This is an optimization exercise on Yosys and OpenROAD, whose aim is small area, a short achievable clock period and few clock cycles per item, not a production implementation. At most, simulation tests tie the RTL to the original design; equivalence was not proved. Some runs may be left out. An edit can pass the tests and still lose a function that they never use. For run 6, only the layout was checked, not whether the RTL still works.

run_1/top_view.png
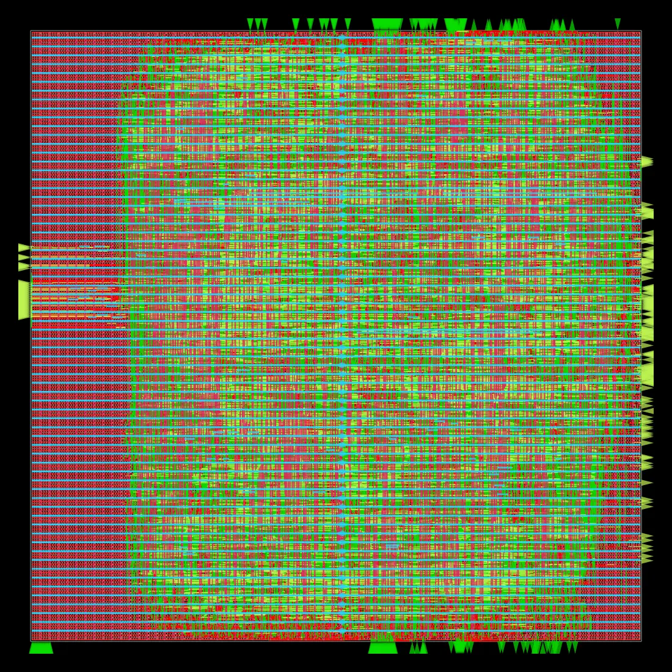
run_1/m4.png
Bar = 200 µm.
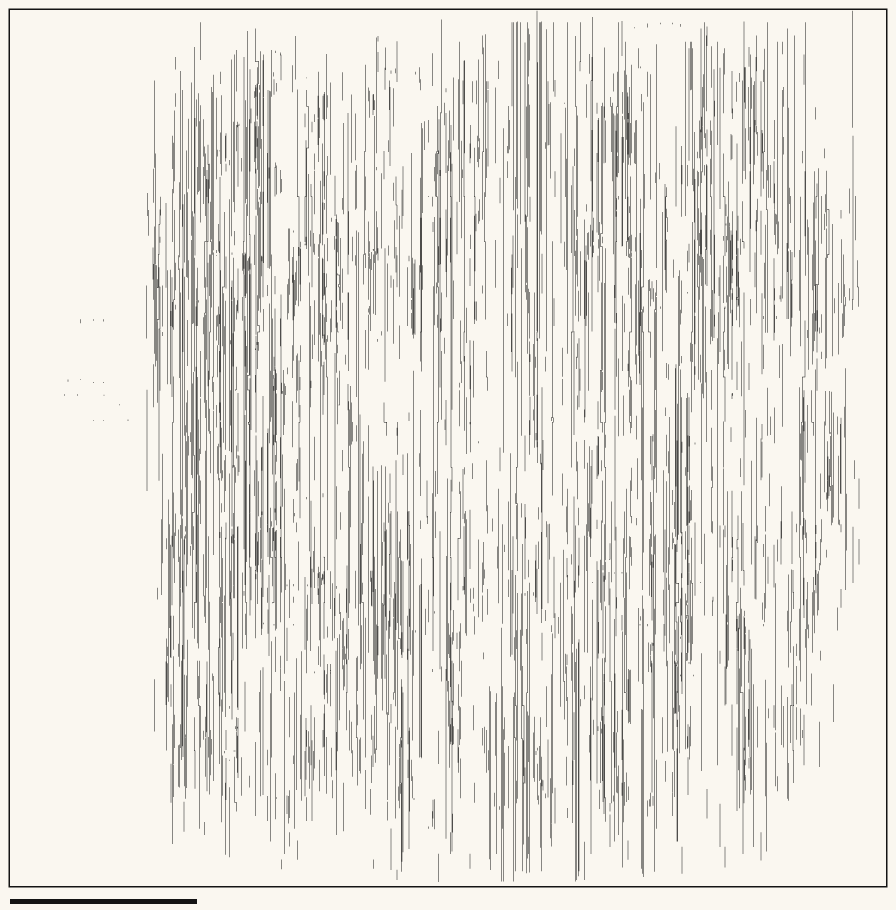
run_1/port_trees.png
Bar = 200 µm.
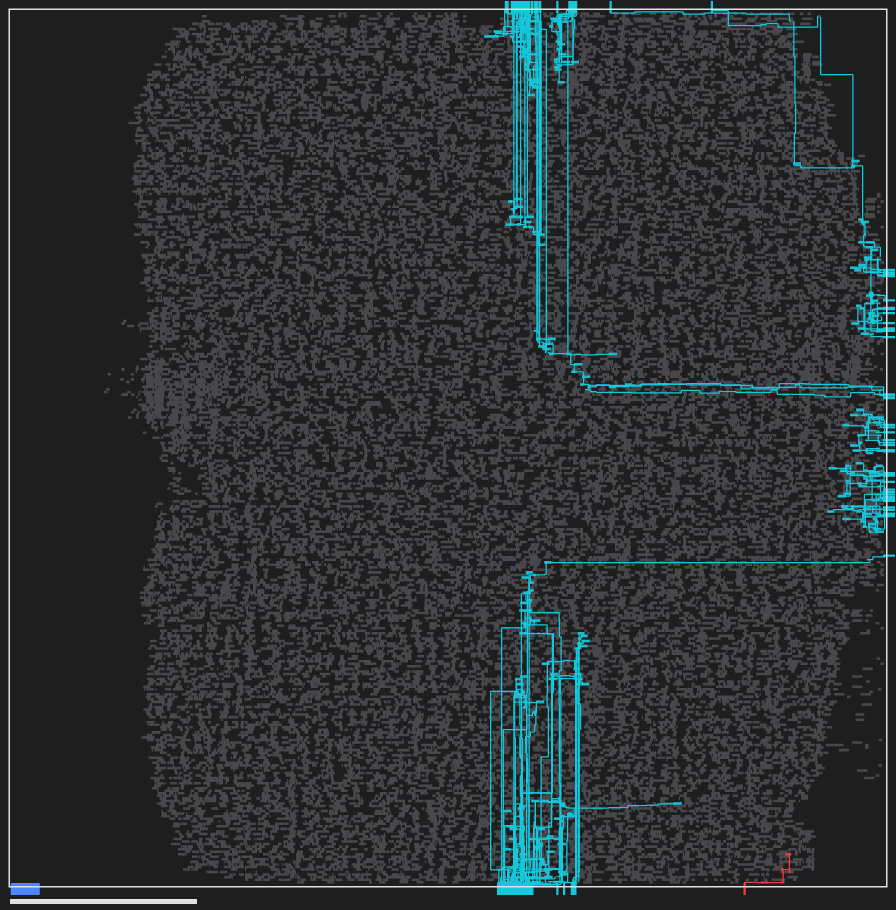
===== flow/design.v =====
module systolic_fa(input a, input b, input c, output s, output co);
	assign s = a ^ b ^ c;
	assign co = (a & b) | (c & (a ^ b));
endmodule
module systolic_xor2(input a, input b, output y);
	assign y = a ^ b;
endmodule
module systolic_xnor2(input a, input b, output y);
	assign y = ~(a ^ b);
endmodule
module systolic_mux2(input a0, input a1, input s, output y);
	assign y = s ? a1 : a0;
endmodule
module systolic_nor2(input a, input b, output y);
	assign y = ~(a | b);
endmodule
`timescale 1 ps / 1 ps
module systolic_array_top (
		input  wire reset_sink_reset,
		input  wire clock_sink,
		output wire [127:0] data_out_data,  
		input  wire data_out_ready,
		output reg data_out_valid,
		input  wire [127:0] st_rows_data,  
		output wire st_rows_ready,
		input  wire st_rows_valid,
		input  wire [127:0] st_cols_data,
		output wire st_cols_ready,
		input  wire st_cols_valid,
		input  wire [31:0] st_instr_data,
		output reg st_instr_ready,
		input wire st_instr_valid
	);
	wire CLOCK = clock_sink;
	wire reset = reset_sink_reset;
	reg [1:0] credits;
	reg [3:0] beat;
	reg [127:0] in_a;
	reg [127:0] in_a3;
	reg [63:0] in_s1;
	reg [63:0] in_s2;
	reg [63:0] in_s3;
	reg v0, last0;
	reg active;
	reg pending;
	reg [3:0] phase;
	reg [4:0] next_col;
	reg [127:0] out_reg;
	reg rdy_a, rdy_b;	 
	reg ld_a, ld_b;		 
	reg here;		 
	reg idle;		 
	wire in_ready = rdy_a || (rdy_b && data_out_ready);
	assign st_rows_ready = in_ready;
	assign st_cols_ready = in_ready;
	wire load = ld_a || (ld_b && data_out_ready);
	wire out_free = !data_out_valid || data_out_ready;
	wire xfer = here && out_free;
	wire clr = load || idle;
	wire data_in_valid = st_rows_valid && st_cols_valid;
	wire fire = in_ready && data_in_valid;
	wire ifire = st_instr_ready && st_instr_valid;
	wire waiting = pending || last0;
	wire [1:0] credits_n = credits + {1'b0, ifire} - {1'b0, fire && beat == 4'd15};
	wire last0_n = fire && beat == 4'd15;
	wire active_n = (active || v0) && !load;
	wire pending_n = waiting && !load;
	wire [3:0] phase_n = load ? 4'd0 : phase + 4'd1;
	wire [4:0] next_col_n = load ? 5'd0 : next_col + {4'd0, xfer};
	wire dv_n = xfer || (data_out_valid && !data_out_ready);
	wire waiting_n = pending_n || last0_n;
	wire last_here_n = (next_col_n == 5'd15) && (phase_n == 4'd15);
	wire hasi_n = credits_n != 2'd0;
	always @ (posedge CLOCK, posedge reset) begin
		if (reset) begin
			credits <= 0;
			st_instr_ready <= 0;
			beat <= 0;
			last0 <= 0;
			v0 <= 0;
			active <= 0;
			pending <= 0;
			phase <= 0;
			next_col <= 5'd16;
			data_out_valid <= 0;
			rdy_a <= 0;
			rdy_b <= 0;
			ld_a <= 0;
			ld_b <= 0;
			here <= 0;
			idle <= 1;
		end else begin
			credits <= credits_n;
			st_instr_ready <= credits_n != 2'd2;
			if (fire)
				beat <= beat + 4'd1;
			last0 <= last0_n;
			v0 <= fire;
			active <= active_n;
			pending <= pending_n;
			phase <= phase_n;
			next_col <= next_col_n;
			data_out_valid <= dv_n;
			rdy_a <= hasi_n && (!waiting_n || next_col_n[4] || (last_here_n && !dv_n));
			rdy_b <= hasi_n && waiting_n && last_here_n && dv_n;
			ld_a <= waiting_n && (next_col_n[4] || (last_here_n && !dv_n));
			ld_b <= waiting_n && last_here_n && dv_n;
			here <= !next_col_n[4] && (phase_n == next_col_n[3:0]);
			idle <= !active_n && !fire;
		end
	end
	genvar r, c, k;
	generate
		for (r = 0; r < 16; r = r + 1) begin: pre_row
			wire [7:0] av = st_rows_data[127-8*r -: 8];
			always @ (posedge CLOCK) begin
				in_a[8*r+7 -: 8] <= av;
				in_a3[8*r+7 -: 8] <= av + {av[6:0], 1'b0};
			end
		end
		for (c = 0; c < 16; c = c + 1) begin: pre_col
			for (k = 0; k < 4; k = k + 1) begin: digit
				wire [1:0] d = st_cols_data[127-8*c-7+2*k +: 2];
				always @ (posedge CLOCK) begin
					in_s1[4*c+k] <= fire && d == 2'd1;
					in_s2[4*c+k] <= fire && d == 2'd2;
					in_s3[4*c+k] <= fire && d == 2'd3;
				end
			end
		end
	endgenerate
	wire [7:0] sum [0:15][0:15];
	reg [7:0] shadow [0:15][0:15];
	generate
		for (c = 0; c < 16; c = c + 1) begin: col
			for (r = 0; r < 16; r = r + 1) begin: row
				wire [7:0] a = in_a[8*r+7 -: 8];
				wire [7:0] a3 = in_a3[8*r+7 -: 8];
				wire [3:0] s1 = in_s1[4*c+3 -: 4];
				wire [3:0] s2 = in_s2[4*c+3 -: 4];
				wire [3:0] s3 = in_s3[4*c+3 -: 4];
				wire [7:0] sum_p;
				reg [7:0] acc;	 
				wire pp0_0, pp0_1, pp0_2, pp0_3, pp0_4, pp0_5, pp0_6, pp0_7, pp1_2, pp1_3, pp1_4, pp1_5, pp1_6, pp1_7, pp2_4, pp2_5, pp2_6, pp2_7, pp3_6, pp3_7, x0, x1, x2, x3, x4, x5, x6, x7, fs0, fc0, fs1, fc1, fs2, fc2, fs3, fc3, fs4, fc4, fs5, fc5, fs6, fc6, fs7, fc7, fs8, fc8, p0, g0, p1, g1, p2, g2, p3, g3, p4, g4, p5, g5, p6, g6, G0_1, P0_1, G0_3, P0_3, G0_5, P0_5, G1_2, P1_2, G1_3, P1_3, G1_6, P1_6, G2_4, P2_4, G2_5, P2_5, G2_6, P2_6, sum0, sum1, sum2, sum3, sum4, sum5, sum6, xs0, xs1, xs2, xs3, xs4, xs5, xs6, xs7, sum7;
				assign pp0_0 = ~((s1[0] | s3[0]) & a[0]);
				assign pp0_1 = ~((s1[0] & a[1]) | (s2[0] & a[0]) | (s3[0] & a3[1]));
				assign pp0_2 = ~((s1[0] & a[2]) | (s2[0] & a[1]) | (s3[0] & a3[2]));
				assign pp0_3 = ~((s1[0] & a[3]) | (s2[0] & a[2]) | (s3[0] & a3[3]));
				assign pp0_4 = ~((s1[0] & a[4]) | (s2[0] & a[3]) | (s3[0] & a3[4]));
				assign pp0_5 = ~((s1[0] & a[5]) | (s2[0] & a[4]) | (s3[0] & a3[5]));
				assign pp0_6 = ~((s1[0] & a[6]) | (s2[0] & a[5]) | (s3[0] & a3[6]));
				assign pp0_7 = ~((s1[0] & a[7]) | (s2[0] & a[6]) | (s3[0] & a3[7]));
				assign pp1_2 = ~((s1[1] | s3[1]) & a[0]);
				assign pp1_3 = ~((s1[1] & a[1]) | (s2[1] & a[0]) | (s3[1] & a3[1]));
				assign pp1_4 = ~((s1[1] & a[2]) | (s2[1] & a[1]) | (s3[1] & a3[2]));
				assign pp1_5 = ~((s1[1] & a[3]) | (s2[1] & a[2]) | (s3[1] & a3[3]));
				assign pp1_6 = ~((s1[1] & a[4]) | (s2[1] & a[3]) | (s3[1] & a3[4]));
				assign pp1_7 = ~((s1[1] & a[5]) | (s2[1] & a[4]) | (s3[1] & a3[5]));
				assign pp2_4 = ~((s1[2] | s3[2]) & a[0]);
				assign pp2_5 = ~((s1[2] & a[1]) | (s2[2] & a[0]) | (s3[2] & a3[1]));
				assign pp2_6 = ~((s1[2] & a[2]) | (s2[2] & a[1]) | (s3[2] & a3[2]));
				assign pp2_7 = ~((s1[2] & a[3]) | (s2[2] & a[2]) | (s3[2] & a3[3]));
				assign pp3_6 = ~((s1[3] | s3[3]) & a[0]);
				assign pp3_7 = ~((s1[3] & a[1]) | (s2[3] & a[0]) | (s3[3] & a3[1]));
				assign x0 = acc[0];
				assign x1 = acc[1];
				assign x2 = acc[2];
				assign x3 = acc[3];
				assign x4 = acc[4];
				assign x5 = acc[5];
				assign x6 = acc[6];
				assign x7 = acc[7];
				systolic_fa fa0(.a(x2), .b(pp0_2), .c(pp1_2), .s(fs0), .co(fc0));
				systolic_fa fa1(.a(x3), .b(pp0_3), .c(pp1_3), .s(fs1), .co(fc1));
				systolic_fa fa2(.a(x4), .b(pp0_4), .c(pp1_4), .s(fs2), .co(fc2));
				systolic_fa fa3(.a(pp2_4), .b(fc1), .c(fs2), .s(fs3), .co(fc3));
				systolic_fa fa4(.a(x5), .b(pp0_5), .c(pp1_5), .s(fs4), .co(fc4));
				systolic_fa fa5(.a(pp2_5), .b(fc2), .c(fs4), .s(fs5), .co(fc5));
				systolic_fa fa6(.a(x6), .b(pp0_6), .c(pp1_6), .s(fs6), .co(fc6));
				systolic_fa fa7(.a(pp2_6), .b(pp3_6), .c(fc4), .s(fs7), .co(fc7));
				systolic_fa fa8(.a(fs6), .b(fs7), .c(fc5), .s(fs8), .co(fc8));
				systolic_xor2 px0(.a(x0), .b(pp0_0), .y(p0));
				systolic_nor2 gx0(.a(x0), .b(pp0_0), .y(g0));
				systolic_xor2 px1(.a(x1), .b(pp0_1), .y(p1));
				systolic_nor2 gx1(.a(x1), .b(pp0_1), .y(g1));
				assign p2 = ~fs0;
				assign g2 = 1'b0;
				systolic_xor2 px3(.a(fc0), .b(fs1), .y(p3));
				systolic_nor2 gx3(.a(fc0), .b(fs1), .y(g3));
				assign p4 = ~fs3;
				assign g4 = 1'b0;
				systolic_xor2 px5(.a(fc3), .b(fs5), .y(p5));
				systolic_nor2 gx5(.a(fc3), .b(fs5), .y(g5));
				assign p6 = ~fs8;
				assign g6 = 1'b0;
				assign G0_1 = g1 | (p1 & g0);
				assign P0_1 = p1 & p0;
				assign G0_3 = g3 | (p3 & g2);
				assign P0_3 = p3 & p2;
				assign G0_5 = g5 | (p5 & g4);
				assign P0_5 = p5 & p4;
				assign G1_2 = g2 | (p2 & G0_1);
				assign P1_2 = p2 & P0_1;
				assign G1_3 = G0_3 | (P0_3 & G0_1);
				assign P1_3 = P0_3 & P0_1;
				assign G1_6 = g6 | (p6 & G0_5);
				assign P1_6 = p6 & P0_5;
				assign G2_4 = g4 | (p4 & G1_3);
				assign P2_4 = p4 & P1_3;
				assign G2_5 = G0_5 | (P0_5 & G1_3);
				assign P2_5 = P0_5 & P1_3;
				assign G2_6 = G1_6 | (P1_6 & G1_3);
				assign P2_6 = P1_6 & P1_3;
				assign sum0 = p0;
				assign sum1 = p1 ^ g0;
				assign sum2 = p2 ^ G0_1;
				assign sum3 = p3 ^ G1_2;
				assign sum4 = p4 ^ G1_3;
				assign sum5 = p5 ^ G2_4;
				assign sum6 = p6 ^ G2_5;
				systolic_xor2 xg0(.a(x7), .b(pp0_7), .y(xs0));
				systolic_xor2 xg1(.a(pp1_7), .b(pp2_7), .y(xs1));
				systolic_xor2 xg2(.a(pp3_7), .b(xs0), .y(xs2));
				systolic_xor2 xg3(.a(xs1), .b(xs2), .y(xs3));
				systolic_xor2 xg4(.a(fc6), .b(xs3), .y(xs4));
				systolic_xor2 xg5(.a(xs4), .b(fc7), .y(xs5));
				systolic_xor2 xg6(.a(xs5), .b(fc8), .y(xs6));
				systolic_xor2 xg7(.a(xs6), .b(G2_6), .y(xs7));
				assign sum7 = xs7;
				assign sum_p = {sum7, sum6, sum5, sum4, sum3, sum2, sum1, sum0};
				assign sum[c][r] = sum_p;
				wire [7:0] shadow_d;
				systolic_mux2 smux[7:0] (.a0(shadow[(c+1)%16][r]), .a1(sum_p), .s(load), .y(shadow_d));
				always @ (posedge CLOCK) begin
					acc <= clr ? 8'hff : ~sum_p;
					shadow[c][r] <= shadow_d;
				end
			end
		end
	endgenerate
	always @ (posedge CLOCK) begin
		if (xfer)
			out_reg <= {shadow[0][0], shadow[0][1], shadow[0][2], shadow[0][3],
				shadow[0][4], shadow[0][5], shadow[0][6], shadow[0][7],
				shadow[0][8], shadow[0][9], shadow[0][10], shadow[0][11],
				shadow[0][12], shadow[0][13], shadow[0][14], shadow[0][15]};
	end
	assign data_out_data = out_reg;
endmodule

===== flow/run.sh =====
#!/bin/bash
# synth_recipe.tcl (not shown) runs the flow's synth.tcl, then flattens the netlist and writes it again
# the make line also repeats each setting of config.mk as NAME=value (left out here)
make -C /OpenROAD-flow-scripts/flow DESIGN_CONFIG=/design/flow/config.mk WORK_HOME=/design/flow/orfs CLKGATE_MAP_FILE= SYNTH_SCRIPT=/design/flow/synth_recipe.tcl finish

===== flow/config.mk =====
export PLATFORM = sky130hd
export DESIGN_NAME = systolic_array_top
export DESIGN_NICKNAME = systolic_array_top
export VERILOG_FILES = /design/flow/design.v
export SDC_FILE = /design/flow/constraint.sdc
export NUM_CORES = 8
export LEC_CHECK = 0
export CAP_MARGIN = 20
export CORE_MARGIN = 2
export CORE_UTILIZATION = 35
export PLACE_DENSITY = 0.45
export SETUP_SLACK_MARGIN = 2.5
export SLEW_MARGIN = 20
export SYNTH_HIERARCHICAL = 1

===== flow/constraint.sdc =====
create_clock -name core_clock -period 6.0 [get_ports {clock_sink}]
set_input_delay 1.2000 -clock core_clock [delete_from_list [all_inputs] [get_ports {clock_sink}]]
set_output_delay 1.2000 -clock core_clock [all_outputs]
set_load 0.01 [all_outputs]

==> results.toml, run 1 <==
[sta]
rsz0062_at_grt = "true"
fin_skew_ns = 0.05203
hold_viol = 0
worst_hold_slack_ns = 0.4010
slew-limit-headroom_pct = 12.26
period_needed_ns = 3.566
period_share_pct = 59.43
fmax_mhz = 280.4
tns_ns = 0
setup_violations = 0

[clock_network]
cts.htree.levels = 6
clk_latency_ns = 1.21
clk_pin_slew_ns = 0.08
cts_max_path_buffers = 4
cts_root_buffer = "clkbuf_16"
numCtsBuffers = 580
cts_tree = "yes"
clkSinkCount = 4683

[setup_path]
max_stage_delay_ns = 0.67
r2r_cells = 8
crit_end = "shadow[78][7]$_DFF_P_"
worstPathArrival_ns = 4.63
r2r-end = "shadow[78][7]$_DFF_P_"
end_kind = "flop"
critPathLaunchType = "flop"
critPathRequiredTime_ns = 7.06
r2r_setup_slack_ns = 2.43
critPathMaxFanout = 25
crit_buf_inv = 1
crit_path_frequent_cell = "fa_1"
r2r-start = "in_a3[115]$_DFF_P_"
crit_chain = "buf_6 > a222oi_1 > fa_1 > fa_1 > fa_1 > nor2_1 > xor2_1 > mux2_4"
cp_slowest_cell = "dfxtp_2"

[grt]
track_usage_pct = 34.42
grt_pass1_wl_um = 2129000
grt.overflow.total = 0
grt_max_degree = 127
antenna_found_initial = 241

[synth]
synth-edff-count = 128
yosys_warnings = 8
syn_nets = 30980
synth_cell_type_count = 55
ys_seq_elements = 4683
async_reset_ff_share_pct = 0.5766
syn_avg_cell_area_um2 = 11.11

[drt]
drc_errors = 0
drtIter0Drc = 57130
vias = 254100
ant_nets = 0
vias_per_cell = 6.540

[layout]
layout_commonest_cell = "dfxtp_1"
fin_nets = 30170
final_cell_mix = "dfxtp_1, a222oi_1, xor2_1"
area_delta_synth_final_pct = 15.27
drive_gt1_share_pct = 20.95
finalInstanceArea_mm2 = 0.3522

[hold_path]
hold_class = "primary input to async pin"

[run]
drv_cap = 0

[status]
status = "complete, no violations"

[placed_design]
dp_slack_ns = 1.768
placed_area_mm2 = 0.3218
place.gp.congestion = 0.8844
io_buffers = 393

[floorplanning]
io_pins = 426
coreArea_mm2 = 0.8712
die_area_mm2 = 0.8804
Testbench counts for the RTL of run 1, summed over its fixed seeds: cycles 4,248, items 256.
Back to the opening pictures, top_view.png:
# rows: 343
Final Core Density: 40.42%
final std cells w/o fill: 38850
die height: 938.3 µm
routed wire length: 1624000 µm

Back to the opening pictures, m4.png:
- longest straight run: 457 µm
- wire length on this layer: 132 mm

Back to the opening pictures, port_trees.png:
- blue: `st_instr_data` (bits 32; direction input; end cells 0; buffers 0)
- red: `data_out_ready` (bits 1; direction input; end cells 3; buffers 1; wire 82.8 µm)
- cyan: `st_rows_data` (bits 128; direction input; end cells 272; buffers 128; wire 19000 µm)

run 1: per-layer routing:
| metal | vias up | GRT usage (%) | part of all wire (%) |
|---|---|---|---|
| met5 | - | 0.1839 | 0.10 |
| met4 | 114 | 23.81 | 8.1 |
| met3 | 4546 | 11.39 | 14 |
| met2 | 20840 | 48.36 | 40 |
| met1 | 129500 | 44.44 | 38 |
| li1 | 99100 | - | - |
run 1: kinds of logic (layout without fill, tap and decap cells):
kind of cell | after synthesis | count (layout) | share of synthesized area, %
and+or+nand+nor | 5096 | 5096 | 6.893
AOI/OAI and AO/OA | 4767 | 4767 | 17.00
DFF | 4683 | 4683 | 31.15
xor gates and xnor gates | 3919 | 3919 | 11.24
buffers and inverters | 3794 | 3440 | 4.888
adders and majority gates | 3190 | 3190 | 18.76
muxes | 2048 | 2048 | 10.06
other | 0 | 149 | 0
run 1: per-module statistics from Yosys, one instance, submodules excluded:
module | copies in the design | cells inside
systolic_array_top | 1 | 19050
systolic_fa | 2304 | 1
systolic_mux2 | 2048 | 1
systolic_nor2 | 1024 | 1
systolic_xor2 | 3072 | 1
run 1: layout make-up:
class	instances	area (µm²)
fill	82970	519000
multi-input combinational	19020	196700
sequential	4683	96290
timing repair buffer	1781	22220
clock buffer	831	17090
tap	11560	14460
clock inverter	213	2759
inverter	615	2332
antenna	149	372.9
run 1: cells in the mapped netlist (17+ instances only):
cell type,instances,area share (%)
buf_2,167,0.27
edfxtp_1,128,1.3
dfxtp_1,4528,30
or2_4,256,0.73
nor3b_1,35,0.086
a31o_4,256,1.5
buf_1,284,0.35
or2_2,54,0.11
a222oi_1,4096,13
nor4_1,17,0.035
xor2_1,3859,11
o21ai_0,48,0.079
and2_1,21,0.043
ha_1,870,3.6
buf_4,111,0.27
clkbuf_1,2608,3.2
a31oi_4,256,1.8
inv_1,613,0.75
fa_1,2320,15
dfrtp_1,25,0.20
nor2_1,1420,1.7
a21o_1,17,0.042
a21oi_1,35,0.057
nor2b_1,17,0.035
nand2_1,3188,3.9
and3_1,64,0.13
mux2_4,2048,10
xnor2_1,59,0.17
run 1: timing repair:
item	CTS	global route
gates cloned	6	8
pin swaps	34	129
resized for setup	134	215
setup buffers	350	189
hold buffers	0	0
setup endpoints to repair	1214	507
==> inputs of run 2 (changes only) <==
--- a/flow/design.v
+++ b/flow/design.v
@@ -8,8 +8,8 @@
 module systolic_xnor2(input a, input b, output y);
 	assign y = ~(a ^ b);
 endmodule
-module systolic_mux2(input a0, input a1, input s, output y);
-	assign y = s ? a1 : a0;
+module systolic_mux2(input a0, input a1, input s, input sn, output y);
+	assign y = (a1 & s) | (a0 & sn);
 endmodule
 module systolic_nor2(input a, input b, output y);
 	assign y = ~(a | b);
@@ -35,11 +35,8 @@
 	wire reset = reset_sink_reset;
 	reg [1:0] credits;
 	reg [3:0] beat;
-	reg [127:0] in_a;
-	reg [127:0] in_a3;
-	reg [63:0] in_s1;
-	reg [63:0] in_s2;
-	reg [63:0] in_s3;
+	reg [127:0] row_m, row_m3, col_m, col_m3;
+	reg [63:0] row_s1, row_s2, row_s3, col_s1, col_s2, col_s3;
 	reg v0, last0;
 	reg active;
 	reg pending;
@@ -54,6 +51,7 @@
 	assign st_rows_ready = in_ready;
 	assign st_cols_ready = in_ready;
 	wire load = ld_a || (ld_b && data_out_ready);
+	wire load_n = !load;
 	wire out_free = !data_out_valid || data_out_ready;
 	wire xfer = here && out_free;
 	wire clr = load || idle;
@@ -111,20 +109,23 @@
 	end
 	genvar r, c, k;
 	generate
-		for (r = 0; r < 16; r = r + 1) begin: pre_row
+		for (r = 0; r < 16; r = r + 1) begin: pre
 			wire [7:0] av = st_rows_data[127-8*r -: 8];
+			wire [7:0] bv = st_cols_data[127-8*r -: 8];
 			always @ (posedge CLOCK) begin
-				in_a[8*r+7 -: 8] <= av;
-				in_a3[8*r+7 -: 8] <= av + {av[6:0], 1'b0};
+				row_m[8*r+7 -: 8] <= av;
+				row_m3[8*r+7 -: 8] <= av + {av[6:0], 1'b0};
+				col_m[8*r+7 -: 8] <= bv;
+				col_m3[8*r+7 -: 8] <= bv + {bv[6:0], 1'b0};
 			end
-		end
-		for (c = 0; c < 16; c = c + 1) begin: pre_col
 			for (k = 0; k < 4; k = k + 1) begin: digit
-				wire [1:0] d = st_cols_data[127-8*c-7+2*k +: 2];
 				always @ (posedge CLOCK) begin
-					in_s1[4*c+k] <= fire && d == 2'd1;
-					in_s2[4*c+k] <= fire && d == 2'd2;
-					in_s3[4*c+k] <= fire && d == 2'd3;
+					row_s1[4*r+k] <= fire && av[2*k +: 2] == 2'd1;
+					row_s2[4*r+k] <= fire && av[2*k +: 2] == 2'd2;
+					row_s3[4*r+k] <= fire && av[2*k +: 2] == 2'd3;
+					col_s1[4*r+k] <= fire && bv[2*k +: 2] == 2'd1;
+					col_s2[4*r+k] <= fire && bv[2*k +: 2] == 2'd2;
+					col_s3[4*r+k] <= fire && bv[2*k +: 2] == 2'd3;
 				end
 			end
 		end
@@ -134,11 +135,12 @@
 	generate
 		for (c = 0; c < 16; c = c + 1) begin: col
 			for (r = 0; r < 16; r = r + 1) begin: row
-				wire [7:0] a = in_a[8*r+7 -: 8];
-				wire [7:0] a3 = in_a3[8*r+7 -: 8];
-				wire [3:0] s1 = in_s1[4*c+3 -: 4];
-				wire [3:0] s2 = in_s2[4*c+3 -: 4];
-				wire [3:0] s3 = in_s3[4*c+3 -: 4];
+				localparam DIAG = (r < 8) == (c < 8);
+				wire [7:0] a = DIAG ? row_m[8*r+7 -: 8] : col_m[8*c+7 -: 8];
+				wire [7:0] a3 = DIAG ? row_m3[8*r+7 -: 8] : col_m3[8*c+7 -: 8];
+				wire [3:0] s1 = DIAG ? col_s1[4*c+3 -: 4] : row_s1[4*r+3 -: 4];
+				wire [3:0] s2 = DIAG ? col_s2[4*c+3 -: 4] : row_s2[4*r+3 -: 4];
+				wire [3:0] s3 = DIAG ? col_s3[4*c+3 -: 4] : row_s3[4*r+3 -: 4];
 				wire [7:0] sum_p;
 				reg [7:0] acc;	 
 				wire pp0_0, pp0_1, pp0_2, pp0_3, pp0_4, pp0_5, pp0_6, pp0_7, pp1_2, pp1_3, pp1_4, pp1_5, pp1_6, pp1_7, pp2_4, pp2_5, pp2_6, pp2_7, pp3_6, pp3_7, x0, x1, x2, x3, x4, x5, x6, x7, fs0, fc0, fs1, fc1, fs2, fc2, fs3, fc3, fs4, fc4, fs5, fc5, fs6, fc6, fs7, fc7, fs8, fc8, p0, g0, p1, g1, p2, g2, p3, g3, p4, g4, p5, g5, p6, g6, G0_1, P0_1, G0_3, P0_3, G0_5, P0_5, G1_2, P1_2, G1_3, P1_3, G1_6, P1_6, G2_4, P2_4, G2_5, P2_5, G2_6, P2_6, sum0, sum1, sum2, sum3, sum4, sum5, sum6, xs0, xs1, xs2, xs3, xs4, xs5, xs6, xs7, sum7;
@@ -230,7 +232,7 @@
 				assign sum_p = {sum7, sum6, sum5, sum4, sum3, sum2, sum1, sum0};
 				assign sum[c][r] = sum_p;
 				wire [7:0] shadow_d;
-				systolic_mux2 smux[7:0] (.a0(shadow[(c+1)%16][r]), .a1(sum_p), .s(load), .y(shadow_d));
+				systolic_mux2 smux[7:0] (.a0(shadow[(c+1)%16][r]), .a1(sum_p), .s(load), .sn(load_n), .y(shadow_d));
 				always @ (posedge CLOCK) begin
 					acc <= clr ? 8'hff : ~sum_p;
 					shadow[c][r] <= shadow_d;
--- a/flow/config.mk
+++ b/flow/config.mk
@@ -8,6 +8,8 @@
 export CAP_MARGIN = 20
 export CORE_MARGIN = 2
 export CORE_UTILIZATION = 35
+export CTS_CLUSTER_DIAMETER = 100
+export CTS_CLUSTER_SIZE = 20
 export PLACE_DENSITY = 0.45
 export SETUP_SLACK_MARGIN = 2.5
 export SLEW_MARGIN = 20
run_2/port_trees.png
Bar = 200 µm.
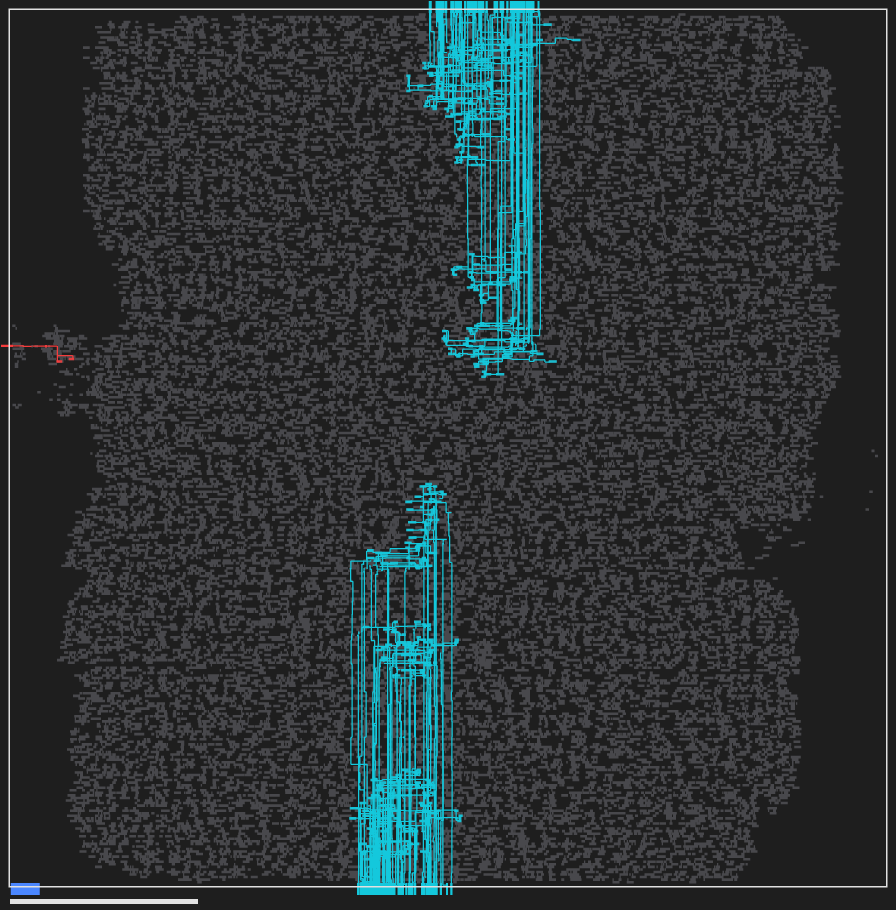
- cyan: `st_rows_data` (bits 128; direction input; end cells 496; buffers 128; wire 32.4 mm)
- red: `data_out_ready` (bits 1; direction input; end cells 3; buffers 1; wire 88.8 µm)
- blue: `st_instr_data` (bits 32; direction input; end cells 0; buffers 0)

run_2/top_view.png
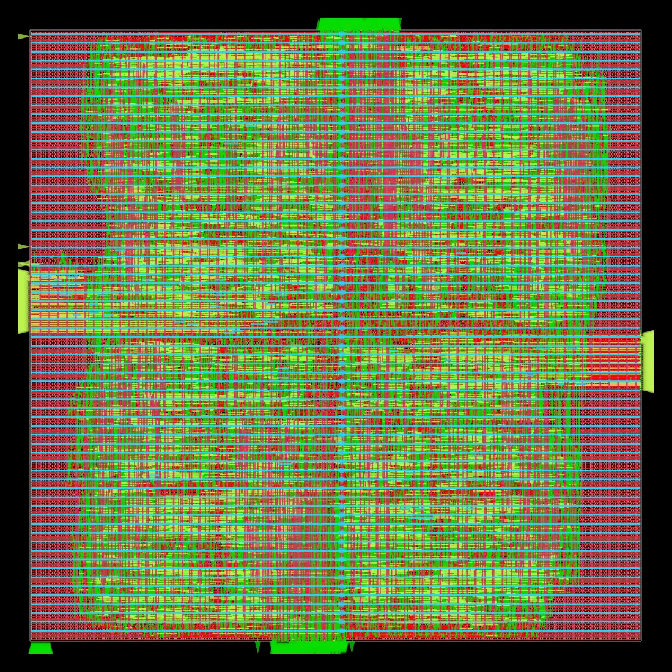
die height: 933.6 µm
final std cells w/o fill: 39280

==> run 2 against run 1 <==
Compared with the run above: core utilization shrank 2.0 points; still clean; cell area down 5.9%; clock-buffer cell count down 440; wire length decreased by 8.7%; synthesized cell count is 4.2% higher; setup slack improved by 0.020 ns; largest cell class unchanged; critical path depth fell by 1; register-to-register slack gained 0.02 ns; maximum frequency grew 0.56%.
==> results.toml, run 2 <==
[status]
status = "complete, no violations"

[setup_path]
max_stage_delay_ns = 1.00
r2r-start = "col_s1[15]$_DFF_P_"
crit_path_frequent_cell = "fa_1"
r2r-end = "shadow[50][7]$_DFF_P_"
crit_chain = "or2_2 > nand2_1 > fa_1 > fa_1 > nor2_1 > xor2_1 > a22o_1"
critPathRequiredTime_ns = 7.03
cp_slowest_cell = "dfxtp_1"
r2r_cells = 7
end_kind = "flop"
critPathMaxFanout = 10
worstPathArrival_ns = 4.58
r2r_setup_slack_ns = 2.45

[sta]
period_needed_ns = 3.546
slew-limit-headroom_pct = 12.46
fmax_mhz = 282.0
fin_skew_ns = 0.07216
tns_ns = 0
hold_viol = 0
worstMarginPinSlew_ns = 1.311
setup_violations = 0
period_share_pct = 59.10
rsz0062_at_grt = "true"

[floorplanning]
placementRows = 341
coreArea_mm2 = 0.8619
io_pins = 426
die_area_mm2 = 0.8716

[synth]
yosysTopAreaCell = "dfxtp_1"
synth.area.top_cells = "dfxtp_1, fa_1, a222oi_1, xor2_1, a22o_1"
syn_avg_cell_area_um2 = 10.55
syn_nets = 32550
synth_cell_type_count = 43
synth-edff-count = 128
yosys_warnings = 8
ys_seq_elements = 5115
synth.most_common_cell = "dfxtp_1"
async_reset_ff_share_pct = 0.5279
synth_top_area_share_pct = 32.83

[clock_network]
cts.htree.levels = 5
clk_latency_ns = 1.11
numCtsBuffers = 320
cts_root_buffer = "clkbuf_16"
clkSinkCount = 5115

[grt]
antenna_found_initial = 257
grt_max_degree = 158
track_usage_pct = 31.87
grt_pass1_wl_um = 2005000
grt.overflow.total = 0

[layout]
multi_input_area_mm2 = 0.1840
final_cell_mix = "dfxtp_1, a222oi_1, xor2_1"
area_delta_synth_final_pct = 9.522
layout_commonest_cell = "dfxtp_1"
drive_gt1_share_pct = 8.730
fin_nets = 31300
register_area_mm2 = 0.1051
fill_cells = 84510

[drt]
vias_per_cell = 6.459
ant_nets = 0
routed_wl_um = 1482000
drtIter0Drc = 54990
vias = 253700

[placed_design]
place.gp.congestion = 0.8969
dp_slack_ns = 1.356
io_buffers = 393

[run]
drv_cap = 0

[hold_path]
hold_class = "primary input to async pin"
Testbench counts for the RTL of run 2, summed over its fixed seeds: cycles 4,248, items 256.
==> run 2: how the worst max path moves through the flow <==
stage / to / slack [ns] / depth (start not counted)
2_1_floorplan: col[0].row[0].acc[7]$_SDFF_PP1_ / -144.17 / 7
3_3_place_gp: col[13].row[0].acc[1]$_SDFF_PP1_ / 1.39 / 9
3_5_place_dp: col[13].row[5].acc[3]$_SDFF_PP1_ / 1.36 / 9
4_1_cts: st_rows_ready / 2.41 / 4
5_1_grt: shadow[116][7]$_DFF_P_ / 2.42 / 9
6_report: shadow[50][7]$_DFF_P_ / 2.45 / 7
==> run 2: area by class of cell <==
class / count / share of cell area (%)
Timing Repair Buffer: 1418 / 4.280
Sequential cell: 5115 / 31.72
Clock buffer: 391 / 2.591
Clock inverter: 90 / 0.3683
Inverter: 871 / 0.9892
Antenna cell: 215 / 0.1624
Tap cell: 11490 / 4.340
Multi-Input combinational cell: 19690 / 55.55
==> run 2: kinds of logic after synthesis <==
| group | synth area share, % |
|---|---|
| xor+xnor | 11.62 |
| buf+inv | 5.044 |
| flops | 34.32 |
| simple gates | 7.047 |
| mux | 0.003723 |
| fa+ha+maj | 20.65 |
| compound gates | 21.31 |
==> run 2: worst max-delay path, delay by kind of cell, from the launching register on <==
kind | cells | cell delay, ns
compound gates | 1 | 0.20
xor+xnor | 1 | 0.37
fa+ha+maj | 2 | 1.01
flops | 1 | 1.00
simple gates | 3 | 0.89
==> run 2: per-stage QoR <==
| step | util, % | std cells |
|---|---|---|
| CTS | 38.08 | 38980 |
| floorplan | - | 28670 |
| global route | 38.40 | 39150 |
| finish | 38.44 | 39280 |
| global placement | 36.85 | 38490 |
| detailed placement | 36.85 | 38490 |
==> run 2: routing by layer <==
layer / part of all wire, % / track usage, %
met3: 14 / 11.33
met2: 40 / 43.74
met1: 40 / 43.82
met5: 0.044 / 0.03268
met4: 5.8 / 16.21
==> run 2: timing repair <==
item                       4_1_cts  5_1_grt
gates resized for setup        266      300
buffers inserted                11       80
setup endpoints to repair      657      401
pin swaps                        1       81
hold buffers                     0        0
==> inputs of run 3 (changes only) <==
--- a/flow/config.mk
+++ b/flow/config.mk
@@ -8,8 +8,6 @@
 export CAP_MARGIN = 20
 export CORE_MARGIN = 2
 export CORE_UTILIZATION = 35
-export CTS_CLUSTER_DIAMETER = 100
-export CTS_CLUSTER_SIZE = 20
 export PLACE_DENSITY = 0.45
 export SETUP_SLACK_MARGIN = 2.5
 export SLEW_MARGIN = 20
run_3/m4.png
Bar = 200 µm.
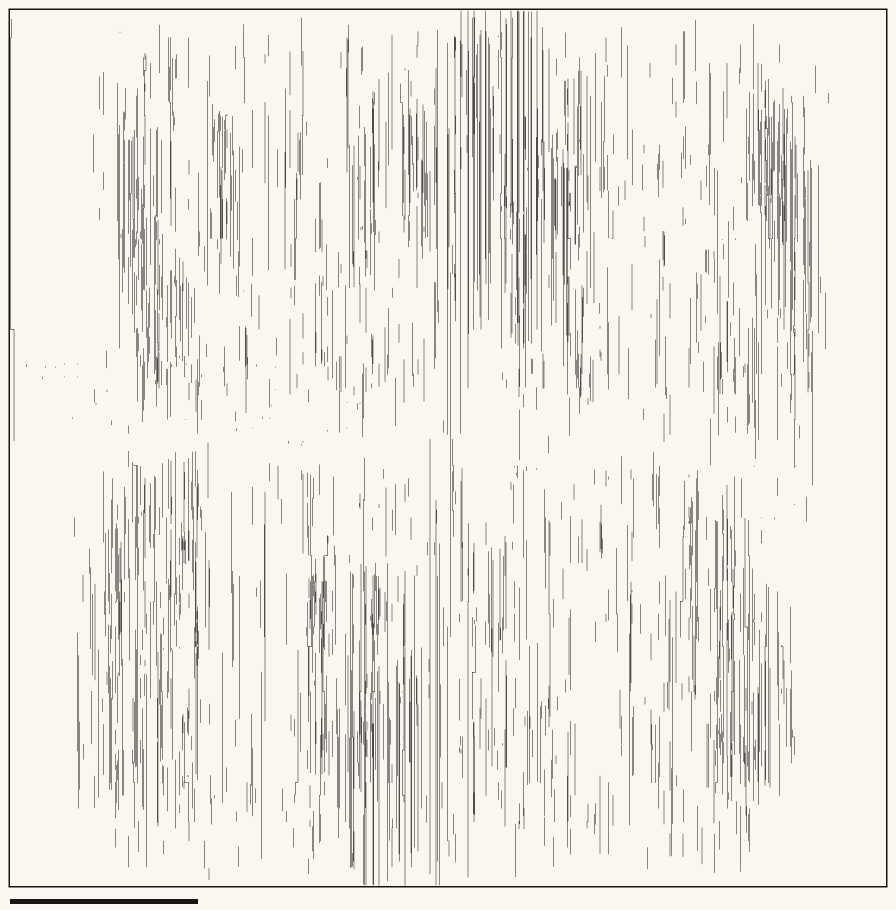
- main direction: vertical
- share of all routed wire: 6.1%
- longest straight run: 464 µm
- nets with wire on the layer: 878

run_3/top_view.png
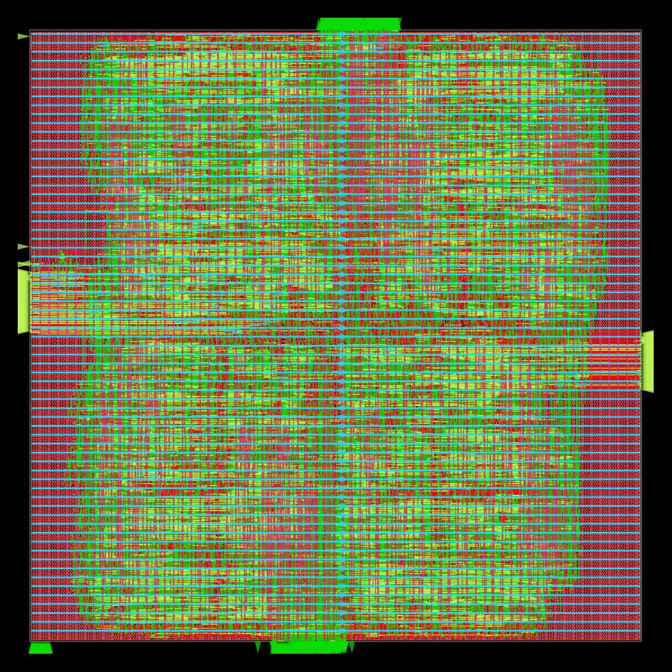
die footprint: 0.8716 mm²
routed wire length: 1483000 µm
post-route cell area: 0.3428 mm²
final std cells w/o fill: 39860
Final Core Density: 39.78%

==> run 3 against run 2 <==
Compared with the run above: still clean; flip-flop and latch count unchanged; core utilization up 1.3 points; global-route usage up 0.13 points; synthesized cell count unchanged; setup slack better by 0.047 ns; register-to-register slack better by 0.05 ns; die area unchanged; synthesized area unchanged; non-clock buffer count down 29; critical path type unchanged.
==> results.toml, run 3 <==
[grt]
grt_pass1_vias = 251800
top_usage_layer = "met1"
track_usage_pct = 32.01
grt_pass1_wl_um = 2016000
antenna_found_initial = 251
grt_util_met3_pct = 11.48
use_met1_pct = 43.90
grt.overflow.total = 0
grt_use_met2_pct = 43.66
grt_max_degree = 158

[synth]
yosysSeqAreaShare_pct = 34.32
syn_nets = 32550
syn_avg_cell_area_um2 = 10.55
synth_cell_type_count = 43
yosys_warnings = 8
synth.area.top_cells = "dfxtp_1, fa_1, a222oi_1, xor2_1, a22o_1"
synth_top_area_share_pct = 32.83
synth-edff-count = 128
synth_common_cells = "dfxtp_1, a222oi_1, xor2_1, nand2_1, clkbuf_1"
ys_seq_elements = 5115
syn_inst = 28670
async_reset_ff_share_pct = 0.5279
yosysTopAreaCell = "dfxtp_1"
synth.most_common_cell = "dfxtp_1"
synth_area_mm2 = 0.3025
ys.flop_type = "dfxtp_1"

[clock_network]
cts.htree.levels = 6
cts_max_path_buffers = 4
clk_pin_slew_ns = 0.06
numCtsBuffers = 622
clkSinkCount = 5115
cts_root_buffer = "clkbuf_16"
cts_tree = "yes"
clk_latency_ns = 1.21

[placed_design]
place.gp.congestion = 0.8969
dp.final_hpwl_um = 960000
dp.cells = 38490
io_buffers = 393
placed_area_mm2 = 0.3176

[layout]
fill_cells = 83540
seq_area_share_pct = 30.64
n_all_inverters = 871
multi_input_area_share_pct = 53.68
fin_nets = 31570
register_area_mm2 = 0.1050
final_cell_mix = "dfxtp_1, a222oi_1, xor2_1"
top_regs = "col.row.acc: 2048 flops, shadow: 2048 flops"
layout_commonest_cell = "dfxtp_1"
clock_area_share_pct = 6.383
area_share_nonclk_buffers_pct = 4.014
multi_input_area_mm2 = 0.1840
diodes = 174
largest_cell_class = "multi-input gates"
nClkBuffers = 858
area_delta_synth_final_pct = 13.34
num-multi-input-gates = 19690
drive_gt1_share_pct = 10.55
signal_buffers = 1389
seq_cells = 5115

[sta]
period_share_pct = 58.31
fmax_mhz = 285.8
worstMarginPinSlew_ns = 1.274
rsz0062_at_grt = "true"
fin_skew_ns = 0.06691
tns_ns = 0
drv_slew = 0
setup_violations = 0
slew-limit-headroom_pct = 14.94
worst_hold_slack_ns = 0.2954
period_needed_ns = 3.499
hold_viol = 0

[drt]
ant_nets = 0
drc_errors = 0
wl_met2_um = 588400
dr_wl_met3_um = 204200
met1_length_um = 599600
first_pass_iters = 17
drtIter0Drc = 54120
wire_per_inst_um = 37.21
vias_per_cell = 6.423
vias = 256000
highest_layer = "met5"

[floorplanning]
coreArea_mm2 = 0.8619
die_h_um = 933.6
die_w_um = 933.6
io_pins = 426
initial_core_util_pct = 35.09
placementRows = 341
tapcell.inserted = 11490

[setup_path]
path_class = "flop to flop"
end_kind = "flop"
crit_chain = "buf_4 > a222oi_1 > fa_1 > fa_1 > xor2_1 > a31oi_1 > nor2_1 > xor2_1 > a22o_1"
critPathMaxFanout = 11
worstPathArrival_ns = 4.58
critPathLaunchType = "flop"
critPathRequiredTime_ns = 7.08
max_stage_delay_ns = 0.71
cp_slowest_cell = "dfxtp_1"

[hold_path]
hold_class = "primary input to async pin"

[status]
status = "complete, no violations"

[run]
drv_cap = 0
## run 3: cells by family (layout without fill, tap and decap cells)
kind of cell	Yosys count	after routing	synth area share (%)
xor+xnor	4014	4014	11.62
other cells	0	174	0
compound gates	6921	6921	21.31
mux	1	1	0.003723
simple gates	5160	5160	7.047
flops	5115	5115	34.32
fa+ha+maj	3590	3590	20.65
buf+inv	3864	3398	5.044
## run 3: timing repair
action	in CTS	in global routing
pin swaps	1	76
buffers inserted	9	54
endpoints found under the setup margin	631	361
gates resized for setup	280	277
hold buffers	0	0
## run 3: stage by stage
| stage | util [%] | worst slack, ns |
|---|---|---|
| after floorplan | - | -144.17 |
| after global placement | 36.85 | 1.389 |
| after detailed placement | 36.85 | 1.356 |
| after CTS | 39.48 | 2.458 |
| after global routing | 39.75 | 2.366 |
| final | 39.78 | 2.501 |
## run 3: final timing paths
kind	from	endpoint	slack [ns]	cells past startpoint
worst max-delay path	row_m3[12]$_DFF_P_	shadow[65][7]$_DFF_P_	2.50	9
min in group core_clock	shadow[50][3]$_DFF_P_	shadow[34][3]$_DFF_P_	0.41	1
worst min-delay path	reset_sink_reset	st_instr_ready$_DFF_PP0_	0.30	2
worst min register to register	shadow[50][3]$_DFF_P_	shadow[34][3]$_DFF_P_	0.41	1
max in group asynchronous	reset_sink_reset	idle$_DFF_PP1_	5.15	3
worst max register to register	row_m3[12]$_DFF_P_	shadow[65][7]$_DFF_P_	2.50	9
## run 3: Yosys stat by module, one instance, submodules excluded
| module | cell area [µm²] | flip-flops and latches |
|---|---|---|
| systolic_fa | 20.02 | 0 |
| systolic_array_top | 207600 | 5115 |
| systolic_xor2 | 8.758 | 0 |
| systolic_mux2 | 8.758 | 0 |
| systolic_nor2 | 3.754 | 0 |
## run 3: worst max-delay path: cells and delay by family, from the launching register on
family                   cells  cell delay (ns)
buffers and inverters        1             0.40
adder cells (fa/ha/maj)      2             1.00
flip-flops                   1             0.71
AO/OA/AOI/OAI                3             0.77
XOR/XNOR                     2             0.40
AND/OR/NAND/NOR              1             0.09
==> inputs of run 4 (changes only) <==
--- a/flow/config.mk
+++ b/flow/config.mk
@@ -8,7 +8,9 @@
 export CAP_MARGIN = 20
 export CORE_MARGIN = 2
 export CORE_UTILIZATION = 35
+export CTS_CLUSTER_DIAMETER = 100
+export CTS_CLUSTER_SIZE = 20
 export PLACE_DENSITY = 0.45
-export SETUP_SLACK_MARGIN = 2.5
+export SETUP_SLACK_MARGIN = 2.7
 export SLEW_MARGIN = 20
 export SYNTH_HIERARCHICAL = 1
run_4/m4.png
Bar = 200 µm.
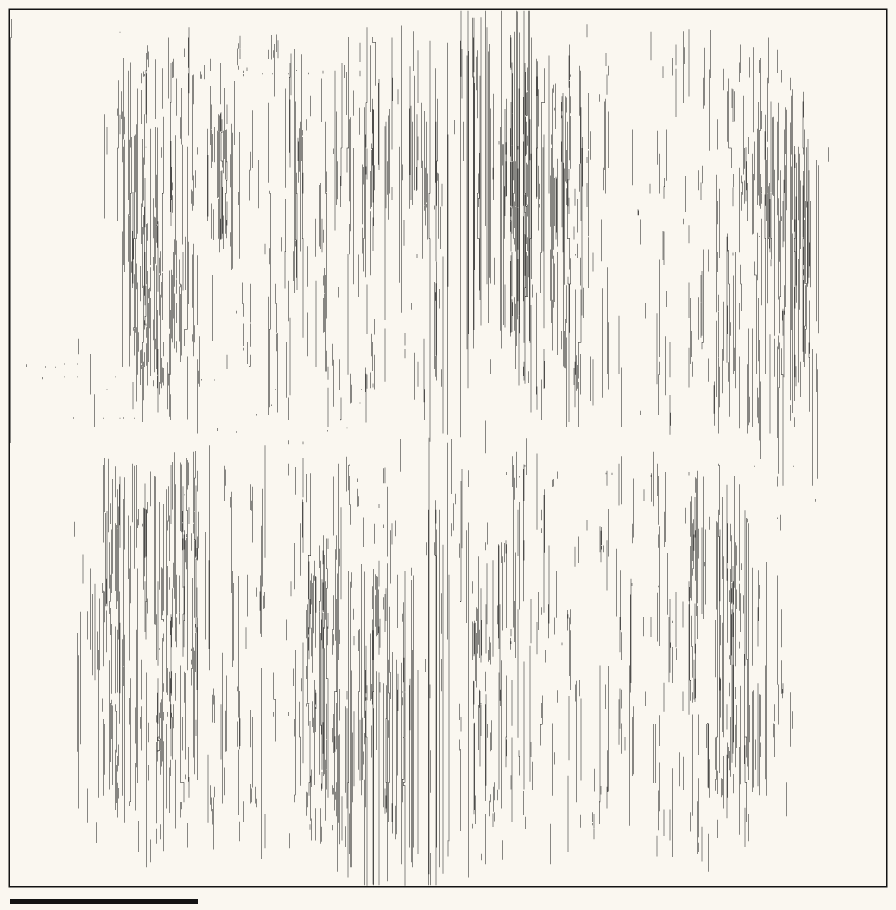
- wire length on this layer: 105 mm
- main direction: vertical
- longest straight run: 465 µm

run_4/pinout.png
Bar = 200 µm. Pins as bars across the die edge, other pins in gray.
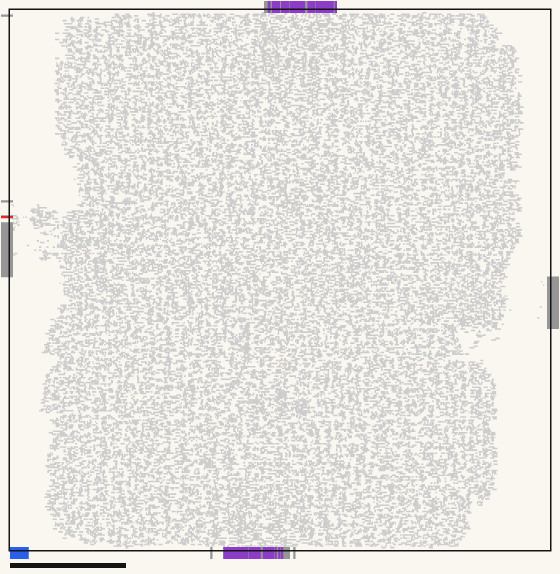
- blue: `st_instr_data` (pins 32; direction input; edge south)
- red: `data_out_ready` (pins 1; direction input; edge west)
- purple: `st_rows_data` (pins 128; direction input; edge 64 south, 64 north)
- all pins by edge: 157 south, 132 north, 72 west, 65 east

==> run 4 against run 3 <==
Compared with the run above: core utilization grew 0.068 points; clock skew grew 0.020 ns; maximum frequency grew 2.7%; cell area grew 0.17%; setup slack gained 0.090 ns; via count grew 2.0%; critical path type is now flop to output port; largest cell class unchanged.
==> results.toml, run 4 <==
[floorplanning]
die_h_um = 933.6
coreArea_mm2 = 0.8619
io_pins = 426
die_area_mm2 = 0.8716
initial_core_util_pct = 35.09
placementRows = 341
die_w_um = 933.6

[synth]
synth_cell_type_count = 43
synth_common_cells = "dfxtp_1, a222oi_1, xor2_1, nand2_1, clkbuf_1"
async_reset_ff_share_pct = 0.5279
synth_top_area_share_pct = 32.83
synth.area.top_cells = "dfxtp_1, fa_1, a222oi_1, xor2_1, a22o_1"
yosysSeqAreaShare_pct = 34.32
synth-edff-count = 128
yosysTopAreaCell = "dfxtp_1"
ys_seq_elements = 5115
syn_inst = 28670
synth.most_common_cell = "dfxtp_1"
syn_avg_cell_area_um2 = 10.55
synth_area_mm2 = 0.3025
syn_nets = 32550
yosys_warnings = 8
ys.flop_type = "dfxtp_1"

[grt]
track_usage_pct = 32.82
antenna_found_initial = 263
grt_pass1_vias = 251300
grt_max_degree = 158
grt.overflow.total = 0
grt_pass1_wl_um = 2053000

[setup_path]
r2r_cells = 9
crit_buf_inv = 1
end_kind = "output port"
r2r-start = "col_m[115]$_DFF_P_"
crit_cells = 1
path_class = "flop to output port"
cp_slowest_cell = "edfxtp_1"
max_stage_delay_ns = 0.84
r2r_setup_slack_ns = 2.65
critPathRequiredTime_ns = 4.80
critPathLaunchType = "flop"
critPathLaunch = "out_reg[63]$_DFFE_PN_"
crit_chain = "buf_2"
worstPathArrival_ns = 2.21
path_delay_family = "flip-flops"
r2r-end = "shadow[230][7]$_DFF_P_"
crit_end = "data_out_data[63]"
critPathMaxFanout = 11

[clock_network]
cts_setup_buffers = 187
cts_tree = "yes"
postCtsHoldBufs = 0
post_cts_resized = 667
numCtsBuffers = 320
clk_latency_ns = 1.13
clkSinkCount = 5115
cts_root_buffer = "clkbuf_16"
cts_max_path_buffers = 4
cts.htree.levels = 5
clk_pin_slew_ns = 0.09

[sta]
hold_viol = 0
period_share_pct = 56.80
tns_ns = 0
rsz0062_at_grt = "true"
drv_slew = 0
worstMarginPinSlew_ns = 1.272
slew-limit-headroom_pct = 15.10
setup_violations = 0
timing.final.ws_setup_ns = 2.592
fmax_mhz = 293.4
fin_skew_ns = 0.08678
period_needed_ns = 3.408

[placed_design]
dp.cells = 38490
dp_slack_ns = 1.356
place.gp.congestion = 0.8969
dp.final_hpwl_um = 960000
io_buffers = 393

[run]
drv_cap = 0

[hold_path]
hold_class = "primary input to async pin"

[layout]
fin_nets = 31950
top_regs = "col.row.acc: 2048 flops, shadow: 2048 flops"
layout_commonest_cell = "dfxtp_1"
area_delta_synth_final_pct = 13.54
drive_gt1_share_pct = 12.38
final_cells = 39910
final_cell_mix = "dfxtp_1, a222oi_1, xor2_1"

[drt]
vias_per_cell = 6.542
first_pass_iters = 17
ant_nets = 0
wire_per_inst_um = 39.20
vias = 261100
drtIter0Drc = 58090
drc_errors = 0
routed_wl_um = 1565000

[status]
status = "complete, no violations"
-- run 4: cell counts after synthesis --
Identical to the previous run, type by type.
-- run 4: final cells by class --
cell class	instances	area, µm²
inverter	871	3279
antenna	197	493.0
fill	83750	518400
clock inverter	90	1220
tap	11490	14380
timing repair buffer	2069	23230
clock buffer	391	8583
multi-input combinational	19690	187000
sequential	5115	105300
-- run 4: Yosys stat by module (local to each module, per instance) --
module / area (µm²) / flip-flops and latches
systolic_array_top: 207600 / 5115
systolic_fa: 20.02 / 0
systolic_mux2: 8.758 / 0
systolic_xor2: 8.758 / 0
systolic_nor2: 3.754 / 0
-- run 4: logic make-up after synthesis --
kind of cell	after synthesis	synth area share (%)
flip-flops	5115	34.32
AO/OA/AOI/OAI	6921	21.31
AND/OR/NAND/NOR	5160	7.047
buffers and inverters	3864	5.044
adder cells (fa/ha/maj)	3590	20.65
XOR/XNOR	4014	11.62
multiplexers	1	0.003723
-- run 4: routing by layer --
layer,up-vias,part of all wire (%),GRT usage [%],wire [µm]
met5,-,0.074,0.1852,1161
met4,106,6.7,17.56,105300
met2,20340,39,44.86,617200
met3,3791,14,12.04,224500
li1,104700,-,-,-
met1,132100,39,44.68,616400
-- run 4: worst min path at each step --
stage                                      start                        to  slack (ns)
final                           reset_sink_reset      credits[1]$_DFF_PP0_        0.36
after global routing            reset_sink_reset  st_instr_ready$_DFF_PP0_        0.40
after CTS                       reset_sink_reset      credits[1]$_DFF_PP0_        0.31
after detailed placement  shadow[203][2]$_DFF_P_    shadow[187][2]$_DFF_P_        0.42
after floorplan            shadow[15][0]$_DFF_P_      out_reg[0]$_DFFE_PN_        0.41
after global placement    shadow[195][5]$_DFF_P_    shadow[179][5]$_DFF_P_        0.42
-- run 4: stage by stage --
step	area, µm²	util, %	hold WS (ns)
5_1_grt	343100	39.81	0.4037
3_5_place_dp	317600	36.85	0.4230
3_3_place_gp	317600	36.85	0.4214
6_report	343400	39.85	0.3588
4_1_cts	332200	38.55	0.3092
2_1_floorplan	302500	-	0.4091
==> inputs of run 5 (changes only) <==
--- a/flow/config.mk
+++ b/flow/config.mk
@@ -11,6 +11,6 @@
 export CTS_CLUSTER_DIAMETER = 100
 export CTS_CLUSTER_SIZE = 20
 export PLACE_DENSITY = 0.45
-export SETUP_SLACK_MARGIN = 2.7
+export SETUP_SLACK_MARGIN = 2.3
 export SLEW_MARGIN = 20
 export SYNTH_HIERARCHICAL = 1
run_5/m4.png
Bar = 200 µm.
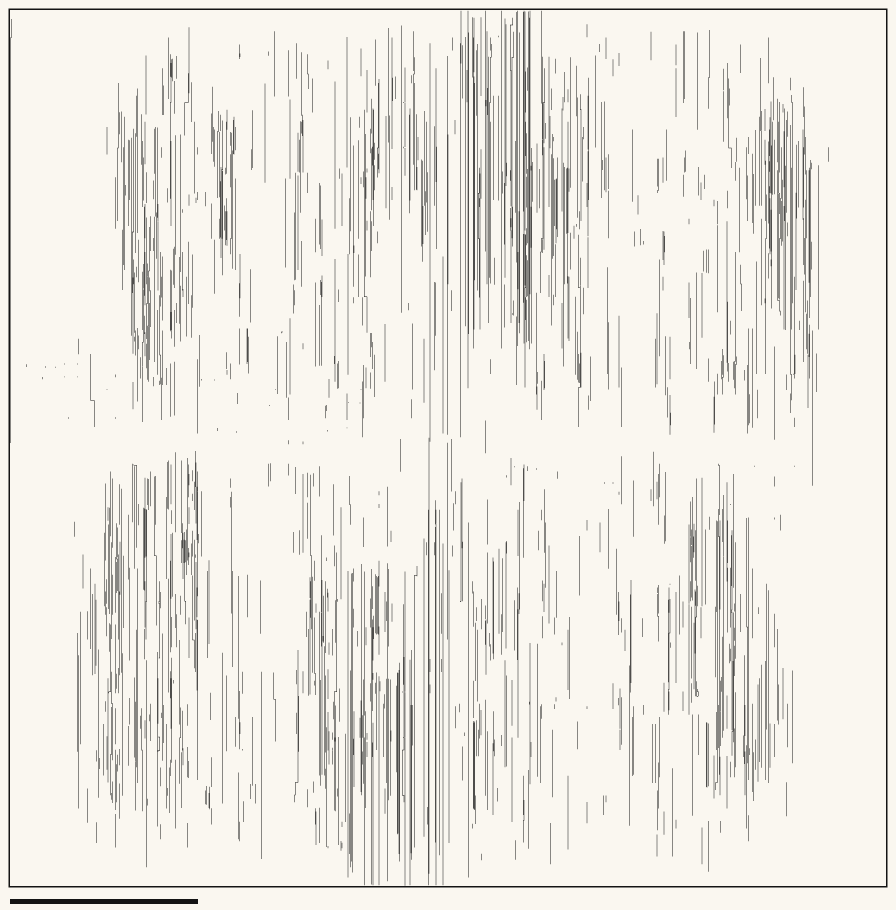
- longest straight run: 464 µm
- share of all routed wire: 5.8%

run_5/pinout.png
Bar = 200 µm. Pins as bars across the die edge, other pins in gray.
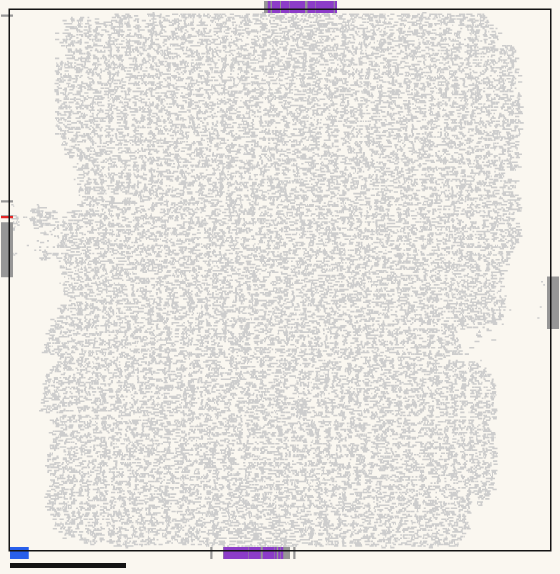
- blue: `st_instr_data` (pins 32; direction input; edge south)
- red: `data_out_ready` (pins 1; direction input; edge west)
- purple: `st_rows_data` (pins 128; direction input; edge 64 south, 64 north)
- all pins by edge: 157 south, 132 north, 72 west, 65 east

==> run 5 against run 4 <==
Compared with the run above: first-iteration DRC count is 6.9% lower; largest cell class unchanged; synthesized area stayed put; register-to-register slack worse by 0.35 ns; clock skew is 0.0092 ns lower; setup slack worse by 0.29 ns; sequential share of layout area is 1.2 points higher; core utilization is 1.7 points lower; via count is 3.6% lower; still clean; non-clock buffer count is 737 lower; die area stayed put.
==> results.toml, run 5 <==
[status]
status = "complete, no violations"

[sta]
fmax_mhz = 270.3
setup_violations = 0
tns_ns = 0
period_share_pct = 61.67
period_needed_ns = 3.700
worst_hold_slack_ns = 0.3760
slew-limit-headroom_pct = 10.28
timing.final.ws_setup_ns = 2.300
drv_slew = 0
hold_viol = 0
worstMarginPinSlew_ns = 1.344
fin_skew_ns = 0.07762

[setup_path]
r2r-start = "col_s3[1]$_DFF_P_"
crit_chain = "or2_2 > nand2_1 > fa_1 > xor2_1 > a31o_2 > a31oi_1 > nor2_1 > xor2_1 > a22o_1"
critPathRequiredTime_ns = 6.95
cp_slowest_cell = "dfxtp_2"
crit_path_frequent_cell = "xor2_1"
path_delay_family = "flip-flops"
worstPathArrival_ns = 4.65
end_kind = "flop"
critPathMaxFanout = 33
crit_buf_inv = 0
max_stage_delay_ns = 0.95
crit_cells = 9
r2r_setup_slack_ns = 2.30

[drt]
drtIter0Drc = 54080
wl_met2_um = 578700
vias_per_cell = 6.424
vias = 251800
ant_nets = 0
drc_errors = 0
routed_wl_um = 1456000
dr_wl_met3_um = 195900
first_pass_iters = 17
highest_layer = "met5"

[clock_network]
cts_tree = "yes"
clk_latency_ns = 1.12
postCtsHoldBufs = 0
numCtsBuffers = 320
cts_max_path_buffers = 4
cts_root_buffer = "clkbuf_16"
cts.htree.levels = 5

[synth]
ys_seq_elements = 5115
synth_top_family_by_area = "compound AO/OA/AOI/OAI gates"
ys.flop_type = "dfxtp_1"
synth_xor_area_share_pct = 11.62
yosys_warnings = 8
syn_avg_cell_area_um2 = 10.55
yosysTopAreaCell = "dfxtp_1"
synth_common_cells = "dfxtp_1, a222oi_1, xor2_1, nand2_1, clkbuf_1"
yosysSeqAreaShare_pct = 34.32
synth-edff-count = 128
synth_area_mm2 = 0.3025
synth.area.top_cells = "dfxtp_1, fa_1, a222oi_1, xor2_1, a22o_1"
yosys.area_share.adder_pct = 20.65
synth_cell_type_count = 43
muxShareOfSynthArea_pct = 0.003723
async_reset_ff_share_pct = 0.5279
syn_nets = 32550
synth.most_common_cell = "dfxtp_1"

[layout]
drive_gt1_share_pct = 8.004
final_cell_mix = "dfxtp_1, a222oi_1, xor2_1"
layout_commonest_cell = "dfxtp_1"
finalInstanceArea_mm2 = 0.3285
multi_input_area_mm2 = 0.1834
fin_nets = 31210
fill_cells = 84690
top_regs = "col.row.acc: 2048 flops, shadow: 2048 flops"
area_delta_synth_final_pct = 8.622
register_area_mm2 = 0.1048

[placed_design]
place.gp.congestion = 0.8969
placed_area_mm2 = 0.3176

[grt]
grt.overflow.total = 0
grt_max_degree = 158
track_usage_pct = 31.76
grt_pass1_wl_um = 2000000
grt_pass1_vias = 248400
antenna_found_initial = 252

[run]
drv_cap = 0

[floorplanning]
die_h_um = 933.6
placementRows = 341
initial_core_util_pct = 35.09
io_pins = 426
coreArea_mm2 = 0.8619
die_area_mm2 = 0.8716
-- run 5: cell counts after synthesis --
No cell type changed its count.
-- run 5: modules after synthesis (local to each module, per instance) --
module / copies in the design / flip-flops and latches / cell area [µm²] / cells inside
systolic_array_top: 1 / 5115 / 207600 / 20220
systolic_fa: 2304 / 0 / 20.02 / 1
systolic_mux2: 2048 / 0 / 8.758 / 1
systolic_xor2: 3072 / 0 / 8.758 / 1
systolic_nor2: 1024 / 0 / 3.754 / 1
-- run 5: cell type report --
cell class / count / area share [%]
Antenna cell: 220 / 0.1676
Clock buffer: 391 / 2.613
Clock inverter: 90 / 0.3713
Inverter: 871 / 0.9974
Multi-Input combinational cell: 19690 / 55.83
Sequential cell: 5115 / 31.89
Tap cell: 11490 / 4.376
Timing Repair Buffer: 1332 / 3.755
-- run 5: how the worst max path moves through the flow --
stage,start,end
after floorplan,data_out_ready,col[0].row[0].acc[7]$_SDFF_PP1_
after global placement,data_out_ready,col[13].row[0].acc[1]$_SDFF_PP1_
after detailed placement,data_out_ready,col[13].row[5].acc[3]$_SDFF_PP1_
after CTS,rdy_b$_DFF_PP0_,st_rows_ready
after global routing,row_s1[57]$_DFF_P_,shadow[78][7]$_DFF_P_
final,col_s3[1]$_DFF_P_,shadow[1][7]$_DFF_P_
-- run 5: stage by stage --
| stage | cells | utilization [%] |
|---|---|---|
| CTS | 38970 | 38.00 |
| detailed placement | 38490 | 36.85 |
| floorplan | 28670 | - |
| finish | 39200 | 38.12 |
| global placement | 38490 | 36.85 |
| global route | 39080 | 38.09 |
-- run 5: routing by layer --
layer | GRT usage [%] | up-vias
met2 | 43.64 | 17720
met5 | 0.03268 | -
li1 | - | 103400
met1 | 43.75 | 127800
met4 | 15.95 | 84
met3 | 11.24 | 2887
-- run 5: repair_timing --
item	in CTS	in global routing
endpoints found under the setup margin	122	289
pin swaps	0	1
gates cloned	0	0
buffers inserted	2	3
gates resized for setup	51	147
--- run 6 (changed files replaced; the others as in run 5) ---
==> flow/design.v <==
module systolic_1x1(
	input CLOCK,
	input input_valid,
	input reset,
	input mult_over,
	input [7:0] in_col,
	input [7:0] in_row,
	input [7:0] in_data,
	output reg [7:0] out_col,
	output reg [7:0] out_row,
	output reg [7:0] out_data
);
	reg [7:0] mac;
	wire [7:0] mac_next;
	wire [7:0] mult_res;
	wire [7:0] mac_shifted;
	assign mult_res = out_col * out_row;
	assign mac_next = mac + mult_res;
	assign mac_shifted = mac_next[7:0];
	always @ (posedge CLOCK, posedge reset) begin
		if (reset) begin
			out_col <= 0;
			out_row <= 0;
			out_data <= 0;
			mac <= 0;
		end
		else if (input_valid) begin
			mac <= mac_next;
			out_col <= in_col;
			out_row <= in_row;
			out_data <= mult_over? in_data : mac_shifted;
		end
	end
endmodule
module systolic_2x2(
	input CLOCK,
	input input_valid,
	input reset,
	input mult_over,
	input [15:0] in_col,
	input [15:0] in_row,
	input [15:0] in_data,
	output [15:0] out_col,
	output [15:0] out_row,
	output [15:0] out_data
);
	wire [15:0] internal_col;
	wire [15:0] internal_row;
	wire [15:0] internal_data;
	systolic_1x1 m00(
		.CLOCK(CLOCK),
		.input_valid(input_valid),
		.reset(reset),
		.mult_over(mult_over),
		.in_col(in_col[7:0]),
		.in_row(in_row[7:0]),
		.in_data(internal_data[7:0]),
		.out_col(internal_col[7:0]),
		.out_row(internal_row[7:0]),
		.out_data(out_data[7:0])
	);
	systolic_1x1 m10(
		.CLOCK(CLOCK),
		.input_valid(input_valid),
		.reset(reset),
		.mult_over(mult_over),
		.in_col(internal_col[7:0]),
		.in_row(in_row[15:8]),
		.in_data(internal_data[15:8]),
		.out_col(out_col[7:0]),
		.out_row(internal_row[15:8]),
		.out_data(out_data[15:8])
	);
	systolic_1x1 m01(
		.CLOCK(CLOCK),
		.input_valid(input_valid),
		.reset(reset),
		.mult_over(mult_over),
		.in_col(in_col[15:8]),
		.in_row(internal_row[7:0]),
		.in_data(in_data[7:0]),
		.out_col(internal_col[15:8]),
		.out_row(out_row[7:0]),
		.out_data(internal_data[7:0])
	);
	systolic_1x1 m11(
		.CLOCK(CLOCK),
		.input_valid(input_valid),
		.reset(reset),
		.mult_over(mult_over),
		.in_col(internal_col[15:8]),
		.in_row(internal_row[15:8]),
		.in_data(in_data[15:8]),
		.out_col(out_col[15:8]),
		.out_row(out_row[15:8]),
		.out_data(internal_data[15:8])
	);
endmodule
module systolic_4x4(
	input CLOCK,
	input input_valid,
	input reset,
	input mult_over,
	input [31:0] in_col,
	input [31:0] in_row,
	input [31:0] in_data,
	output [31:0] out_col,
	output [31:0] out_row,
	output [31:0] out_data
);
	wire [31:0] internal_col;
	wire [31:0] internal_row;
	wire [31:0] internal_data;
	systolic_2x2 m00(
		.CLOCK(CLOCK),
		.input_valid(input_valid),
		.reset(reset),
		.mult_over(mult_over),
		.in_col(in_col[15:0]),
		.in_row(in_row[15:0]),
		.in_data(internal_data[15:0]),
		.out_col(internal_col[15:0]),
		.out_row(internal_row[15:0]),
		.out_data(out_data[15:0])
	);
	systolic_2x2 m10(
		.CLOCK(CLOCK),
		.input_valid(input_valid),
		.reset(reset),
		.mult_over(mult_over),
		.in_col(internal_col[15:0]),
		.in_row(in_row[31:16]),
		.in_data(internal_data[31:16]),
		.out_col(out_col[15:0]),
		.out_row(internal_row[31:16]),
		.out_data(out_data[31:16])
	);
	systolic_2x2 m01(
		.CLOCK(CLOCK),
		.input_valid(input_valid),
		.reset(reset),
		.mult_over(mult_over),
		.in_col(in_col[31:16]),
		.in_row(internal_row[15:0]),
		.in_data(in_data[15:0]),
		.out_col(internal_col[31:16]),
		.out_row(out_row[15:0]),
		.out_data(internal_data[15:0])
	);
	systolic_2x2 m11(
		.CLOCK(CLOCK),
		.input_valid(input_valid),
		.reset(reset),
		.mult_over(mult_over),
		.in_col(internal_col[31:16]),
		.in_row(internal_row[31:16]),
		.in_data(in_data[31:16]),
		.out_col(out_col[31:16]),
		.out_row(out_row[31:16]),
		.out_data(internal_data[31:16])
	);
endmodule
module systolic_8x8(
	input CLOCK,
	input input_valid,
	input reset,
	input mult_over,
	input [63:0] in_col,
	input [63:0] in_row,
	input [63:0] in_data,
	output [63:0] out_col,
	output [63:0] out_row,
	output [63:0] out_data
);
	wire [63:0] internal_col;
	wire [63:0] internal_row;
	wire [63:0] internal_data;
	systolic_4x4 m00(
		.CLOCK(CLOCK),
		.input_valid(input_valid),
		.reset(reset),
		.mult_over(mult_over),
		.in_col(in_col[31:0]),
		.in_row(in_row[31:0]),
		.in_data(internal_data[31:0]),
		.out_col(internal_col[31:0]),
		.out_row(internal_row[31:0]),
		.out_data(out_data[31:0])
	);
	systolic_4x4 m10(
		.CLOCK(CLOCK),
		.input_valid(input_valid),
		.reset(reset),
		.mult_over(mult_over),
		.in_col(internal_col[31:0]),
		.in_row(in_row[63:32]),
		.in_data(internal_data[63:32]),
		.out_col(out_col[31:0]),
		.out_row(internal_row[63:32]),
		.out_data(out_data[63:32])
	);
	systolic_4x4 m01(
		.CLOCK(CLOCK),
		.input_valid(input_valid),
		.reset(reset),
		.mult_over(mult_over),
		.in_col(in_col[63:32]),
		.in_row(internal_row[31:0]),
		.in_data(in_data[31:0]),
		.out_col(internal_col[63:32]),
		.out_row(out_row[31:0]),
		.out_data(internal_data[31:0])
	);
	systolic_4x4 m11(
		.CLOCK(CLOCK),
		.input_valid(input_valid),
		.reset(reset),
		.mult_over(mult_over),
		.in_col(internal_col[63:32]),
		.in_row(internal_row[63:32]),
		.in_data(in_data[63:32]),
		.out_col(out_col[63:32]),
		.out_row(out_row[63:32]),
		.out_data(internal_data[63:32])
	);
endmodule
module systolic_16x16(
	input CLOCK,
	input input_valid,
	input reset,
	input mult_over,
	input [127:0] in_col,
	input [127:0] in_row,
	input [127:0] in_data,
	output [127:0] out_col,
	output [127:0] out_row,
	output [127:0] out_data
);
	wire [127:0] internal_col;
	wire [127:0] internal_row;
	wire [127:0] internal_data;
	systolic_8x8 m00(
		.CLOCK(CLOCK),
		.input_valid(input_valid),
		.reset(reset),
		.mult_over(mult_over),
		.in_col(in_col[63:0]),
		.in_row(in_row[63:0]),
		.in_data(internal_data[63:0]),
		.out_col(internal_col[63:0]),
		.out_row(internal_row[63:0]),
		.out_data(out_data[63:0])
	);
	systolic_8x8 m10(
		.CLOCK(CLOCK),
		.input_valid(input_valid),
		.reset(reset),
		.mult_over(mult_over),
		.in_col(internal_col[63:0]),
		.in_row(in_row[127:64]),
		.in_data(internal_data[127:64]),
		.out_col(out_col[63:0]),
		.out_row(internal_row[127:64]),
		.out_data(out_data[127:64])
	);
	systolic_8x8 m01(
		.CLOCK(CLOCK),
		.input_valid(input_valid),
		.reset(reset),
		.mult_over(mult_over),
		.in_col(in_col[127:64]),
		.in_row(internal_row[63:0]),
		.in_data(in_data[63:0]),
		.out_col(internal_col[127:64]),
		.out_row(out_row[63:0]),
		.out_data(internal_data[63:0])
	);
	systolic_8x8 m11(
		.CLOCK(CLOCK),
		.input_valid(input_valid),
		.reset(reset),
		.mult_over(mult_over),
		.in_col(internal_col[127:64]),
		.in_row(internal_row[127:64]),
		.in_data(in_data[127:64]),
		.out_col(out_col[127:64]),
		.out_row(out_row[127:64]),
		.out_data(internal_data[127:64])
	);
endmodule
module systolic_32x32(
	input CLOCK,
	input input_valid,
	input reset,
	input mult_over,
	input [255:0] in_col,
	input [255:0] in_row,
	input [255:0] in_data,
	output [255:0] out_col,
	output [255:0] out_row,
	output [255:0] out_data
);
	wire [255:0] internal_col;
	wire [255:0] internal_row;
	wire [255:0] internal_data;
	systolic_16x16 m00(
		.CLOCK(CLOCK),
		.input_valid(input_valid),
		.reset(reset),
		.mult_over(mult_over),
		.in_col(in_col[127:0]),
		.in_row(in_row[127:0]),
		.in_data(internal_data[127:0]),
		.out_col(internal_col[127:0]),
		.out_row(internal_row[127:0]),
		.out_data(out_data[127:0])
	);
	systolic_16x16 m10(
		.CLOCK(CLOCK),
		.input_valid(input_valid),
		.reset(reset),
		.mult_over(mult_over),
		.in_col(internal_col[127:0]),
		.in_row(in_row[255:128]),
		.in_data(internal_data[255:128]),
		.out_col(out_col[127:0]),
		.out_row(internal_row[255:128]),
		.out_data(out_data[255:128])
	);
	systolic_16x16 m01(
		.CLOCK(CLOCK),
		.input_valid(input_valid),
		.reset(reset),
		.mult_over(mult_over),
		.in_col(in_col[255:128]),
		.in_row(internal_row[127:0]),
		.in_data(in_data[127:0]),
		.out_col(internal_col[255:128]),
		.out_row(out_row[127:0]),
		.out_data(internal_data[127:0])
	);
	systolic_16x16 m11(
		.CLOCK(CLOCK),
		.input_valid(input_valid),
		.reset(reset),
		.mult_over(mult_over),
		.in_col(internal_col[255:128]),
		.in_row(internal_row[255:128]),
		.in_data(in_data[255:128]),
		.out_col(out_col[255:128]),
		.out_row(out_row[255:128]),
		.out_data(internal_data[255:128])
	);
endmodule
`timescale 1 ps / 1 ps
module systolic_array_top (
		input  wire reset_sink_reset,
		input  wire clock_sink,
		output wire [127:0] data_out_data,  
		input  wire data_out_ready,
		output reg data_out_valid,
		input  wire [127:0] st_rows_data,  
		output wire st_rows_ready,
		input  wire st_rows_valid,
		input  wire [127:0] st_cols_data,
		output wire st_cols_ready,
		input  wire st_cols_valid,
		input  wire [31:0] st_instr_data,
		output wire st_instr_ready,
		input wire st_instr_valid
	);
	wire CLOCK;
	wire reset;
	assign CLOCK = clock_sink;
	assign reset = reset_sink_reset;
	localparam STATE_WAITING = 0;
	localparam STATE_READING = 1;
	localparam STATE_COMPUTE = 2;
	localparam STATE_WRITING = 3;
	reg [3:0] state;
	localparam N_CYCLES_FOR_COMPUTE = 31;
	reg [31:0] instr_n_cols;
	reg [31:0] instr_n_rows;
	reg [31:0] cycle_count;
	reg mult_over;
	reg data_in_ready;
	wire data_in_valid;
	assign data_in_valid = st_cols_valid && st_rows_valid;
	assign st_cols_ready = data_in_ready && (cycle_count < instr_n_cols);
	assign st_rows_ready = data_in_ready && (cycle_count < instr_n_rows);
	reg array_reset;
	always @ (posedge CLOCK, posedge reset) begin
		if (reset) begin
			array_reset <= 1;
		end else begin
			array_reset <= (state == STATE_WAITING && !st_instr_valid) ||
				(state == STATE_WRITING && data_out_ready && cycle_count == instr_n_cols - 1);
		end
	end
	wire [127:0] in_col;
	wire [127:0] in_row;
	wire [127:0] data_out_compute;
	systolic_16x16_buffered compute(
		.CLOCK(CLOCK),
		.reset(array_reset),
		.input_valid(1'b1),
		.backpressure(!data_out_ready && (state == STATE_WRITING)),
		.mult_over(state == STATE_WRITING),
		.in_col(in_col),
		.in_row(in_row),
		.out_data(data_out_compute) 
	);
	assign data_out_data = swap_endian(data_out_compute);
	assign st_instr_ready = (state == STATE_WAITING);
	assign in_col = (state == STATE_READING && cycle_count < instr_n_cols && data_in_valid)? swap_endian(st_cols_data) : 0;
	assign in_row = (state == STATE_READING && cycle_count < instr_n_rows && data_in_valid)? swap_endian(st_rows_data) : 0;
	always @ (posedge CLOCK, posedge reset) begin
		if (reset) begin
			state <= STATE_WAITING;
			instr_n_cols <= 0;
			instr_n_rows <= 0;
			mult_over <= 0;
			data_out_valid <= 0;
			data_in_ready <= 0;
			cycle_count <= 0;
		end
		else begin
			if (state == STATE_WAITING) begin
				if (st_instr_valid) begin
					state <= STATE_READING;
					instr_n_cols <= 32'd16;  
					instr_n_rows <= 32'd16;  
					mult_over <= 0;
					data_out_valid <= 0;
					data_in_ready <= 1;
					cycle_count <= 0;
				end
			end else if (state == STATE_READING) begin
				if (data_in_valid) begin
					cycle_count <= cycle_count + 1;
					if (cycle_count == 15 ) begin
						state <= STATE_COMPUTE;
						mult_over <= 0;
						data_out_valid <= 0;
						data_in_ready <= 0;
						cycle_count <= 0;
					end
				end
			end else if (state == STATE_COMPUTE) begin
				cycle_count <= cycle_count + 1;
				if (cycle_count == N_CYCLES_FOR_COMPUTE - 1) begin
					state <= STATE_WRITING;
					mult_over <= 1;
					data_out_valid <= 1;
					data_in_ready <= 0;
					cycle_count <= 0;
				end
			end else if (state == STATE_WRITING) begin
				if (data_out_ready) begin
					cycle_count <= cycle_count + 1;
					if (cycle_count == instr_n_cols - 1) begin
						state <= STATE_WAITING;
						mult_over <= 1;
						data_out_valid <= 0;
						data_in_ready <= 0;
						cycle_count <= 0;
					end
				end
			end
		end
	end	
	function automatic [127:0] swap_endian(input [127:0] v) ;
	begin
		swap_endian[007:000] = v[127:120];
		swap_endian[015:008] = v[119:112];
		swap_endian[023:016] = v[111:104];
		swap_endian[031:024] = v[103:096];
		swap_endian[039:032] = v[095:088];
		swap_endian[047:040] = v[087:080];
		swap_endian[055:048] = v[079:072];
		swap_endian[063:056] = v[071:064];
		swap_endian[071:064] = v[063:056];
		swap_endian[079:072] = v[055:048];
		swap_endian[087:080] = v[047:040];
		swap_endian[095:088] = v[039:032];
		swap_endian[103:096] = v[031:024];
		swap_endian[111:104] = v[023:016];
		swap_endian[119:112] = v[015:008];
		swap_endian[127:120] = v[007:000];
	end
	endfunction
endmodule
module systolic_16x16_buffered(
	input CLOCK,
	input reset,
	input input_valid,
	input backpressure,
	input mult_over,
	input [127:0] in_col,
	input [127:0] in_row,
	output [127:0] out_data
);
	wire [127:0] delay_row;
	wire [127:0] delay_col;
	assign delay_col[7:0] = in_col[7:0];
	assign delay_row[7:0] = in_row[7:0];
	genvar i;
	generate
		for (i = 1; i < 16; i = i + 1) begin: delay_data
			wide_delay #(i) d_col(
				.CLOCK(CLOCK),
				.en(input_valid && !backpressure),
				.reset(reset),
				.in(in_col[(i+1)*8-1:i*8]),
				.out(delay_col[(i+1)*8-1:i*8])
			);
			wide_delay #(i) d_row(
				.CLOCK(CLOCK),
				.en(input_valid && !backpressure),
				.reset(reset),
				.in(in_row[(i+1)*8-1:i*8]),
				.out(delay_row[(i+1)*8-1:i*8])
			);
		end
	endgenerate
	systolic_16x16 sys_mod0(
		.CLOCK(CLOCK),
		.input_valid(input_valid && !backpressure),
		.reset(reset),
		.mult_over(mult_over),
		.in_col(delay_col),
		.in_row(delay_row),
		.in_data(128'b0),
		.out_data(out_data)
	);
endmodule
module systolic_32x32_buffered(
	input CLOCK,
	input reset,
	input input_valid,
	input backpressure,
	input mult_over,
	input [255:0] in_col,
	input [255:0] in_row,
	output [255:0] out_data
);
	wire [255:0] delay_row;
	wire [255:0] delay_col;
	assign delay_col[7:0] = in_col[7:0];
	assign delay_row[7:0] = in_row[7:0];
	genvar i;
	generate
		for (i = 1; i < 32; i = i + 1) begin: delay_data
			wide_delay #(i) d_col(
				.CLOCK(CLOCK),
				.en(input_valid && !backpressure),
				.reset(reset),
				.in(in_col[(i+1)*8-1:i*8]),
				.out(delay_col[(i+1)*8-1:i*8])
			);
			wide_delay #(i) d_row(
				.CLOCK(CLOCK),
				.en(input_valid && !backpressure),
				.reset(reset),
				.in(in_row[(i+1)*8-1:i*8]),
				.out(delay_row[(i+1)*8-1:i*8])
			);
		end
	endgenerate
	systolic_32x32 sys_mod0(
		.CLOCK(CLOCK),
		.input_valid(input_valid && !backpressure),
		.reset(reset),
		.mult_over(mult_over),
		.in_col(delay_col),
		.in_row(delay_row),
		.in_data(256'b0),
		.out_data(out_data)
	);
endmodule
module wide_delay
#(
	parameter DEPTH = 1,
	parameter DATA_WIDTH = 8
)
(
	input CLOCK,
	input en,
	input reset,
	input [DATA_WIDTH-1:0] in,
	output [DATA_WIDTH-1:0] out
);
	reg [DATA_WIDTH-1:0] delay [DEPTH-1:0];
	assign out = delay[DEPTH-1];
	integer idx;
	generate
	always @ (posedge CLOCK, posedge reset) begin
		if (reset) begin
			for (idx = 0; idx < DEPTH; idx = idx + 1) begin
				delay[idx] <= 0;
			end
		end
		else if (en) begin
			delay[0] <= in;
			for (idx = 1; idx < DEPTH; idx = idx + 1) begin : delay_line
				delay[idx] <= delay[idx-1];
			end
		end
	end
	endgenerate
endmodule
==> flow/config.mk <==
export PLATFORM = sky130hd
export DESIGN_NAME = systolic_array_top
export DESIGN_NICKNAME = systolic_array_top
export VERILOG_FILES = /design/flow/design.v
export SDC_FILE = /design/flow/constraint.sdc
export NUM_CORES = 8
export LEC_CHECK = 0
export CAP_MARGIN = 20
export CORE_MARGIN = 2
export CORE_UTILIZATION = 45
export SLEW_MARGIN = 20
run_6/pinout.png
Bar = 200 µm. Pins as bars across the die edge, other pins in gray.
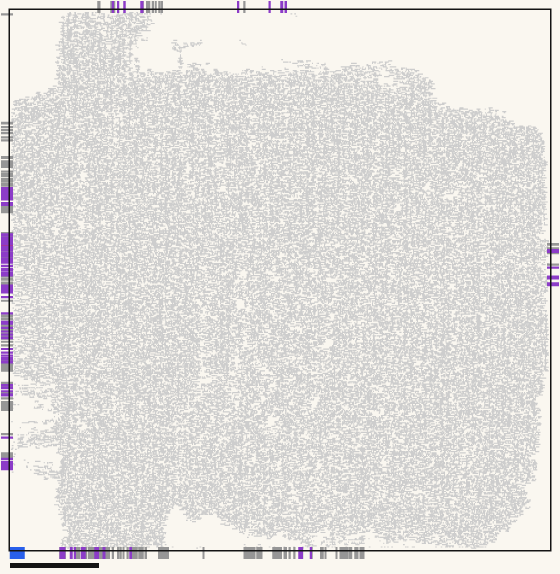
- red: `data_out_ready` (pins 1; direction input; edge west)
- purple: `st_rows_data` (pins 128; direction input; edge 79 west, 28 south, 13 north, 8 east)
- blue: `st_instr_data` (pins 32; direction input; edge south)

run_6/port_trees.png
Bar = 200 µm.
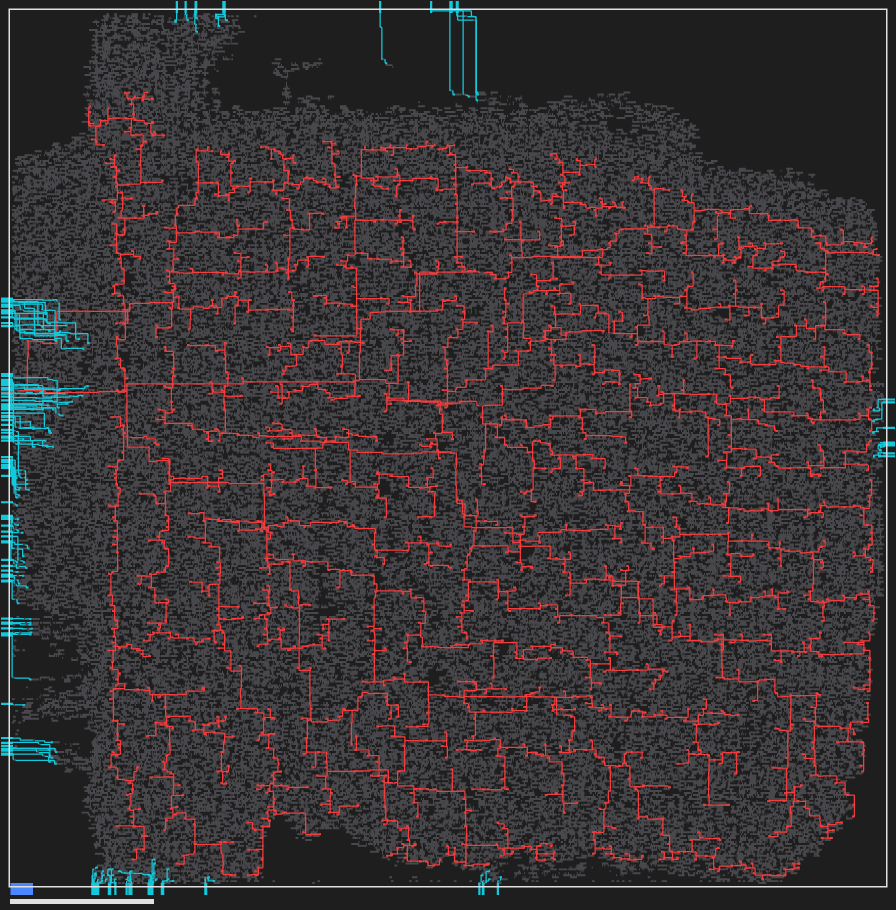
- blue: `st_instr_data` (bits 32; direction input; end cells 0; buffers 0)
- cyan: `st_rows_data` (bits 128; direction input; end cells 128; buffers 128; wire 6310 µm)
- red: `data_out_ready` (bits 1; direction input; end cells 2048; buffers 47; wire 38.5 mm)

==> run 6 against run 5 <==
Compared with the run above: wire length up 14%; synthesized area rose by 120%; setup slack got worse by 0.96 ns; core utilization rose by 12 points; final cell count rose by 140%; largest cell class unchanged; highest routed layer unchanged.
==> results.toml, run 6 <==
[status]
status = "complete, no violations"

[hold_path]
hold_class = "primary input to async pin"

[setup_path]
path_class = "flop to output port"
cp_slowest_cell = "clkdlybuf4s50_1"
r2r_setup_slack_ns = 1.79
crit_buf_inv = 1
critPathRequiredTime_ns = 4.80
path_delay_family = "simple AND/OR/NAND/NOR gates"
end_kind = "output port"
max_stage_delay_ns = 0.55
critPathMaxFanout = 7
worstPathArrival_ns = 3.46
crit_chain = "nor4_1 > nand4_1 > nor2_1 > and3_1 > clkdlybuf4s50_1"
critPathLaunchType = "flop"

[sta]
rsz0062_at_grt = "false"
fin_skew_ns = 0.09478
tns_ns = 0
period_share_pct = 77.63
drv_slew = 0
period_needed_ns = 4.658
worstMarginPinSlew_ns = 1.193
fmax_mhz = 214.7
setup_violations = 0
hold_viol = 0
slew-limit-headroom_pct = 20.46
worst_hold_slack_ns = 0.3501

[layout]
fin_nets = 82590
largest_cell_class = "multi-input gates"
layout_commonest_cell = "nand2_1"
multi_input_area_share_pct = 49.74
signal_buffers = 1077
nClkBuffers = 1770
clock_area_share_pct = 5.786
seq_area_share_pct = 34.85
top_regs = "compute.delay_data.d_col.delay: 960 flops, compute.delay_data.d_row.delay: 960 flops, cycle_count: 32 flops"
n_all_inverters = 8843
register_area_mm2 = 0.2540
diodes = 14
seq_cells = 10150
area_share_nonclk_buffers_pct = 1.722
area_delta_synth_final_pct = 9.937
fill_cells = 139700
num-multi-input-gates = 51980
drive_gt1_share_pct = 3.930
multi_input_area_mm2 = 0.3625
final_cell_mix = "nand2_1, dfrtp_1, inv_1"

[drt]
drc_errors = 0
drtIter0Drc = 25910
first_pass_iters = 8
vias = 457600
ant_nets = 0
wire_per_inst_um = 17.66
vias_per_cell = 4.883
routed_wl_um = 1655000

[synth]
synth_top_area_share_pct = 38.31
yosysTopAreaCell = "dfrtp_1"
yosysSeqAreaShare_pct = 38.32
ys.flop_type = "dfrtp_1"
synth_cell_type_count = 57
syn_inst = 74440
yosys_warnings = 32
ys_seq_elements = 10150
synth_area_mm2 = 0.6629
async_reset_ff_share_pct = 100.0
synth.area.top_cells = "dfrtp_1, nand2_1, fa_1, ha_1, xnor2_1"
synth.most_common_cell = "nand2_1"
syn_avg_cell_area_um2 = 8.905
synth-edff-count = 0
synth_common_cells = "nand2_1, dfrtp_1, inv_1, fa_1, ha_1"
syn_nets = 83700

[floorplanning]
io_pins = 426
tapcell.inserted = 19440
initial_core_util_pct = 45.15
die_area_mm2 = 1.483
die_w_um = 1218
coreArea_mm2 = 1.468
placementRows = 445
die_h_um = 1218

[clock_network]
clk_pin_slew_ns = 0.06
clk_latency_ns = 1.32
cts_setup_buffers = 0
numCtsBuffers = 1279
cts_max_path_buffers = 6
cts_root_buffer = "clkbuf_16"
cts.htree.levels = 7
post_cts_resized = 0
postCtsHoldBufs = 0
clkSinkCount = 10150
cts_tree = "yes"

[grt]
grt_pass1_vias = 471900
track_usage_pct = 22.71
grt_max_degree = 216
grt_pass1_wl_um = 2722000
grt.overflow.total = 0
antenna_found_initial = 19

[placed_design]
io_buffers = 393
place.gp.congestion = 0.8552
dp.final_hpwl_um = 1225000

[run]
drv_cap = 0
run 6: changes by cell type after synthesis, moves of 1973 or more:
cell and change:
nand2_1 +23140, dfrtp_1 +10120, inv_1 +7973, dfxtp_1 -4960, a222oi_1 -4096, xnor2_1 +3792
xor2_1 -3192, ha_1 +3106, and2_1 +3006, fa_1 +2272, a21oi_1 +2114, mux2i_1 +1973
run 6: logic make-up after synthesis:
group | count (synthesis) | share of synthesized area, %
AOI/OAI and AO/OA | 4533 | 3.798
xor gates and xnor gates | 4614 | 6.097
adders and majority gates | 8968 | 22.15
buffers and inverters | 12300 | 7.006
DFF | 10150 | 38.32
muxes | 2224 | 3.406
and+or+nand+nor | 31640 | 19.23
run 6: through the flow:
step	std cells	setup slack (ns)	area (µm²)	util [%]
floorplan	74440	-135.53	662900	-
global route	93700	1.115	728700	49.63
detailed placement	91500	1.792	686500	46.76
CTS	93700	1.224	728700	49.63
finish	93720	1.342	728700	49.63
global placement	91490	1.695	686500	46.76
run 6: final timing paths:
check,start,to,depth (start not counted)
worst max-delay path,cycle_count[10]$_DFFE_PP0P_,st_cols_ready,5
worst min-delay path,reset_sink_reset,data_out_valid$_DFFE_PP0P_,3
worst max register to register,compute.sys_mod0.m00.m10.m00.m10.out_row[0]$_DFFE_PP0N_,compute.sys_mod0.m00.m10.m00.m10.mac[7]$_DFFE_PP0N_,15
worst min register to register,compute.delay_data[15].d_col.delay[12][2]$_DFFE_PP0N_,compute.delay_data[15].d_col.delay[13][2]$_DFFE_PP0N_,2
max in group asynchronous,array_reset$_DFF_PP1_,compute.delay_data[12].d_row.delay[3][7]$_DFFE_PP0N_,4
min in group core_clock,data_out_ready,array_reset$_DFF_PP1_,3
run 6: layer usage:
layer | wire length (µm) | part of all wire [%] | track usage (%) | vias up
met5 | 124 | 0.0075 | 0 | -
met3 | 49180 | 3.0 | 2.112 | 2159
met4 | 45630 | 2.8 | 5.548 | 16
met1 | 760500 | 46 | 31.62 | 226300
li1 | - | - | - | 223700
met2 | 799700 | 48 | 38.40 | 5470
run 6: tightest hold or removal path, delay by kind of cell:
kind	cells	cell delay, ns
buffers and inverters	3	0.88

afterwards: timing with drivers on the ports:
No port has a modelled driver above. Below, the same layouts with a new extraction and two added sets of constraints.
Step 1, drivers: a clkbuf_16 drives clock_sink and a buf_2 each remaining input, both assumed.
Step 2 times the ports against the registers' clock, not the clock port: input delays grow and output delays shrink by t, the midpoint of the rising clock arrivals with the driver on.
Slacks: ideal ports / drivers / drivers and shift; pairs: ideal ports / drivers.
run | shift t [ns] | slack for setup (ns) | latest minus earliest clock arrival (ns) | cell pins on the clock port's net
run 1 | 1.351 | 2.434 / 2.365 / 1.969 | 0.057 / 0.056 | 1
run 2 | 1.218 | 2.454 / 2.397 / 1.714 | 0.082 / 0.082 | 1
run 3 | 1.314 | 2.501 / 2.379 / 1.571 | 0.077 / 0.076 | 1
run 4 | 1.231 | 2.592 / 2.455 / 1.817 | 0.099 / 0.100 | 1
run 5 | 1.221 | 2.300 / 2.300 / 1.597 | 0.094 / 0.094 | 1
run 6 | 1.448 | 1.342 / 1.164 / 1.778 | 0.104 / 0.104 | 1
After both steps every run listed still meets setup and hold. The setup slack of run 3, which loses most, moves by -0.122 ns with the drivers and by -0.930 ns with both steps.
